Background: an optimization exercise with open tools, aiming at small area. Do not read the settings as production practice. At most, simulation tests tie the RTL to the original design; equivalence was not proved. The series may have gaps, and a smaller design here may also do less where the tests do not look. The RTL of runs 8 and 9 was laid out without a check of its function.

==> flow/design.v, too long to show whole: its modules and the start of the top module <==
// module MBF: 1531 lines
// module MBF_fa: 3 lines
// module MBF_ha: 3 lines
// module MBF_hn: 4 lines
// module MBF_maj3: 3 lines
// module MBF_and2: 3 lines
// module MBF_or2: 3 lines
// module MBF_xor2: 3 lines
// module MBF_nand2: 3 lines
// module MBF_nor2: 3 lines
module MBF(CLK, RESET, IN_VALID, IN_DATA, X_DATA, Y_DATA, OUT_VALID);
  // ...
==> flow/flow/run.sh <==
#!/bin/bash
# The standard layout, with the port buffers that global placement inserts made from the
# smallest buffer cell. The make output goes to flow_make.log; ORFS keeps each step's own
# log under orfs/logs/.
set -euo pipefail
export BUFFER_PORTS_ARGS="-buffer_cell sky130_fd_sc_hd__buf_1"
bash standard.sh finish > flow_make.log 2>&1
==> flow/standard.sh <==
#!/bin/bash
# synth_recipe.tcl (not shown) runs the flow's synth.tcl, then flattens the netlist and writes it again
# the make line also repeats each setting of config.mk as NAME=value (left out here)
make -C /OpenROAD-flow-scripts/flow DESIGN_CONFIG=/design/flow/config.mk WORK_HOME=/design/flow/orfs CLKGATE_MAP_FILE= SYNTH_SCRIPT=/design/flow/synth_recipe.tcl "${@:-finish}"
==> flow/config.mk <==
export PLATFORM = sky130hd
export DESIGN_NAME = MBF
export DESIGN_NICKNAME = MBF
export VERILOG_FILES = /design/flow/design.v
export SDC_FILE = /design/flow/constraint.sdc
export NUM_CORES = 4
export LEC_CHECK = 0
export CAP_MARGIN = 20
export CORE_MARGIN = 2
export CORE_UTILIZATION = 50
export CTS_BUF_LIST = sky130_fd_sc_hd__clkbuf_8
export CTS_CLUSTER_DIAMETER = 50
export CTS_CLUSTER_SIZE = 20
export SLEW_MARGIN = 20
export SYNTH_HIERARCHICAL = 1
==> flow/constraint.sdc <==
create_clock -name core_clock -period 7.0 [get_ports {CLK}]
set_input_delay 1.4000 -clock core_clock [delete_from_list [all_inputs] [get_ports {CLK}]]
set_output_delay 1.4000 -clock core_clock [all_outputs]
set_load 0.01 [all_outputs]
Run 1, clock network drawn from the DEF:
The bar under the picture is 50 µm long.
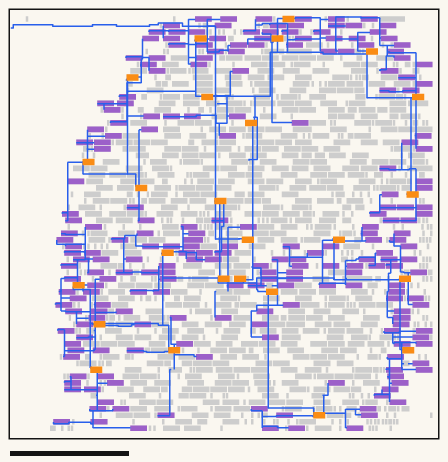
Purple marks flip-flops, count 229. Blue marks clock wires, length 2910 µm. Orange marks clock drivers, count 25.
Position of the flops: widely spread. There are 26 routed clock nets.
Max Clock Skew: 0.03838 ns
later-pin clock latency in the skew report: 0.60 ns

Run 1, signal wires on met4:
Supply wires on this layer in grey.
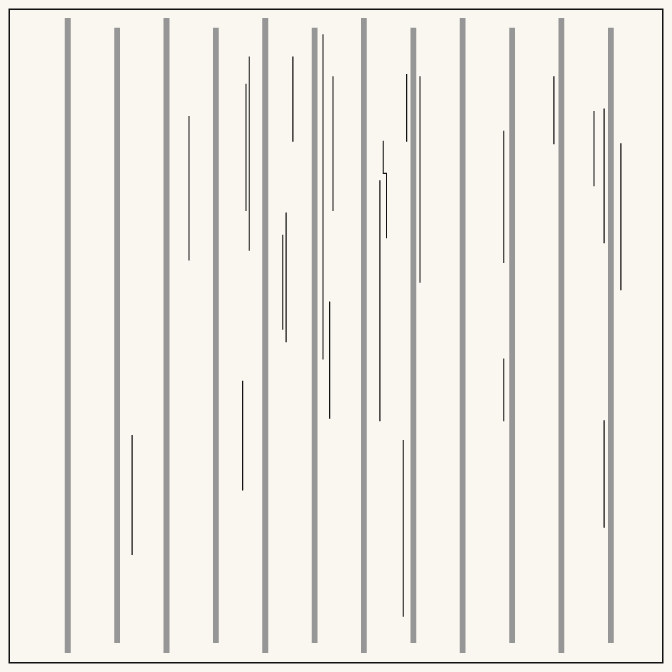
The wires run mostly vertical. The longest straight run is 89.1 µm.
Post-Route WL: 37200 µm
routed vias: 8029

Run 1, wiring by layer:
The bar under the picture is 50 µm long. Only two layers are drawn.
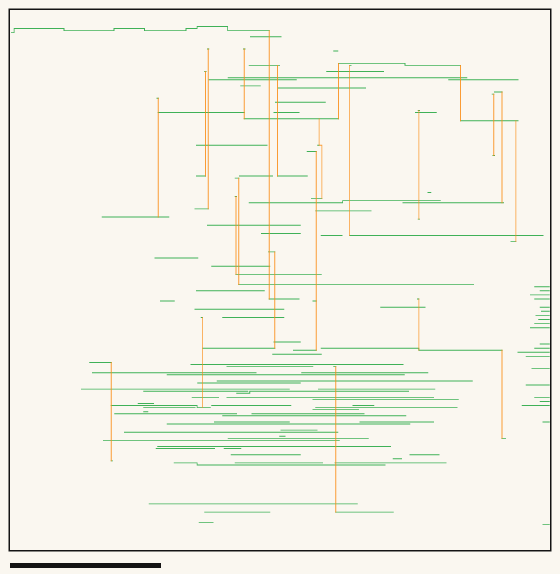
Orange marks metal 4, wire length 846 µm. Green marks metal 3, wire length 2980 µm.
total track usage: 25.01%
wire per inst: 22.80 µm

==> out/qor.csv, run 1 <==
metric,value,unit
critical path startpoint category,flip-flop,
Non-Filler Instances,1632,
Die H,179.2,µm
gr ovfl total,0,
postcts setup bufs,0,
synthesized area,0.01535,mm²
met2 GRT Util,35.85,%
Crit path buffers/inverters,1,
CTS tree,done,
Synth Area in XOR/XNOR,0.5706,%
worst reg2reg path depth,17,
adder-cell share of the synthesized area,57.88,%
sequential cell count,229,
CP Capture Type,flip-flop,
first-pass GRT wire length,56300,µm
cell taking the most area after synthesis,fa_1,
nets,1678,
Max clock buf depth,3,
final setup vio count,0,
vias in the first global route,9194,
Seq/total area,27.31,%
Worst Tran Pin Value,0.8241,ns
total clock sinks,229,
pin count of the biggest net entering global routing,70,
most numerous cell in the Yosys netlist,fa_1,
TritonCTS Buffers,25,
mux cell area share after synthesis,0,%
CP max stage cell,fa_1,
fin util,55.25,%
die area,0.03212,mm²
multi-input gates,718,
met2 wire len,15940,µm
Via density,4.920,
critical path cell sequence,"fa_1, fa_2, inv_1, fa_2, fa_1, fa_1, fa_1, fa_1, fa_1, fa_1, fa_1, nor2_1, fa_1, ha_1, fa_1, fa_1, nand2_1",
synth-to-layout area growth,9.521,%
grt met1 use,37.93,%
Die Wd,179.2,µm
Residual DRC,0,
diode count,0,
Hold Path Class,flip-flop to flip-flop,
initial antenna violation count,0,
Mean Syn Cell Area,13.52,µm²
most frequent cells in the layout,"fa_1, dfxtp_1, inv_1",
"commonest non-fill, non-tap cell in the layout",fa_1,
Storage cell area,0.004591,mm²
TNS Setup,0,ns
worst stage delay on the critical path,0.63,ns
Hold Buf Count CTS,0,
Starting Density,50.44,%
status,timing/DRC/antenna clean,
Final WS setup,0.2083,ns
RD Place Congestion,0.8981,
io pins,43,
highest metal used,met4,
"CTS clk-pin slew, worst paths",0.11,ns
==> run 1 -> run 2 <==
==> flow/flow/run.sh (replaced) <==
#!/bin/bash
# The standard layout, with the port buffers that global placement inserts made from the
# smallest buffer cell, and clock tree synthesis without dummy loads. The make output goes to
# flow_make.log; ORFS keeps each step's own log under orfs/logs/.
set -euo pipefail
export BUFFER_PORTS_ARGS="-buffer_cell sky130_fd_sc_hd__buf_1"
export CTS_ARGS="-sink_clustering_enable -repair_clock_nets -dont_use_dummy_load -buf_list sky130_fd_sc_hd__clkbuf_8 -sink_clustering_size 20 -sink_clustering_max_diameter 50"
bash standard.sh finish > flow_make.log 2>&1
--- a/flow/config.mk
+++ b/flow/config.mk
@@ -11,5 +11,6 @@
 export CTS_BUF_LIST = sky130_fd_sc_hd__clkbuf_8
 export CTS_CLUSTER_DIAMETER = 50
 export CTS_CLUSTER_SIZE = 20
+export GPL_TIMING_DRIVEN = 0
 export SLEW_MARGIN = 20
 export SYNTH_HIERARCHICAL = 1
Run 2, signal wires on met4:
Supply wires on this layer in grey.
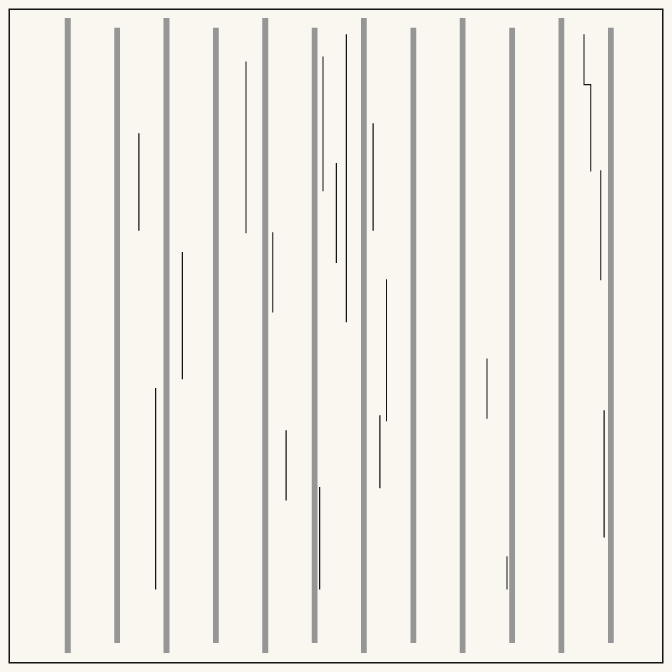
The wires run mostly vertical. The longest straight run is 78.9 µm. The layer holds 1.7% of the routed length. The layer carries 591 µm of wire. 9 nets have wire on it.
Post-Route WL: 34620 µm
routed vias: 7921

Run 2, finished layout with every layer on:
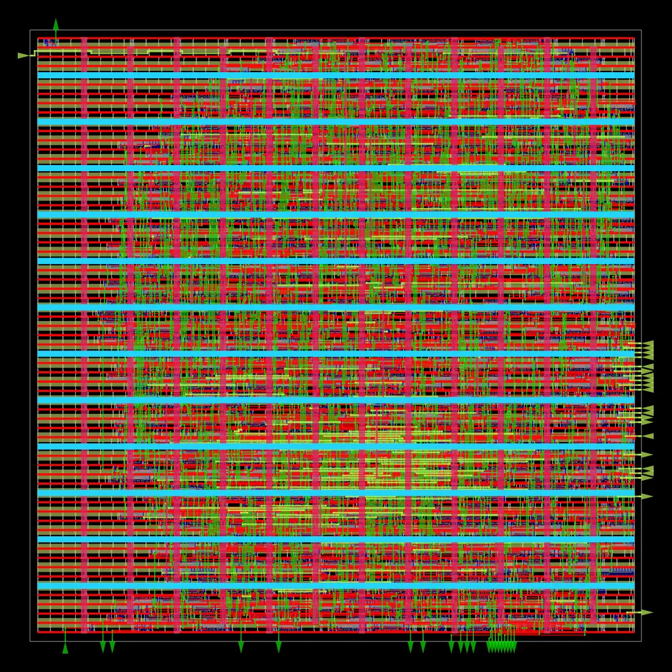
Non-Filler Instances: 1605
fin util: 54.45%
die area: 0.03212 mm²
final instance area: 0.01657 mm²

Run 2, clock network drawn from the DEF:
The bar under the picture is 50 µm long.
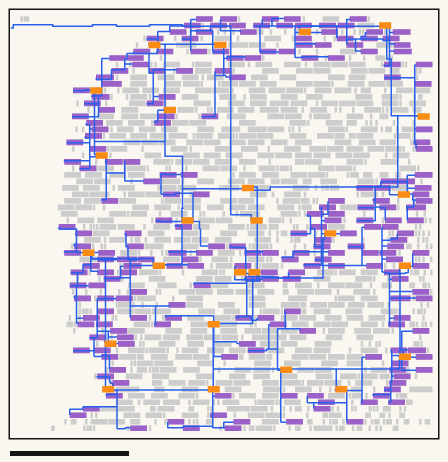
Blue marks clock wires, length 2910 µm. Orange marks clock drivers, count 25. Purple marks flip-flops, count 229.
There are 26 routed clock nets. Position of the flops: widely spread.
Max Clock Skew: 0.08843 ns
later-pin clock latency in the skew report: 0.59 ns

Run 2, wiring by layer:
The bar under the picture is 50 µm long. Only two layers are drawn.
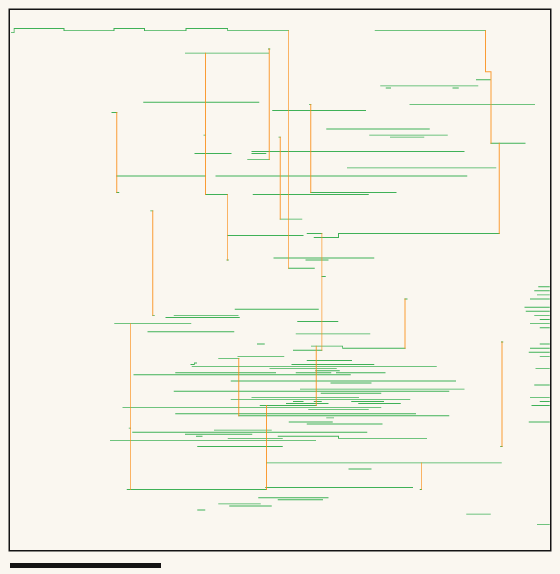
Green marks metal 3, wire length 2750 µm. Orange marks metal 4, wire length 591 µm.
total track usage: 23.39%
wire per inst: 21.57 µm

==> out/qor.csv, run 2 <==
metric,value,unit
cell taking the most area after synthesis,fa_1,
DR pass1 iterations,4,
Via density,4.935,
Hold Path Class,flip-flop to flip-flop,
pin count of the biggest net entering global routing,72,
multi-input gates,718,
fin crit share,97.35,%
Final min period,6.814,ns
critical path startpoint category,flip-flop,
Seq/total area,27.83,%
simple-gate area share of the yosys netlist,6.399,%
diode count,0,
Final WS setup,0.1858,ns
initial antenna violation count,0,
first-pass GRT wire length,53170,µm
Hold Buf Count CTS,0,
sequential cell count,229,
CTS tree,done,
Storage cell area,0.004612,mm²
Synth cell types,16,
Starting Density,50.44,%
met2 wire len,15260,µm
Die Wd,179.2,µm
postcts setup bufs,1,
CP max stage cell,fa_2,
vias in the first global route,8960,
Mean Syn Cell Area,13.52,µm²
Synth Area in XOR/XNOR,0.5706,%
nonclk buf count,74,
Fin Hold WS,0.3642,ns
worst stage delay on the critical path,0.70,ns
max cap viols,0,
nets,1671,
Filler cells,2586,
Final HPWL DP,29960,µm
highest metal used,met4,
total clock sinks,229,
Worst Tran Pin Value,0.7304,ns
mux cell area share after synthesis,0,%
gr ovfl total,0,
most numerous cell in the Yosys netlist,fa_1,
grt met1 use,35.58,%
Die H,179.2,µm
Crit path buffers/inverters,2,
io pins,43,
"CTS clk-pin slew, worst paths",0.10,ns
TritonCTS Buffers,25,
Max clock buf depth,3,
worst reg2reg path depth,19,
"commonest non-fill, non-tap cell in the layout",fa_1,
Synth Flop Type,dfxtp_1,
met2 GRT Util,34.46,%
Residual DRC,0,
synth-to-layout area growth,7.947,%
CP Capture Type,flip-flop,
adder-cell share of the synthesized area,57.88,%
status,timing/DRC/antenna clean,
synthesized area,0.01535,mm²
final setup vio count,0,
TNS Setup,0,ns
share of cells above drive strength 1,9.181,%
RD Place Congestion,0.8879,
most frequent cells in the layout,"fa_1, dfxtp_1, inv_1",
critical path cell sequence,"ha_1, fa_1, fa_1, fa_1, fa_1, fa_1, fa_2, fa_1, fa_1, fa_1, fa_1, ha_1, fa_1, ha_2, inv_1, nor2_1, inv_1, xor2_1, nand2_1",
Initial DRC Count,439,
==> run 2 -> run 3 <==
--- a/flow/config.mk
+++ b/flow/config.mk
@@ -11,6 +11,5 @@
 export CTS_BUF_LIST = sky130_fd_sc_hd__clkbuf_8
 export CTS_CLUSTER_DIAMETER = 50
 export CTS_CLUSTER_SIZE = 20
-export GPL_TIMING_DRIVEN = 0
 export SLEW_MARGIN = 20
 export SYNTH_HIERARCHICAL = 1
Run 3, pin placement:
The bar under the picture is 50 µm long. Pins as bars across the die edge, other pins in grey.
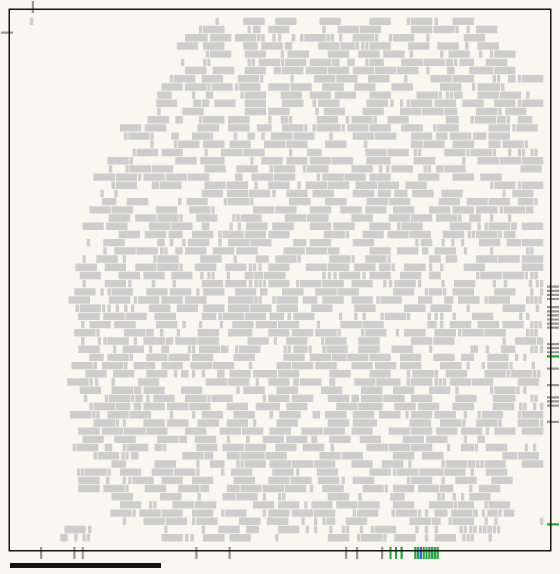
Blue marks OUT_VALID, pins 1, direction output, edge south. Green marks X_DATA, pins 13, direction output, edge 11 south, 2 east.
All pins by edge: 21 east, 20 south, 1 west, 1 north.
Die Wd: 179.2 µm
PortBufs: 40
Die H: 179.2 µm

Run 3, wiring by layer:
The bar under the picture is 50 µm long. Only two layers are drawn.
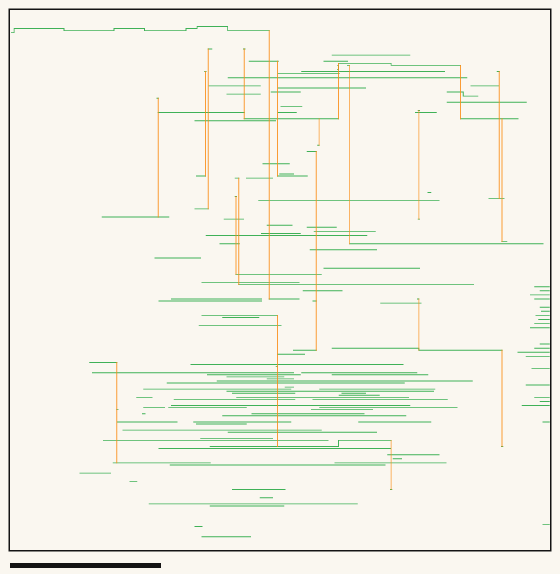
Orange marks metal 4, wire length 770 µm. Green marks metal 3, wire length 3240 µm.
wire per inst: 22.91 µm
total track usage: 24.91%
routed vias: 8065
Post-Route WL: 36930 µm

Run 3, finished layout with every layer on:
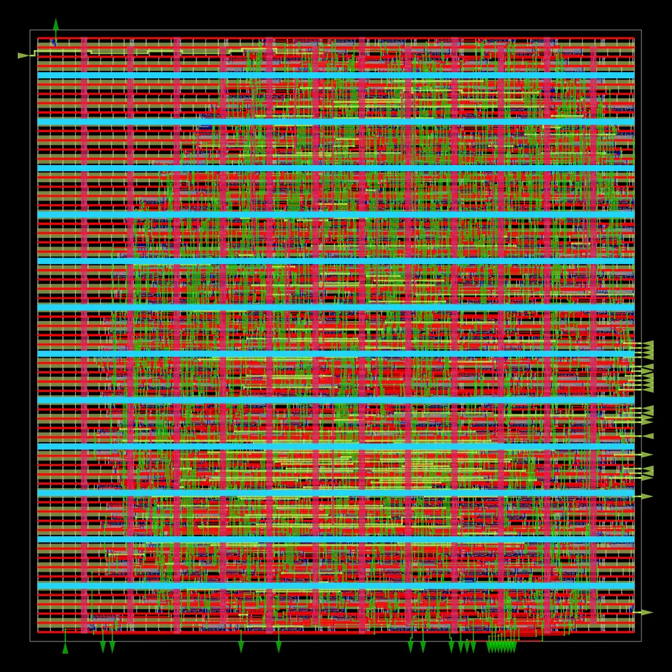
row count: 64
final instance area: 0.01650 mm²

Run 3, clock network drawn from the DEF:
The bar under the picture is 50 µm long.
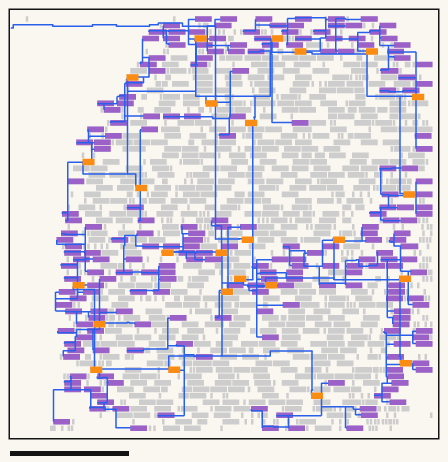
Purple marks flip-flops, count 229. Blue marks clock wires, length 2820 µm. Orange marks clock drivers, count 25.
There are 26 routed clock nets. Position of the flops: widely spread.
later-pin clock latency in the skew report: 0.60 ns

==> out/qor.csv, run 3 <==
metric,value,unit
status,timing/DRC/antenna clean,
crit path kind,flip-flop to flip-flop,
"Data arrival, critical path",7.19,ns
PostCTS Resize Cnt,0,
Non-clk invs,163,
Synth cell types,16,
"CTS clk-pin slew, worst paths",0.11,ns
Crit path buffers/inverters,1,
Residual DRC,0,
Post-synth ARST share,0,%
ClkCell Share,2.085,%
adder-cell share of the synthesized area,57.88,%
TNS Setup,0,ns
multi-input gates,718,
Seq/total area,27.83,%
Starting Density,50.44,%
critical path cell sequence,"fa_1, fa_2, inv_1, fa_2, fa_1, fa_2, fa_1, fa_1, fa_1, fa_1, fa_1, nor2_1, fa_1, ha_1, fa_1, fa_1, nand2_1",
CTS tree,done,
Initial DRC Count,509,
diode count,0,
io pins,43,
gr ovfl total,0,
cell taking the most area after synthesis,fa_1,
"antenna viol nets, final",0,
met2 GRT Util,35.59,%
Post-synth EDFFs,0,
Final min period,6.781,ns
TritonCTS Buffers,25,
placement-stage cell area,0.01612,mm²
Max Clk Rate,147.5,MHz
CLK BUF,25,
GRT Max-Usage Layer,met1,
pin count of the biggest net entering global routing,70,
CP Capture Type,flip-flop,
largest family of logic cells by synthesized area,adder cells,
Syn Inst Count,1135,
crit-path max FO,3,
r2r setup slk,0.22,ns
Via density,5.003,
Synth Flop Type,dfxtp_1,
met2 wire len,15850,µm
first-pass GRT wire length,55970,µm
nonclk buf count,81,
critical path's top delay family,adder cells,
Slew Limit Fails,0,
met3 Use GR,6.870,%
total clock sinks,229,
synthesized area,0.01535,mm²
Filler cells,2600,
compound-cell area share of the yosys netlist,0,%
Storage cell area,0.004593,mm²
Placed Cells incl. Taps,1587,
die area,0.03212,mm²
Hold Buf Count CTS,0,
sequential cell count,229,
CP dominant cell by count,fa_1,
Synth Area in XOR/XNOR,0.5706,%
"commonest non-fill, non-tap cell in the layout",fa_1,
Non-Filler Instances,1612,
"Hold Vio Cnt, Final",0,
WL met1,17070,µm
vias in the first global route,9099,
CORE AREA,0.03043,mm²
Final HPWL DP,31880,µm
commonest cells in the netlist,"fa_1, dfxtp_1, inv_1",
fin util,54.24,%
H-tree Lvls,1,
fin crit share,96.88,%
grt met1 use,38.14,%
share of cells above drive strength 1,8.141,%
most frequent cells in the layout,"fa_1, dfxtp_1, inv_1",
highest metal used,met4,
Relative slew margins,45.07,%
simple-gate area share of the yosys netlist,6.399,%
mux cell area share after synthesis,0,%
initial antenna violation count,0,
Final WS setup,0.2186,ns
area of the multi-input gates,0.009997,mm²
Worst Tran Pin Value,0.8240,ns
critical path startpoint category,flip-flop,
postcts setup bufs,0,
synth-to-layout area growth,7.524,%
RD Place Congestion,0.8981,
fraction of area in multi-input gates,60.57,%
Max clock buf depth,3,
Synth area leaders,"fa_1, dfxtp_1, inv_1, nand2_1, nor2_1",
most numerous cell in the Yosys netlist,fa_1,
final setup vio count,0,
Fin Hold WS,0.3758,ns
max cap viols,0,
Root Driver,clkbuf_8,
Max Clock Skew,0.08829,ns
CP max stage cell,fa_2,
worst stage delay on the critical path,0.61,ns
DR pass1 iterations,4,
n_taps,396,
pre-CTS setup slack,0.1301,ns
nets,1678,
worst reg2reg path depth,17,
Hold Path Class,flip-flop to flip-flop,
WP depth,17,
Yosys warning total,7,
#FFs+latches synth,229,
NonClk Buf Share,2.797,%
Mean Syn Cell Area,13.52,µm²
post-synth top area share,55.69,%
==> run 3 -> run 4 <==
==> flow/flow/run.sh (replaced) <==
#!/bin/bash
# The standard layout, with the port buffers that global placement inserts made from the
# smallest buffer cell, and clock tree synthesis without dummy loads. The make output goes to
# flow_make.log; ORFS keeps each step's own log under orfs/logs/.
set -euo pipefail
export BUFFER_PORTS_ARGS="-buffer_cell sky130_fd_sc_hd__buf_1"
export CTS_ARGS="-sink_clustering_enable -repair_clock_nets -dont_use_dummy_load -buf_list sky130_fd_sc_hd__clkbuf_16 -sink_clustering_size 30 -sink_clustering_max_diameter 60"
bash standard.sh finish > flow_make.log 2>&1
Run 4, clock network drawn from the DEF:
The bar under the picture is 50 µm long.
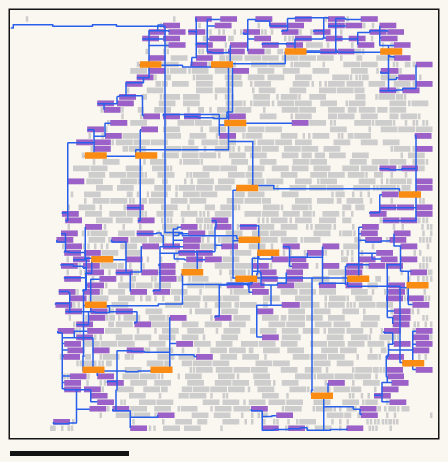
Blue marks clock wires, length 2750 µm. Purple marks flip-flops, count 229. Orange marks clock drivers, count 21.
Position of the flops: widely spread. There are 22 routed clock nets.
Max Clock Skew: 0.04891 ns
later-pin clock latency in the skew report: 0.52 ns

Run 4, signal wires on met4:
Supply wires on this layer in grey.
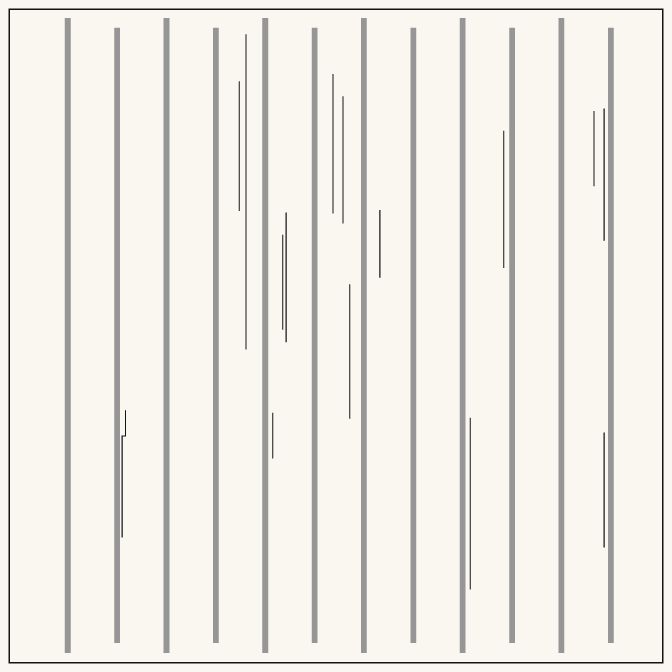
The layer carries 531 µm of wire. The layer holds 1.4% of the routed length. The wires run mostly vertical.
routed vias: 8049
Post-Route WL: 36940 µm

Run 4, pin placement:
The bar under the picture is 50 µm long. Pins as bars across the die edge, other pins in grey.
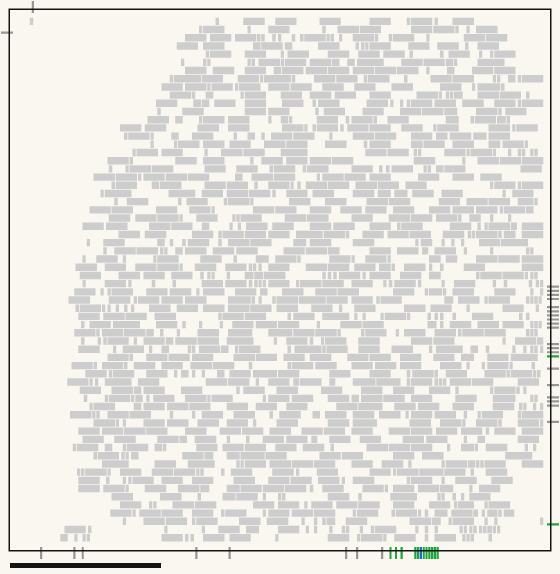
Green marks X_DATA, pins 13, direction output, edge 11 south, 2 east. Blue marks OUT_VALID, pins 1, direction output, edge south.
All pins by edge: 21 east, 20 south, 1 west, 1 north.

Run 4, finished layout with every layer on:
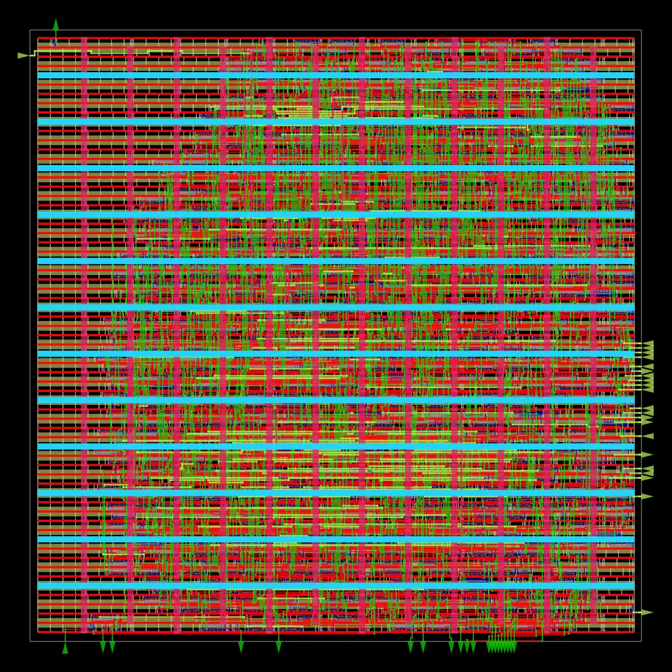
final instance area: 0.01667 mm²
io pins: 43

==> out/qor.csv, run 4 <==
metric,value,unit
status,timing/DRC/antenna clean,
ClkCell Share,3.152,%
total track usage,24.85,%
compound-cell area share of the yosys netlist,0,%
"commonest non-fill, non-tap cell in the layout",fa_1,
r2r setup slk,0.22,ns
sequential cell count,229,
"antenna viol nets, final",0,
WL met1,17170,µm
Storage cell area,0.004589,mm²
CP Capture Type,flip-flop,
Starting Density,50.44,%
Synth cell types,16,
post-synth top area share,55.69,%
Mean Syn Cell Area,13.52,µm²
Non-Filler Instances,1608,
area of the multi-input gates,0.009985,mm²
gr ovfl total,0,
NonClk Buf Share,2.770,%
Residual DRC,0,
row count,64,
"CTS clk-pin slew, worst paths",0.07,ns
met2 wire len,15940,µm
Initial DRC Count,467,
Final HPWL DP,31880,µm
Synth area leaders,"fa_1, dfxtp_1, inv_1, nand2_1, nor2_1",
Synth Flop Type,dfxtp_1,
nonclk buf count,81,
Slew Limit Fails,0,
TNS Setup,0,ns
met3 Use GR,7.252,%
die area,0.03212,mm²
met2 GRT Util,35.79,%
most numerous cell in the Yosys netlist,fa_1,
DR pass1 iterations,5,
Worst Tran Pin Value,0.8207,ns
critical path cell sequence,"fa_1, fa_2, inv_1, fa_2, fa_1, fa_1, fa_1, fa_1, fa_1, fa_1, fa_1, nor2_1, fa_1, ha_1, fa_1, fa_1, nand2_1",
CORE AREA,0.03043,mm²
TritonCTS Buffers,21,
Max clock buf depth,3,
fin crit share,96.88,%
critical path's top delay family,adder cells,
Fin Hold WS,0.3743,ns
Root Driver,clkbuf_16,
Max-area cell class,multi-input gates,
H-tree Lvls,1,
worst hold stages,1,
CP max stage cell,fa_1,
adder-cell share of the synthesized area,57.88,%
Syn Inst Count,1135,
multi-input gates,718,
nets,1674,
Yosys warning total,7,
wire per inst,22.98,µm
Die H,179.2,µm
metal3 WL,3304,µm
GRT Max-Usage Layer,met1,
RSZ-0062 raised after global routing,false,
crit-path max FO,3,
Hold Path Class,flip-flop to flip-flop,
Relative slew margins,45.29,%
synthesized area,0.01535,mm²
largest family of logic cells by synthesized area,adder cells,
highest metal used,met4,
Seq/total area,27.53,%
pre-CTS setup slack,0.1301,ns
postcts setup bufs,0,
#FFs+latches synth,229,
CLK BUF,21,
mux cell area share after synthesis,0,%
worst endpoint required time,7.35,ns
synth-to-layout area growth,8.599,%
PostCTS Resize Cnt,0,
crit path kind,flip-flop to flip-flop,
PortBufs,40,
fraction of area in multi-input gates,59.90,%
Crit path buffers/inverters,1,
Synth Area in XOR/XNOR,0.5706,%
Final min period,6.781,ns
Post-synth ARST share,0,%
CTS tree,done,
RD Place Congestion,0.8981,
Max Clk Rate,147.5,MHz
most frequent cells in the layout,"fa_1, dfxtp_1, inv_1",
Final WS setup,0.2185,ns
vias in the first global route,9117,
cell taking the most area after synthesis,fa_1,
share of cells above drive strength 1,7.343,%
diode count,0,
Die Wd,179.2,µm
grt met1 use,38.17,%
Filler cells,2565,
n_taps,396,
Placed Cells incl. Taps,1587,
commonest cells in the netlist,"fa_1, dfxtp_1, inv_1",
critical path startpoint category,flip-flop,
register area share after synthesis,29.87,%
worst reg2reg path depth,17,
worst stage delay on the critical path,0.63,ns
WP depth,17,
"Data arrival, critical path",7.13,ns
first-pass GRT wire length,55960,µm
fin util,54.78,%
CP dominant cell by count,fa_1,
Post-synth EDFFs,0,
final setup vio count,0,
"Hold Vio Cnt, Final",0,
initial antenna violation count,0,
placement-stage cell area,0.01612,mm²
pin count of the biggest net entering global routing,70,
total clock sinks,229,
Non-clk invs,163,
simple-gate area share of the yosys netlist,6.399,%
max cap viols,0,
Hold Buf Count CTS,0,
Via density,5.006,
==> run 4 -> run 5 <==
==> flow/flow/run.sh (replaced) <==
#!/bin/bash
# The standard layout, with the port buffers that global placement inserts made from the
# smallest buffer cell, and clock tree synthesis without dummy loads. The make output goes to
# flow_make.log; ORFS keeps each step's own log under orfs/logs/.
set -euo pipefail
export BUFFER_PORTS_ARGS="-buffer_cell sky130_fd_sc_hd__buf_1"
export CTS_ARGS="-sink_clustering_enable -repair_clock_nets -dont_use_dummy_load -buf_list sky130_fd_sc_hd__clkbuf_8 -sink_clustering_size 28 -sink_clustering_max_diameter 60"
bash standard.sh finish > flow_make.log 2>&1
Run 5, clock network drawn from the DEF:
The bar under the picture is 50 µm long.
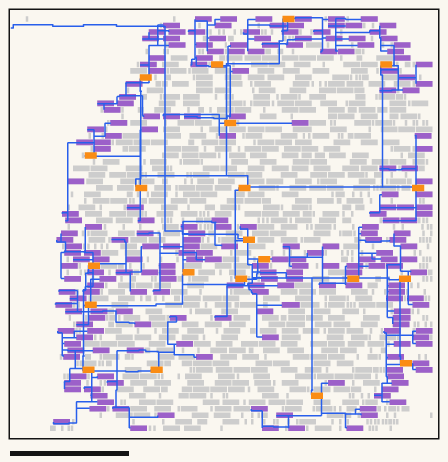
Orange marks clock drivers, count 21. Purple marks flip-flops, count 229. Blue marks clock wires, length 2780 µm.
There are 22 routed clock nets. Position of the flops: widely spread.
later-pin clock latency in the skew report: 0.56 ns
Max Clock Skew: 0.06272 ns

Run 5, pin placement:
The bar under the picture is 50 µm long. Pins as bars across the die edge, other pins in grey.
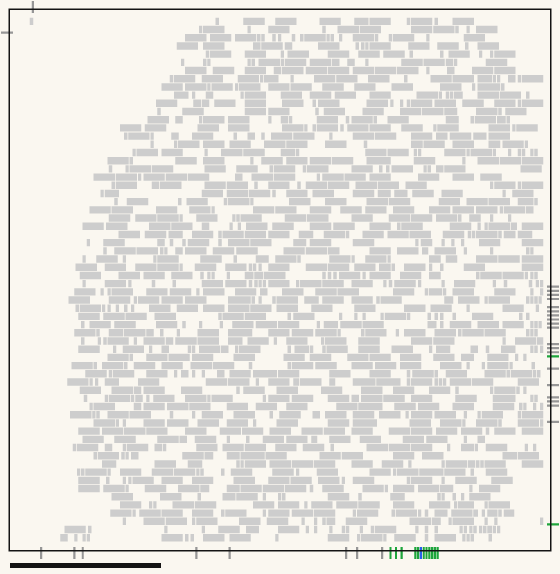
Blue marks OUT_VALID, pins 1, direction output, edge south. Green marks X_DATA, pins 13, direction output, edge 11 south, 2 east.

Run 5, finished layout with every layer on:
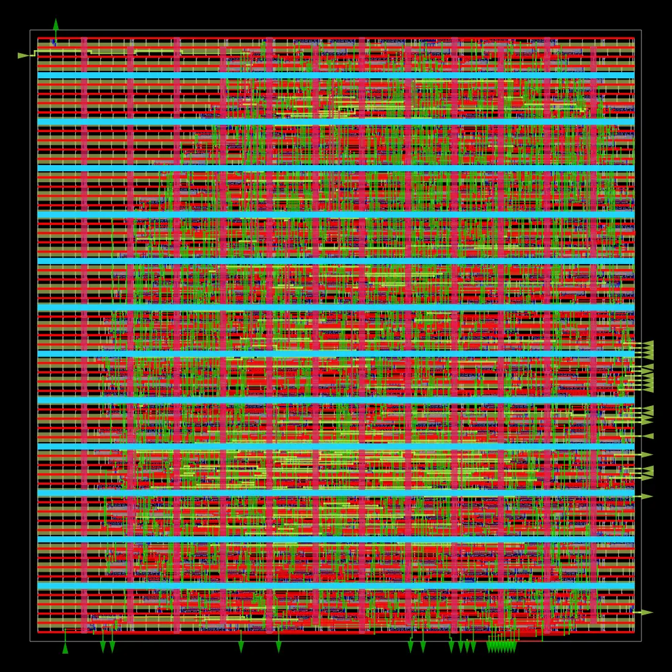
Post-Route WL: 36870 µm
fin util: 54.00%
final instance area: 0.01643 mm²
Non-Filler Instances: 1608

Run 5, signal wires on met4:
Supply wires on this layer in grey.
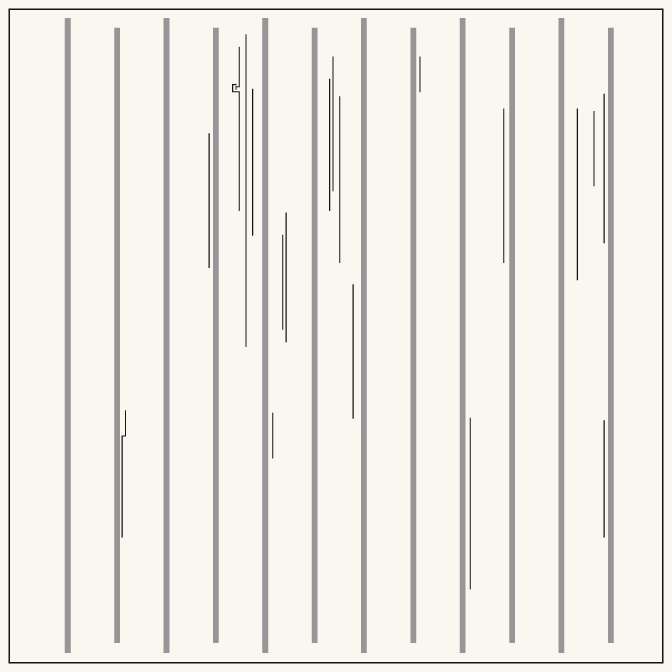
13 nets have wire on it. The longest straight run is 85.7 µm. The layer carries 715 µm of wire. The layer holds 1.9% of the routed length.
routed vias: 8027

==> out/qor.csv, run 5 <==
metric,value,unit
most numerous cell in the Yosys netlist,fa_1,
WL met1,17190,µm
PostCTS Resize Cnt,0,
CTS tree,done,
grt met1 use,38.18,%
crit-path max FO,3,
crit path kind,flip-flop to flip-flop,
highest metal used,met4,
diode count,0,
worst hold stages,1,
Residual DRC,0,
metal3 WL,3103,µm
critical path cell sequence,"fa_1, fa_2, inv_1, fa_2, fa_1, fa_1, fa_1, fa_1, fa_1, fa_1, fa_1, nor2_1, fa_1, ha_1, fa_1, fa_1, nand2_1",
#FFs+latches synth,229,
total clock sinks,229,
CP dominant cell by count,fa_1,
fin crit share,96.62,%
Final HPWL DP,31880,µm
vias in the first global route,9101,
status,timing/DRC/antenna clean,
placement-stage cell area,0.01612,mm²
"CTS clk-pin slew, worst paths",0.10,ns
simple-gate area share of the yosys netlist,6.399,%
Max Clk Rate,147.9,MHz
synthesized area,0.01535,mm²
Yosys warning total,7,
Max clock buf depth,3,
gr ovfl total,0,
area of the multi-input gates,0.009985,mm²
DR pass1 iterations,4,
first-pass GRT wire length,55890,µm
worst reg2reg path depth,17,
initial antenna violation count,0,
TritonCTS Buffers,21,
Fin Hold WS,0.3635,ns
CORE AREA,0.03043,mm²
met2 GRT Util,35.45,%
most frequent cells in the layout,"fa_1, dfxtp_1, inv_1",
Post-synth ARST share,0,%
compound-cell area share of the yosys netlist,0,%
Filler cells,2598,
Die H,179.2,µm
multi-input gates,718,
largest family of logic cells by synthesized area,adder cells,
Syn Inst Count,1135,
"antenna viol nets, final",0,
Synth Flop Type,dfxtp_1,
synth-to-layout area growth,7.059,%
Final WS setup,0.2366,ns
commonest cells in the netlist,"fa_1, dfxtp_1, inv_1",
wire per inst,22.93,µm
adder-cell share of the synthesized area,57.88,%
Post-synth EDFFs,0,
Hold Path Class,flip-flop to flip-flop,
die area,0.03212,mm²
Non-clk invs,163,
mux cell area share after synthesis,0,%
RSZ-0062 raised after global routing,false,
Via density,4.992,
worst endpoint required time,7.39,ns
io pins,43,
Relative slew margins,44.27,%
Root Driver,clkbuf_8,
Mean Syn Cell Area,13.52,µm²
TNS Setup,0,ns
fraction of area in multi-input gates,60.76,%
Storage cell area,0.004589,mm²
CP max stage cell,fa_1,
register area share after synthesis,29.87,%
Synth Area in XOR/XNOR,0.5706,%
row count,64,
ClkCell Share,1.759,%
Die Wd,179.2,µm
Max-area cell class,multi-input gates,
Starting Density,50.44,%
"commonest non-fill, non-tap cell in the layout",fa_1,
CP Capture Type,flip-flop,
"Hold Vio Cnt, Final",0,
Slew Limit Fails,0,
Placed Cells incl. Taps,1587,
GRT Max-Usage Layer,met1,
critical path startpoint category,flip-flop,
PortBufs,40,
nonclk buf count,81,
share of cells above drive strength 1,7.343,%
"Data arrival, critical path",7.15,ns
Hold Buf Count CTS,0,
n_taps,396,
H-tree Lvls,1,
pin count of the biggest net entering global routing,70,
max cap viols,0,
nets,1674,
met3 Use GR,7.061,%
NonClk Buf Share,2.809,%
RD Place Congestion,0.8981,
cell taking the most area after synthesis,fa_1,
CLK BUF,21,
Worst Tran Pin Value,0.8359,ns
Seq/total area,27.93,%
post-synth top area share,55.69,%
met2 wire len,15860,µm
WP depth,17,
postcts setup bufs,0,
Crit path buffers/inverters,1,
Synth cell types,16,
pre-CTS setup slack,0.1301,ns
final setup vio count,0,
sequential cell count,229,
r2r setup slk,0.24,ns
critical path's top delay family,adder cells,
Initial DRC Count,517,
total track usage,24.84,%
worst stage delay on the critical path,0.62,ns
Synth area leaders,"fa_1, dfxtp_1, inv_1, nand2_1, nor2_1",
Final min period,6.763,ns
==> run 5 -> run 6 <==
==> flow/flow/run.sh (replaced) <==
#!/bin/bash
# The standard layout, with the port buffers that global placement inserts made from the
# smallest buffer cell, resizer changes from timing-driven placement not kept, and clock
# tree synthesis without dummy loads. The make output goes to
# flow_make.log; ORFS keeps each step's own log under orfs/logs/.
set -euo pipefail
export BUFFER_PORTS_ARGS="-buffer_cell sky130_fd_sc_hd__buf_1"
export GPL_KEEP_OVERFLOW=0
export CTS_ARGS="-sink_clustering_enable -repair_clock_nets -dont_use_dummy_load -buf_list sky130_fd_sc_hd__clkbuf_8 -sink_clustering_size 28 -sink_clustering_max_diameter 60"
bash standard.sh finish > flow_make.log 2>&1
Run 6, signal wires on met4:
Supply wires on this layer in grey.
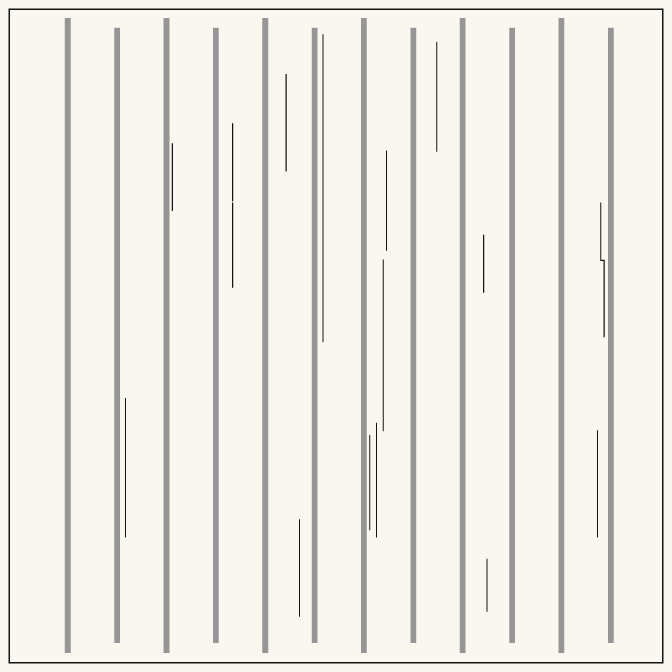
The wires run mostly vertical. The longest straight run is 84.3 µm. 8 nets have wire on it. The layer carries 496 µm of wire. The layer holds 1.4% of the routed length.
Post-Route WL: 36060 µm
routed vias: 7807

Run 6, pin placement:
The bar under the picture is 50 µm long. Pins as bars across the die edge, other pins in grey.
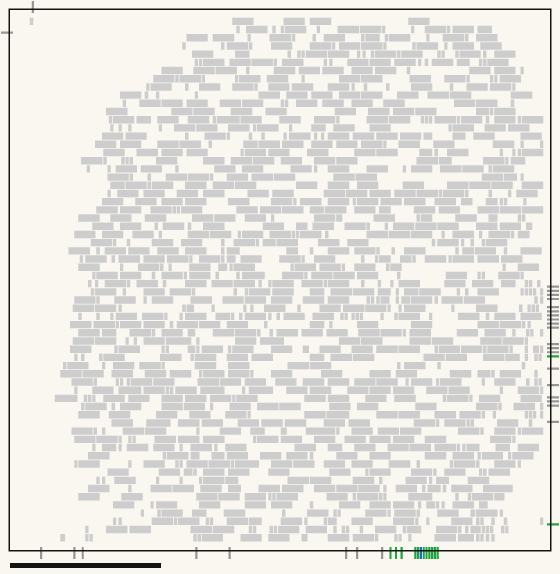
Blue marks OUT_VALID, pins 1, direction output, edge south. Green marks X_DATA, pins 13, direction output, edge 11 south, 2 east.
All pins by edge: 21 east, 20 south, 1 west, 1 north.

Run 6, finished layout with every layer on:
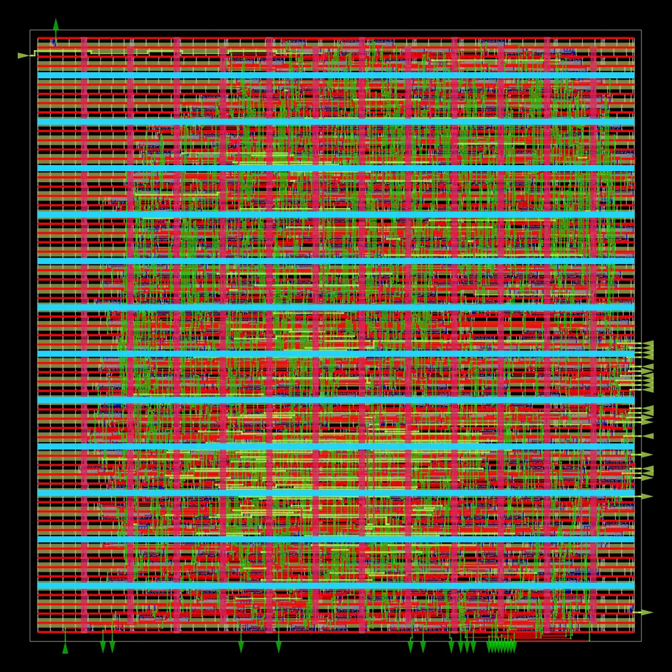
fin util: 53.47%
Non-Filler Instances: 1576
final instance area: 0.01627 mm²

Run 6, wiring by layer:
The bar under the picture is 50 µm long. Only two layers are drawn.
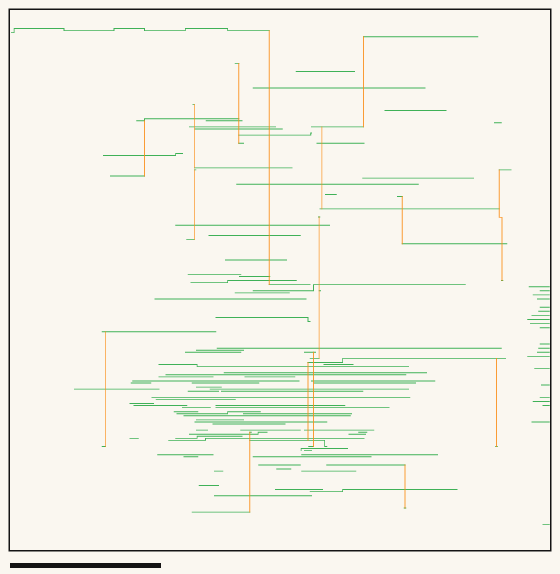
Green marks metal 3, wire length 2910 µm. Orange marks metal 4, wire length 496 µm.
total track usage: 24.24%
wire per inst: 22.88 µm

==> out/qor.csv, run 6 <==
metric,value,unit
status,timing/DRC/antenna clean,
pin count of the biggest net entering global routing,82,
initial antenna violation count,0,
Filler cells,2605,
diode count,0,
met3 Use GR,7.188,%
CTS tree,done,
"Hold Vio Cnt, Final",0,
CORE AREA,0.03043,mm²
WP depth,18,
Placed Cells incl. Taps,1550,
Synth Area in XOR/XNOR,0.5706,%
cell taking the most area after synthesis,fa_1,
row count,64,
critical path cell sequence,"inv_1, fa_1, fa_1, fa_1, fa_1, fa_1, fa_1, inv_1, fa_1, fa_1, inv_1, fa_1, nor2_1, fa_1, ha_1, fa_1, fa_1, nand2_1",
max cap viols,0,
Relative slew margins,51.57,%
mux cell area share after synthesis,0,%
"commonest non-fill, non-tap cell in the layout",fa_1,
final setup vio count,0,
ClkCell Share,1.946,%
vias in the first global route,8875,
Max clock buf depth,3,
Post-synth EDFFs,0,
share of cells above drive strength 1,4.746,%
NonClk Buf Share,1.653,%
Die Wd,179.2,µm
crit path kind,flip-flop to flip-flop,
synth-to-layout area growth,5.991,%
met2 wire len,15890,µm
Synth cell types,16,
"antenna viol nets, final",0,
met2 GRT Util,35.16,%
CP Capture Type,flip-flop,
area of the multi-input gates,0.009977,mm²
Slew Limit Fails,0,
post-synth top area share,55.69,%
most frequent cells in the layout,"fa_1, dfxtp_1, inv_1",
most numerous cell in the Yosys netlist,fa_1,
Mean Syn Cell Area,13.52,µm²
register area share after synthesis,29.87,%
gr ovfl total,0,
Fin Hold WS,0.3747,ns
PostCTS Resize Cnt,1,
r2r setup slk,0.21,ns
nonclk buf count,47,
TritonCTS Buffers,23,
Max Clk Rate,147.3,MHz
DR pass1 iterations,5,
Syn Inst Count,1135,
postcts setup bufs,0,
Die H,179.2,µm
"Data arrival, critical path",7.23,ns
multi-input gates,718,
fraction of area in multi-input gates,61.32,%
RSZ-0062 raised after global routing,false,
Starting Density,50.44,%
H-tree Lvls,1,
Via density,4.954,
Post-synth ARST share,0,%
CP dominant cell by count,fa_1,
metal3 WL,2912,µm
Storage cell area,0.004594,mm²
largest family of logic cells by synthesized area,adder cells,
worst stage delay on the critical path,0.60,ns
CLK BUF,23,
die area,0.03212,mm²
RD Place Congestion,0.9163,
sequential cell count,229,
worst hold stages,1,
Residual DRC,0,
TNS Setup,0,ns
placement-stage cell area,0.01591,mm²
crit-path max FO,4,
Initial DRC Count,523,
highest metal used,met4,
Hold Path Class,flip-flop to flip-flop,
==> run 6 -> run 7 <==
--- a/flow/flow/run.sh
+++ b/flow/flow/run.sh
@@ -6,5 +6,5 @@
 set -euo pipefail
 export BUFFER_PORTS_ARGS="-buffer_cell sky130_fd_sc_hd__buf_1"
 export GPL_KEEP_OVERFLOW=0
-export CTS_ARGS="-sink_clustering_enable -repair_clock_nets -dont_use_dummy_load -buf_list sky130_fd_sc_hd__clkbuf_8 -sink_clustering_size 28 -sink_clustering_max_diameter 60"
+export CTS_ARGS="-sink_clustering_enable -repair_clock_nets -dont_use_dummy_load -buf_list sky130_fd_sc_hd__clkbuf_8 -sink_clustering_size 24 -sink_clustering_max_diameter 60"
 bash standard.sh finish > flow_make.log 2>&1
Run 7, clock network drawn from the DEF:
The bar under the picture is 50 µm long.
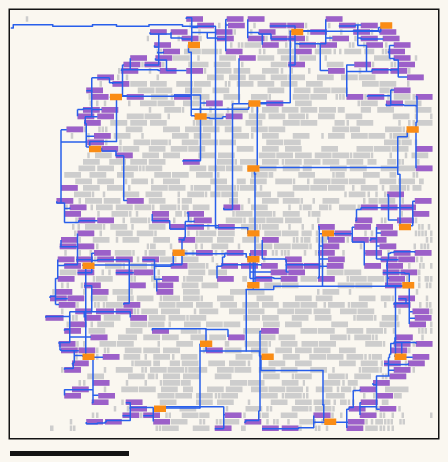
Purple marks flip-flops, count 229. Orange marks clock drivers, count 23. Blue marks clock wires, length 2860 µm.
Position of the flops: widely spread. There are 24 routed clock nets.
later-pin clock latency in the skew report: 0.59 ns
Max Clock Skew: 0.07177 ns

==> out/qor.csv, run 7 <==
metric,value,unit
CORE AREA,0.03043,mm²
Max clock buf depth,3,
worst reg2reg path depth,18,
Mean Syn Cell Area,13.52,µm²
post-synth top area share,55.69,%
Synth area leaders,"fa_1, dfxtp_1, inv_1, nand2_1, nor2_1",
Placed Cells incl. Taps,1550,
Final WS setup,0.2106,ns
status,timing/DRC/antenna clean,
io pins,43,
Post-synth ARST share,0,%
Seq/total area,28.24,%
gr ovfl total,0,
final instance area,0.01627,mm²
final setup vio count,0,
grt met1 use,36.95,%
Hold Path Class,flip-flop to flip-flop,
initial antenna violation count,0,
largest family of logic cells by synthesized area,adder cells,
nonclk buf count,47,
routed vias,7807,
total clock sinks,229,
fin util,53.47,%
Yosys warning total,7,
pin count of the biggest net entering global routing,82,
postcts setup bufs,0,
Synth Flop Type,dfxtp_1,
compound-cell area share of the yosys netlist,0,%
"Hold Vio Cnt, Final",0,
"Data arrival, critical path",7.23,ns
Fin Hold WS,0.3747,ns
met2 wire len,15890,µm
area of the multi-input gates,0.009977,mm²
critical path startpoint category,flip-flop,
H-tree Lvls,1,
r2r setup slk,0.21,ns
pre-CTS setup slack,0.01074,ns
Via density,4.954,
CP dominant cell by count,fa_1,
multi-input gates,718,
crit path kind,flip-flop to flip-flop,
most frequent cells in the layout,"fa_1, dfxtp_1, inv_1",
CLK BUF,23,
share of cells above drive strength 1,4.746,%
crit-path max FO,4,
RD Place Congestion,0.9163,
Initial DRC Count,523,
TNS Setup,0,ns
#FFs+latches synth,229,
row count,64,
n_taps,396,
GRT Max-Usage Layer,met1,
total track usage,24.24,%
max cap viols,0,
Synth cell types,16,
nets,1642,
met2 GRT Util,35.16,%
Storage cell area,0.004594,mm²
Root Driver,clkbuf_8,
PostCTS Resize Cnt,1,
Filler cells,2605,
die area,0.03212,mm²
Die H,179.2,µm
"antenna viol nets, final",0,
fraction of area in multi-input gates,61.32,%
worst endpoint required time,7.44,ns
commonest cells in the netlist,"fa_1, dfxtp_1, inv_1",
worst stage delay on the critical path,0.60,ns
Post-Route WL,36060,µm
Syn Inst Count,1135,
wire per inst,22.88,µm
PortBufs,40,
Non-Filler Instances,1576,
placement-stage cell area,0.01591,mm²
Worst Tran Pin Value,0.7249,ns
critical path's top delay family,adder cells,
Slew Limit Fails,0,
NonClk Buf Share,1.653,%
met3 Use GR,7.188,%
ClkCell Share,1.946,%
Non-clk invs,163,
mux cell area share after synthesis,0,%
adder-cell share of the synthesized area,57.88,%
Crit path buffers/inverters,3,
register area share after synthesis,29.87,%
metal3 WL,2912,µm
Max Clk Rate,147.3,MHz
Max-area cell class,multi-input gates,
WP depth,18,
Synth Area in XOR/XNOR,0.5706,%
CTS tree,done,
critical path cell sequence,"inv_1, fa_1, fa_1, fa_1, fa_1, fa_1, fa_1, inv_1, fa_1, fa_1, inv_1, fa_1, nor2_1, fa_1, ha_1, fa_1, fa_1, nand2_1",
vias in the first global route,8875,
most numerous cell in the Yosys netlist,fa_1,
synth-to-layout area growth,5.991,%
fin crit share,96.99,%
## Run 8: large edit since run 7, in outline
flow/design.v: 1559 -> 1589 lines; modules unchanged: 9
  MBF: edited, 1531 -> 1561 lines
==> flow/flow/run.sh (replaced) <==
#!/bin/bash
# The standard layout, with the port buffers that global placement inserts made from the
# smallest buffer cell, and clock tree synthesis without dummy loads. The make output goes to
# flow_make.log; ORFS keeps each step's own log under orfs/logs/.
set -euo pipefail
export BUFFER_PORTS_ARGS="-buffer_cell sky130_fd_sc_hd__buf_1"
export CTS_ARGS="-sink_clustering_enable -repair_clock_nets -dont_use_dummy_load -buf_list sky130_fd_sc_hd__clkbuf_8 -sink_clustering_size 28 -sink_clustering_max_diameter 60"
bash standard.sh finish > flow_make.log 2>&1
Run 8, wiring by layer:
The bar under the picture is 50 µm long. Only two layers are drawn.
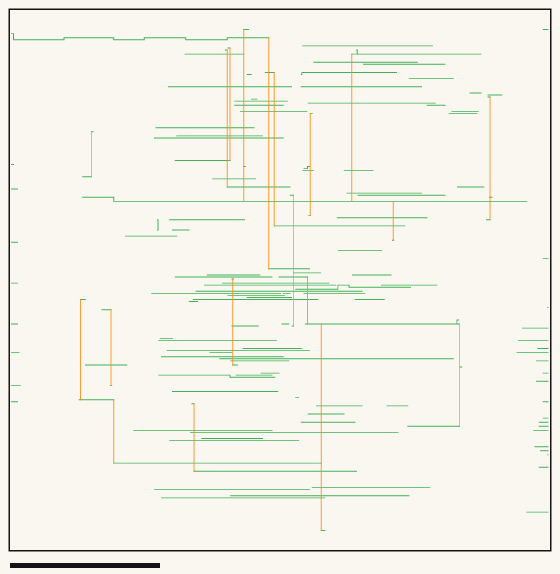
Orange marks metal 4, wire length 712 µm. Green marks metal 3, wire length 2610 µm.
routed vias: 7897
wire per inst: 21.57 µm
total track usage: 22.95%
Post-Route WL: 34770 µm

Run 8, clock network drawn from the DEF:
The bar under the picture is 50 µm long.
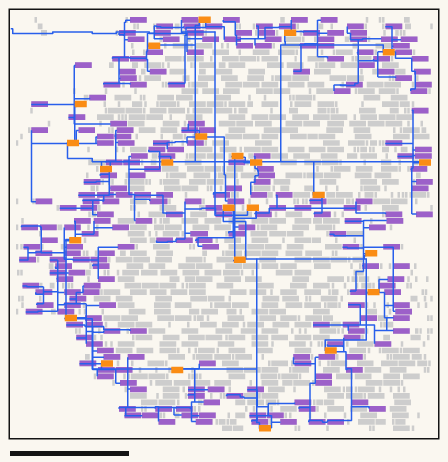
Blue marks clock wires, length 3030 µm. Orange marks clock drivers, count 24. Purple marks flip-flops, count 245.
There are 25 routed clock nets. Position of the flops: widely spread.
later-pin clock latency in the skew report: 0.58 ns

Run 8, pin placement:
The bar under the picture is 50 µm long. Pins as bars across the die edge, other pins in grey.
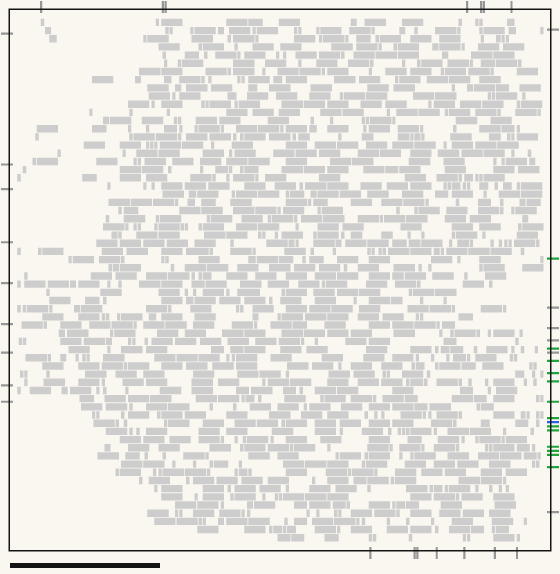
Blue marks OUT_VALID, pins 1, direction output, edge east. Green marks X_DATA, pins 13, direction output, edge east.
Die Wd: 179.6 µm
Die H: 179.6 µm

Run 8, signal wires on met4:
Supply wires on this layer in grey.
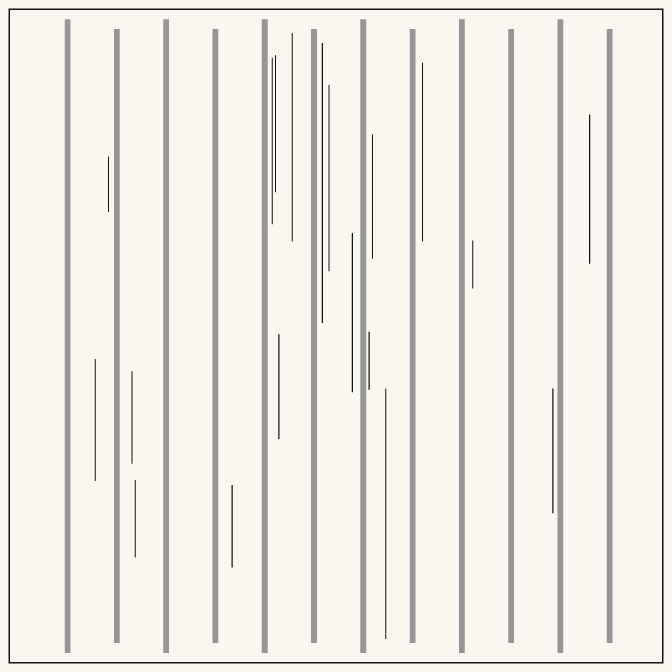
The longest straight run is 76.8 µm. The layer holds 2.1% of the routed length. The wires run mostly vertical. The layer carries 712 µm of wire.

==> out/qor.csv, run 8 <==
metric,value,unit
fin crit share,95.43,%
Starting Density,50.51,%
Synth Flop Type,dfxtp_1,
gr ovfl total,0,
Via density,4.899,
post-synth top area share,51.18,%
Fin Hold WS,0.3365,ns
nets,1660,
met3 Use GR,4.680,%
pin count of the biggest net entering global routing,93,
nonclk buf count,50,
simple-gate area share of the yosys netlist,7.339,%
Root Driver,clkbuf_8,
WP depth,17,
worst hold stages,1,
RSZ-0062 raised after global routing,false,
max cap viols,0,
PostCTS Resize Cnt,0,
worst endpoint required time,7.48,ns
CP max stage cell,fa_1,
CP dominant cell by count,fa_1,
placement-stage cell area,0.01596,mm²
most frequent cells in the layout,"fa_1, dfxtp_1, inv_1",
H-tree Lvls,1,
pre-CTS setup slack,0.2398,ns
commonest cells in the netlist,"fa_1, dfxtp_1, inv_1",
Max clock buf depth,3,
met2 wire len,15510,µm
critical path cell sequence,"fa_1, fa_1, fa_1, fa_1, fa_1, fa_1, fa_1, fa_1, fa_1, fa_1, inv_1, fa_1, ha_1, fa_1, inv_1, fa_1, nor2_1",
TNS Setup,0,ns
"commonest non-fill, non-tap cell in the layout",fa_1,
worst reg2reg path depth,17,
crit path kind,flip-flop to flip-flop,
vias in the first global route,9049,
final instance area,0.01629,mm²
Post-synth EDFFs,0,
synthesized area,0.01541,mm²
Hold Path Class,flip-flop to flip-flop,
synth-to-layout area growth,5.707,%
Final WS setup,0.3200,ns
Mean Syn Cell Area,13.21,µm²
Residual DRC,0,
mux cell area share after synthesis,0,%
highest metal used,met4,
Placed Cells incl. Taps,1588,
share of cells above drive strength 1,4.112,%
critical path's top delay family,adder cells,
Max Clk Rate,149.7,MHz
GRT Max-Usage Layer,met1,
critical path startpoint category,flip-flop,
compound-cell area share of the yosys netlist,0,%
Slew Limit Fails,0,
CP Capture Type,flip-flop,
#FFs+latches synth,245,
Non-clk invs,167,
PortBufs,40,
RD Place Congestion,0.8851,
postcts setup bufs,0,
Post-synth ARST share,0,%
final setup vio count,0,
register area share after synthesis,31.83,%
Synth area leaders,"fa_1, dfxtp_1, inv_1, nand2_1, nor2_1",
first-pass GRT wire length,54590,µm
Filler cells,2608,
"antenna viol nets, final",0,
grt met1 use,35.45,%
crit-path max FO,3,
initial antenna violation count,0,
Non-Filler Instances,1612,
Syn Inst Count,1167,
io pins,43,
CLK BUF,24,
met2 GRT Util,33.92,%
Relative slew margins,54.74,%
diode count,0,
TritonCTS Buffers,24,
Initial DRC Count,564,
Storage cell area,0.004907,mm²
Max-area cell class,multi-input gates,
Max Clock Skew,0.08295,ns
cell taking the most area after synthesis,fa_1,
row count,64,
"Hold Vio Cnt, Final",0,
r2r setup slk,0.32,ns
n_taps,396,
ClkCell Share,2.028,%
fraction of area in multi-input gates,59.47,%
Synth Area in XOR/XNOR,0.9661,%
Crit path buffers/inverters,2,
DR pass1 iterations,5,
"CTS clk-pin slew, worst paths",0.10,ns
CTS tree,done,
status,timing/DRC/antenna clean,
==> run 8 -> run 9 <==
==> flow/flow/run.sh (replaced) <==
#!/bin/bash
# The standard layout, with the port buffers that global placement inserts made from the
# smallest buffer cell, resizer changes from timing-driven placement not kept, and clock
# tree synthesis without dummy loads. The make output goes to
# flow_make.log; ORFS keeps each step's own log under orfs/logs/.
set -euo pipefail
export BUFFER_PORTS_ARGS="-buffer_cell sky130_fd_sc_hd__buf_1"
export GPL_KEEP_OVERFLOW=0
export CTS_ARGS="-sink_clustering_enable -repair_clock_nets -dont_use_dummy_load -buf_list sky130_fd_sc_hd__clkbuf_8 -sink_clustering_size 28 -sink_clustering_max_diameter 60"
bash standard.sh finish > flow_make.log 2>&1
Run 9, signal wires on met4:
Supply wires on this layer in grey.
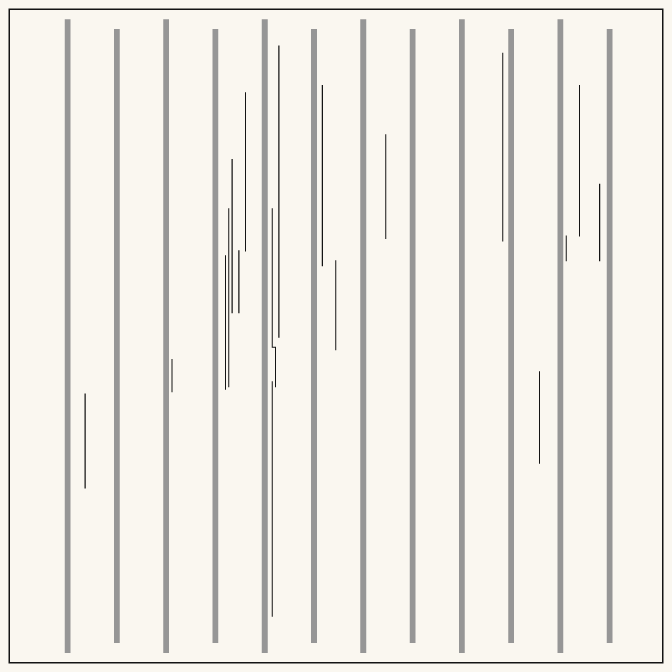
The layer holds 2.0% of the routed length. The layer carries 667 µm of wire.
routed vias: 7839
Post-Route WL: 34220 µm

Run 9, pin placement:
The bar under the picture is 50 µm long. Pins as bars across the die edge, other pins in grey.
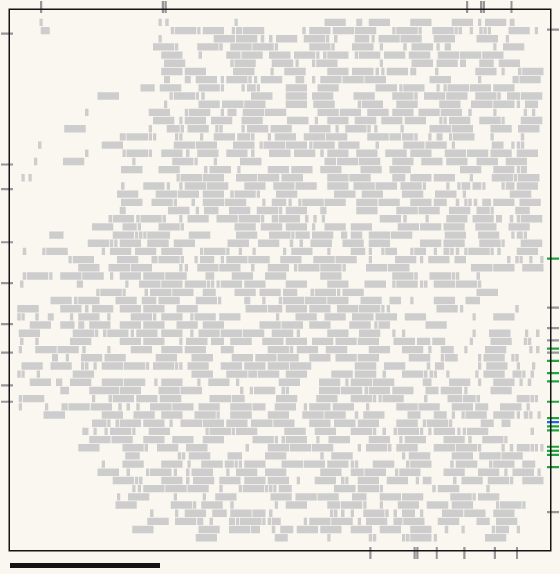
Green marks X_DATA, pins 13, direction output, edge east. Blue marks OUT_VALID, pins 1, direction output, edge east.
All pins by edge: 20 east, 9 west, 7 north, 7 south.

Run 9, finished layout with every layer on:
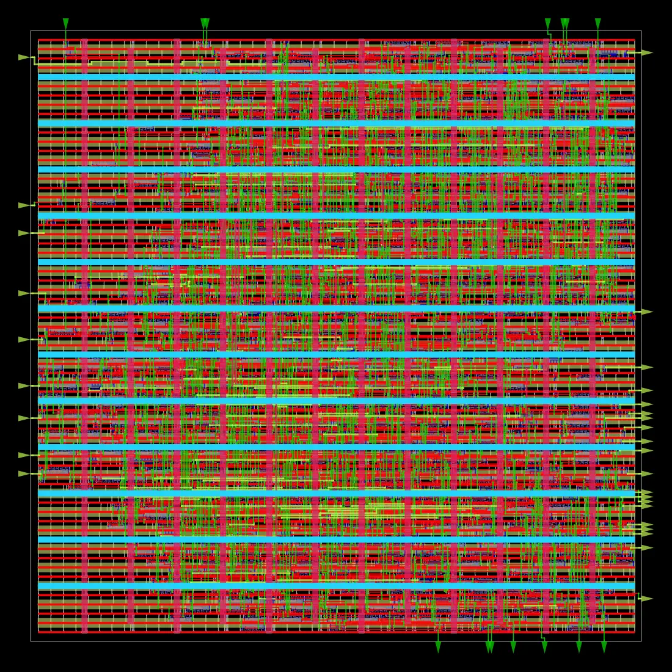
fin util: 53.36%
Non-Filler Instances: 1605

Run 9, clock network drawn from the DEF:
The bar under the picture is 50 µm long.
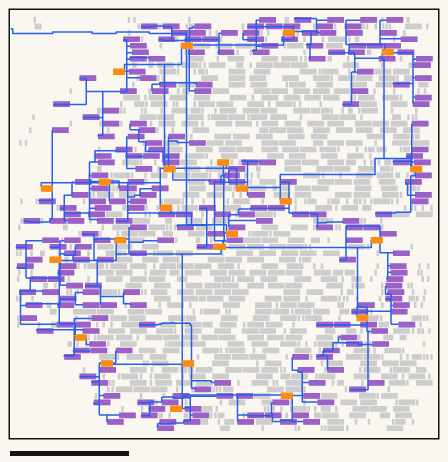
Orange marks clock drivers, count 23. Purple marks flip-flops, count 245. Blue marks clock wires, length 2940 µm.
There are 24 routed clock nets.
later-pin clock latency in the skew report: 0.59 ns
Max Clock Skew: 0.07216 ns

==> out/qor.csv, run 9 <==
metric,value,unit
share of cells above drive strength 1,3.557,%
WP depth,16,
worst hold stages,1,
fraction of area in multi-input gates,59.53,%
die area,0.03224,mm²
r2r setup slk,0.29,ns
Final min period,6.715,ns
"CTS clk-pin slew, worst paths",0.11,ns
fin crit share,95.92,%
critical path's top delay family,adder cells,
Final HPWL DP,29710,µm
critical path startpoint category,flip-flop,
worst stage delay on the critical path,0.59,ns
pin count of the biggest net entering global routing,81,
CTS tree,done,
postcts setup bufs,0,
final instance area,0.01628,mm²
multi-input gates,730,
wire per inst,21.32,µm
nonclk buf count,44,
row count,64,
io pins,43,
most frequent cells in the layout,"fa_1, dfxtp_1, inv_1",
synthesized area,0.01541,mm²
worst reg2reg path depth,16,
Starting Density,50.51,%
Synth cell types,17,
max cap viols,0,
Hold Path Class,flip-flop to flip-flop,
ClkCell Share,1.945,%
commonest cells in the netlist,"fa_1, dfxtp_1, inv_1",
compound-cell area share of the yosys netlist,0,%
Initial DRC Count,493,
critical path cell sequence,"fa_1, fa_1, fa_1, fa_1, fa_1, fa_1, fa_1, fa_1, fa_1, inv_1, fa_1, ha_1, fa_1, inv_1, fa_1, nor2_1",
Storage cell area,0.004906,mm²
met2 wire len,15400,µm
area of the multi-input gates,0.009691,mm²
placement-stage cell area,0.01596,mm²
TNS Setup,0,ns
Synth Flop Type,dfxtp_1,
total track usage,22.45,%
synth-to-layout area growth,5.635,%
Synth area leaders,"fa_1, dfxtp_1, inv_1, nand2_1, nor2_1",
Non-clk invs,167,
Yosys warning total,7,
WL met1,15860,µm
highest metal used,met4,
sequential cell count,245,
CLK BUF,23,
Max-area cell class,multi-input gates,
register area share after synthesis,31.83,%
vias in the first global route,9060,
RSZ-0062 raised after global routing,false,
CORE AREA,0.03051,mm²
pre-CTS setup slack,0.2919,ns
metal3 WL,2280,µm
status,timing/DRC/antenna clean,
==> run 10: too many edits to list; what changed since run 9 <==
flow/design.v: 1589 -> 1589 lines; modules unchanged: 9
  MBF: edited, 1561 -> 1561 lines
--- a/flow/flow/run.sh
+++ b/flow/flow/run.sh
@@ -7,4 +7,4 @@
 export BUFFER_PORTS_ARGS="-buffer_cell sky130_fd_sc_hd__buf_1"
 export GPL_KEEP_OVERFLOW=0
-export CTS_ARGS="-sink_clustering_enable -repair_clock_nets -dont_use_dummy_load -buf_list sky130_fd_sc_hd__clkbuf_8 -sink_clustering_size 28 -sink_clustering_max_diameter 60"
+export CTS_ARGS="-sink_clustering_enable -repair_clock_nets -dont_use_dummy_load -buf_list sky130_fd_sc_hd__clkbuf_8 -sink_clustering_size 16 -sink_clustering_max_diameter 40"
 bash standard.sh finish > flow_make.log 2>&1
Run 10, signal wires on met4:
Supply wires on this layer in grey.
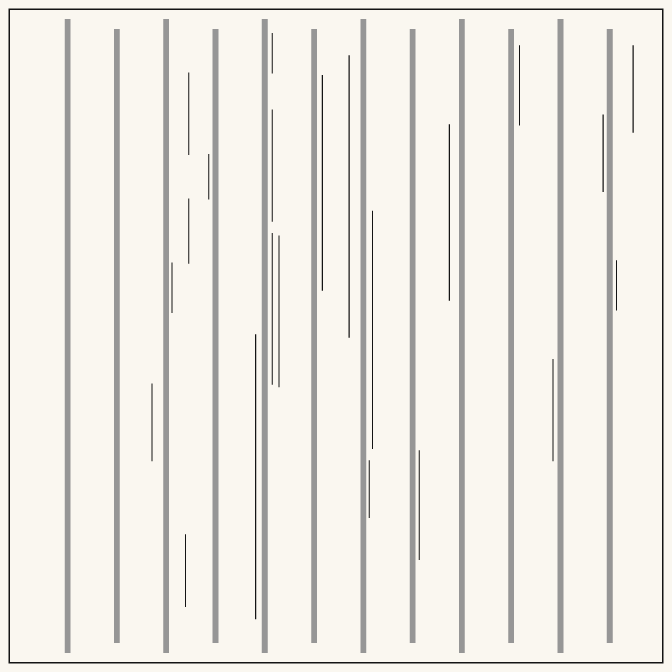
13 nets have wire on it. The layer carries 713 µm of wire. The layer holds 2.1% of the routed length. The longest straight run is 78.2 µm. The wires run mostly vertical.
routed vias: 7831
Post-Route WL: 34210 µm

Run 10, wiring by layer:
The bar under the picture is 50 µm long. Only two layers are drawn.
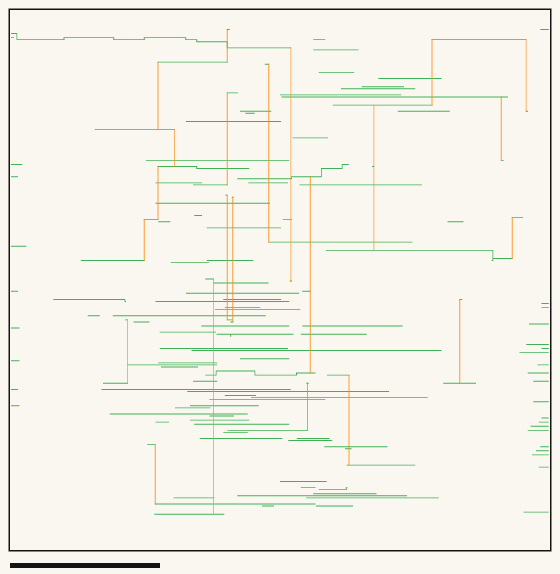
Orange marks metal 4, wire length 713 µm. Green marks metal 3, wire length 2480 µm.
total track usage: 22.74%
wire per inst: 21.17 µm

Run 10, clock network drawn from the DEF:
The bar under the picture is 50 µm long.
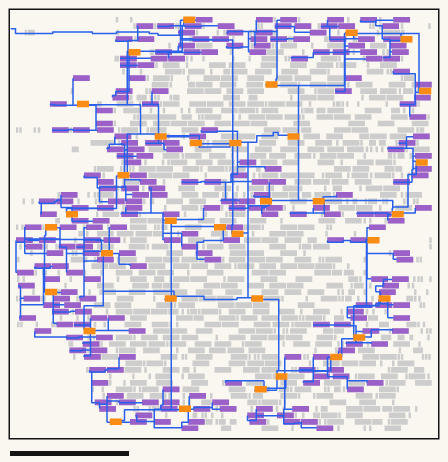
Blue marks clock wires, length 3140 µm. Purple marks flip-flops, count 245. Orange marks clock drivers, count 34.
There are 35 routed clock nets.
Max Clock Skew: 0.08179 ns
later-pin clock latency in the skew report: 0.55 ns

Run 10, pin placement:
The bar under the picture is 50 µm long. Pins as bars across the die edge, other pins in grey.
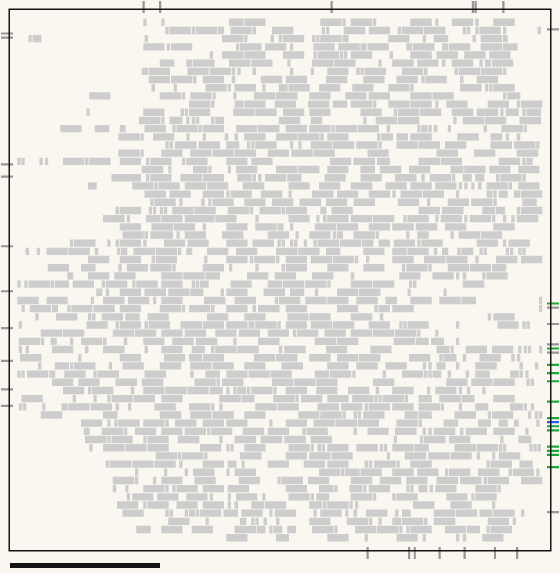
Green marks X_DATA, pins 13, direction output, edge east. Blue marks OUT_VALID, pins 1, direction output, edge east.
All pins by edge: 20 east, 10 west, 7 south, 6 north.
Die H: 179.5 µm
Die Wd: 179.5 µm

==> out/qor.csv, run 10 <==
metric,value,unit
status,timing/DRC/antenna clean,
synth-to-layout area growth,6.669,%
first-pass GRT wire length,54250,µm
commonest cells in the netlist,"fa_1, dfxtp_1, inv_1",
initial antenna violation count,0,
adder-cell share of the synthesized area,54.37,%
placement-stage cell area,0.01596,mm²
DR pass1 iterations,5,
Storage cell area,0.004906,mm²
die area,0.03223,mm²
Max-area cell class,multi-input gates,
Mean Syn Cell Area,13.20,µm²
gr ovfl total,0,
Synth cell types,17,
RSZ-0062 raised after global routing,false,
CP Capture Type,flip-flop,
nonclk buf count,44,
PostCTS Resize Cnt,0,
crit path kind,flip-flop to flip-flop,
Post-synth EDFFs,0,
"Data arrival, critical path",7.20,ns
WL met1,15870,µm
Seq/total area,29.86,%
grt met1 use,34.63,%
CLK BUF,34,
post-synth top area share,51.21,%
critical path startpoint category,flip-flop,
CORE AREA,0.03043,mm²
fraction of area in multi-input gates,58.93,%
Hold Path Class,flip-flop to flip-flop,
H-tree Lvls,2,
critical path cell sequence,"fa_1, fa_1, fa_1, fa_1, fa_1, fa_1, fa_1, fa_1, fa_1, fa_1, inv_1, fa_1, ha_1, fa_1, inv_1, fa_1, nor2_1",
met2 wire len,15140,µm
CP max stage cell,fa_1,
Initial DRC Count,450,
mux cell area share after synthesis,0,%
NonClk Buf Share,1.500,%
most numerous cell in the Yosys netlist,fa_1,
fin util,54.00,%
Non-clk invs,167,
Crit path buffers/inverters,2,
Starting Density,50.62,%
RD Place Congestion,0.8908,
"CTS clk-pin slew, worst paths",0.07,ns
multi-input gates,730,
Max Clk Rate,147.7,MHz
total clock sinks,245,
postcts setup bufs,0,
worst stage delay on the critical path,0.60,ns
simple-gate area share of the yosys netlist,7.343,%
Placed Cells incl. Taps,1582,
nets,1662,
row count,64,
Final WS setup,0.2295,ns
critical path's top delay family,adder cells,
Non-Filler Instances,1616,
Synth Area in XOR/XNOR,1.080,%
CTS tree,done,
#FFs+latches synth,245,
io pins,43,
met2 GRT Util,33.47,%
Worst Tran Pin Value,0.7643,ns
Syn Inst Count,1167,
register area share after synthesis,31.84,%
area of the multi-input gates,0.009683,mm²
"Hold Vio Cnt, Final",0,
final setup vio count,0,
fin crit share,96.72,%
worst reg2reg path depth,17,
worst hold stages,1,
Synth Flop Type,dfxtp_1,
highest metal used,met4,
n_taps,396,
GRT Max-Usage Layer,met1,
Final min period,6.771,ns
Hold Buf Count CTS,0,
Residual DRC,0,
Max clock buf depth,3,
Synth area leaders,"fa_1, dfxtp_1, inv_1, nand2_1, nor2_1",
Yosys warning total,7,
diode count,0,
pre-CTS setup slack,0.2189,ns
sequential cell count,245,
WP depth,17,
most frequent cells in the layout,"fa_1, dfxtp_1, inv_1",
CP dominant cell by count,fa_1,
worst endpoint required time,7.43,ns
share of cells above drive strength 1,4.426,%
cell taking the most area after synthesis,fa_1,
TNS Setup,0,ns
Fin Hold WS,0.3670,ns
Root Driver,clkbuf_8,
compound-cell area share of the yosys netlist,0,%
met3 Use GR,5.348,%
"commonest non-fill, non-tap cell in the layout",fa_1,
==> run 10 -> run 11 <==
--- a/flow/flow/run.sh
+++ b/flow/flow/run.sh
@@ -6,5 +6,5 @@
 set -euo pipefail
 export BUFFER_PORTS_ARGS="-buffer_cell sky130_fd_sc_hd__buf_1"
 export GPL_KEEP_OVERFLOW=0
-export CTS_ARGS="-sink_clustering_enable -repair_clock_nets -dont_use_dummy_load -buf_list sky130_fd_sc_hd__clkbuf_8 -sink_clustering_size 16 -sink_clustering_max_diameter 40"
+export CTS_ARGS="-sink_clustering_enable -repair_clock_nets -dont_use_dummy_load -buf_list sky130_fd_sc_hd__clkbuf_8 -sink_clustering_size 24 -sink_clustering_max_diameter 50"
 bash standard.sh finish > flow_make.log 2>&1
Run 11, wiring by layer:
The bar under the picture is 50 µm long. Only two layers are drawn.
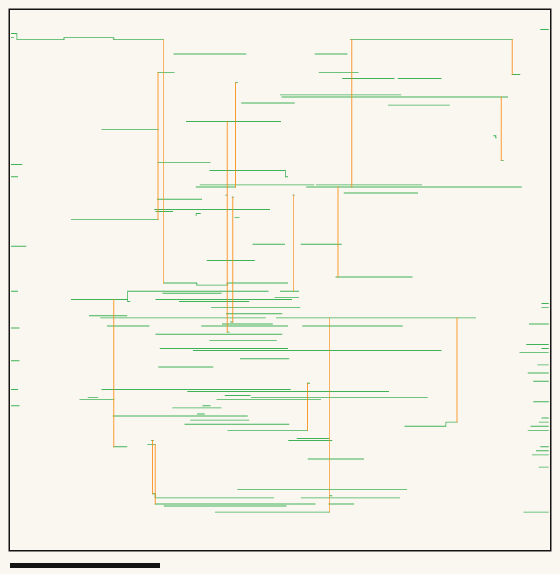
Green marks metal 3, wire length 2340 µm. Orange marks metal 4, wire length 621 µm.
routed vias: 7738
Post-Route WL: 34130 µm
wire per inst: 21.21 µm
total track usage: 22.51%

Run 11, finished layout with every layer on:
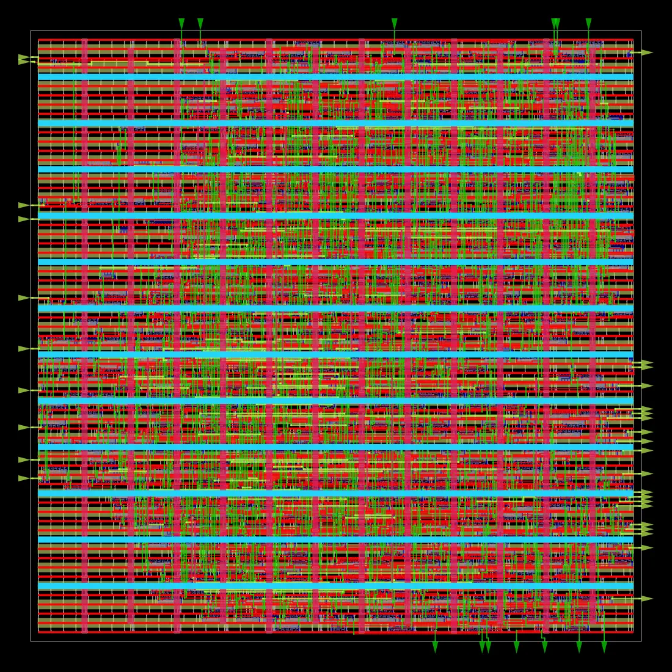
final instance area: 0.01633 mm²
Non-Filler Instances: 1609
fin util: 53.68%

Run 11, pin placement:
The bar under the picture is 50 µm long. Pins as bars across the die edge, other pins in grey.
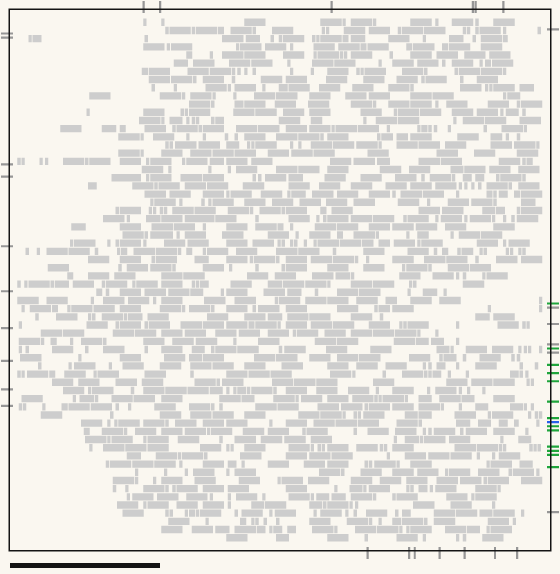
Blue marks OUT_VALID, pins 1, direction output, edge east. Green marks X_DATA, pins 13, direction output, edge east.
All pins by edge: 20 east, 10 west, 7 south, 6 north.

Run 11, clock network drawn from the DEF:
The bar under the picture is 50 µm long.
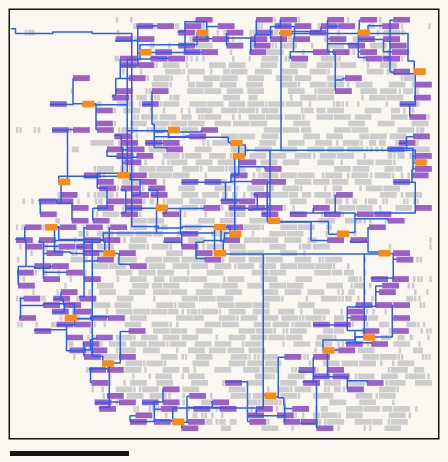
Orange marks clock drivers, count 27. Blue marks clock wires, length 3090 µm. Purple marks flip-flops, count 245.
There are 28 routed clock nets.
later-pin clock latency in the skew report: 0.60 ns
Max Clock Skew: 0.08066 ns

==> out/qor.csv, run 11 <==
metric,value,unit
synthesized area,0.01540,mm²
Synth cell types,17,
ClkCell Share,2.275,%
worst reg2reg path depth,17,
Synth Area in XOR/XNOR,1.080,%
n_taps,396,
Relative slew margins,49.59,%
Post-synth EDFFs,0,
TritonCTS Buffers,27,
r2r setup slk,0.30,ns
simple-gate area share of the yosys netlist,7.343,%
Non-clk invs,167,
CP dominant cell by count,fa_1,
Root Driver,clkbuf_8,
"Data arrival, critical path",7.20,ns
met3 Use GR,4.923,%
multi-input gates,730,
#FFs+latches synth,245,
io pins,43,
die area,0.03223,mm²
max cap viols,0,
"antenna viol nets, final",0,
worst stage delay on the critical path,0.60,ns
adder-cell share of the synthesized area,54.37,%
most frequent cells in the layout,"fa_1, dfxtp_1, inv_1",
total clock sinks,245,
critical path cell sequence,"fa_1, fa_1, fa_1, fa_1, fa_1, fa_1, fa_1, fa_1, fa_1, fa_1, inv_1, fa_1, ha_1, fa_1, inv_1, fa_1, nor2_1",
Worst Tran Pin Value,0.7527,ns
initial antenna violation count,0,
DR pass1 iterations,5,
Mean Syn Cell Area,13.20,µm²
register area share after synthesis,31.84,%
highest metal used,met4,
PostCTS Resize Cnt,0,
GRT Max-Usage Layer,met1,
CORE AREA,0.03043,mm²
row count,64,
RD Place Congestion,0.8908,
"commonest non-fill, non-tap cell in the layout",fa_1,
most numerous cell in the Yosys netlist,fa_1,
crit-path max FO,3,
WL met1,15930,µm
postcts setup bufs,0,
Storage cell area,0.004906,mm²
metal3 WL,2338,µm
Fin Hold WS,0.3607,ns
CP max stage cell,fa_1,
Hold Path Class,flip-flop to flip-flop,
met2 GRT Util,33.78,%
TNS Setup,0,ns
pin count of the biggest net entering global routing,90,
CLK BUF,27,
met2 wire len,15240,µm
Final HPWL DP,29550,µm
H-tree Lvls,1,
cell taking the most area after synthesis,fa_1,
fraction of area in multi-input gates,59.28,%
Initial DRC Count,485,
Die Wd,179.5,µm
Via density,4.809,
Die H,179.5,µm
Synth area leaders,"fa_1, dfxtp_1, inv_1, nand2_1, nor2_1",
"Hold Vio Cnt, Final",0,
Max clock buf depth,3,
Max Clk Rate,149.2,MHz
Slew Limit Fails,0,
post-synth top area share,51.21,%
first-pass GRT wire length,53960,µm
largest family of logic cells by synthesized area,adder cells,
commonest cells in the netlist,"fa_1, dfxtp_1, inv_1",
Final WS setup,0.2954,ns
grt met1 use,34.30,%
gr ovfl total,0,
critical path startpoint category,flip-flop,
CP Capture Type,flip-flop,
Filler cells,2600,
RSZ-0062 raised after global routing,false,
Final min period,6.705,ns
worst hold stages,1,
WP depth,17,
Hold Buf Count CTS,0,
CTS tree,done,
area of the multi-input gates,0.009683,mm²
NonClk Buf Share,1.509,%
mux cell area share after synthesis,0,%
sequential cell count,245,
critical path's top delay family,adder cells,
nets,1655,
compound-cell area share of the yosys netlist,0,%
status,timing/DRC/antenna clean,
Yosys warning total,7,
nonclk buf count,44,
Crit path buffers/inverters,2,
worst endpoint required time,7.49,ns
share of cells above drive strength 1,3.875,%
synth-to-layout area growth,6.043,%

==> separate check: timing with driven ports <==
The results above use ideal ports. As a check the final layouts listed here were re-extracted and re-timed, cells and wires unchanged. Step 1: set_driving_cell puts a clkbuf_16 on CLK and a buf_2 on each other input, an assumption about the parent block. Step 2, shift: input delay + t, output delay - t, t = (earliest + latest rising clock arrival at the registers) / 2. This alone moves slack from input paths to output paths. Slacks: ideal ports / drivers / drivers and shift; pairs: ideal ports / drivers.
run	shift t [ns]	setup slack, ns	hold WS [ns]	worst setup path at the end	slew at the worst register clock pin (ns)
run 1	0.633	0.208 / 0.208 / 0.208	0.385 / 0.385 / 0.385	register to register	0.11 / 0.11
run 2	0.598	0.186 / 0.186 / 0.186	0.364 / 0.364 / 0.364	register to register	0.11 / 0.11
run 3	0.607	0.219 / 0.219 / 0.219	0.376 / 0.376 / 0.376	register to register	0.11 / 0.11
run 4	0.545	0.219 / 0.219 / 0.219	0.374 / 0.374 / 0.374	register to register	0.08 / 0.08
run 5	0.574	0.237 / 0.237 / 0.237	0.364 / 0.364 / 0.364	register to register	0.11 / 0.11
run 6	0.607	0.211 / 0.211 / 0.211	0.375 / 0.375 / 0.375	register to register	0.12 / 0.12
run 7	0.607	0.211 / 0.211 / 0.211	0.375 / 0.375 / 0.375	register to register	0.12 / 0.12
run 8	0.591	0.320 / 0.320 / 0.320	0.336 / 0.336 / 0.336	register to register	0.11 / 0.11
run 9	0.599	0.285 / 0.285 / 0.285	0.306 / 0.306 / 0.306	register to register	0.12 / 0.12
run 10	0.559	0.229 / 0.229 / 0.229	0.367 / 0.367 / 0.367	register to register	0.09 / 0.09
run 11	0.615	0.295 / 0.295 / 0.295	0.361 / 0.361 / 0.361	register to register	0.10 / 0.10
After both steps setup and hold are still met in every run listed.
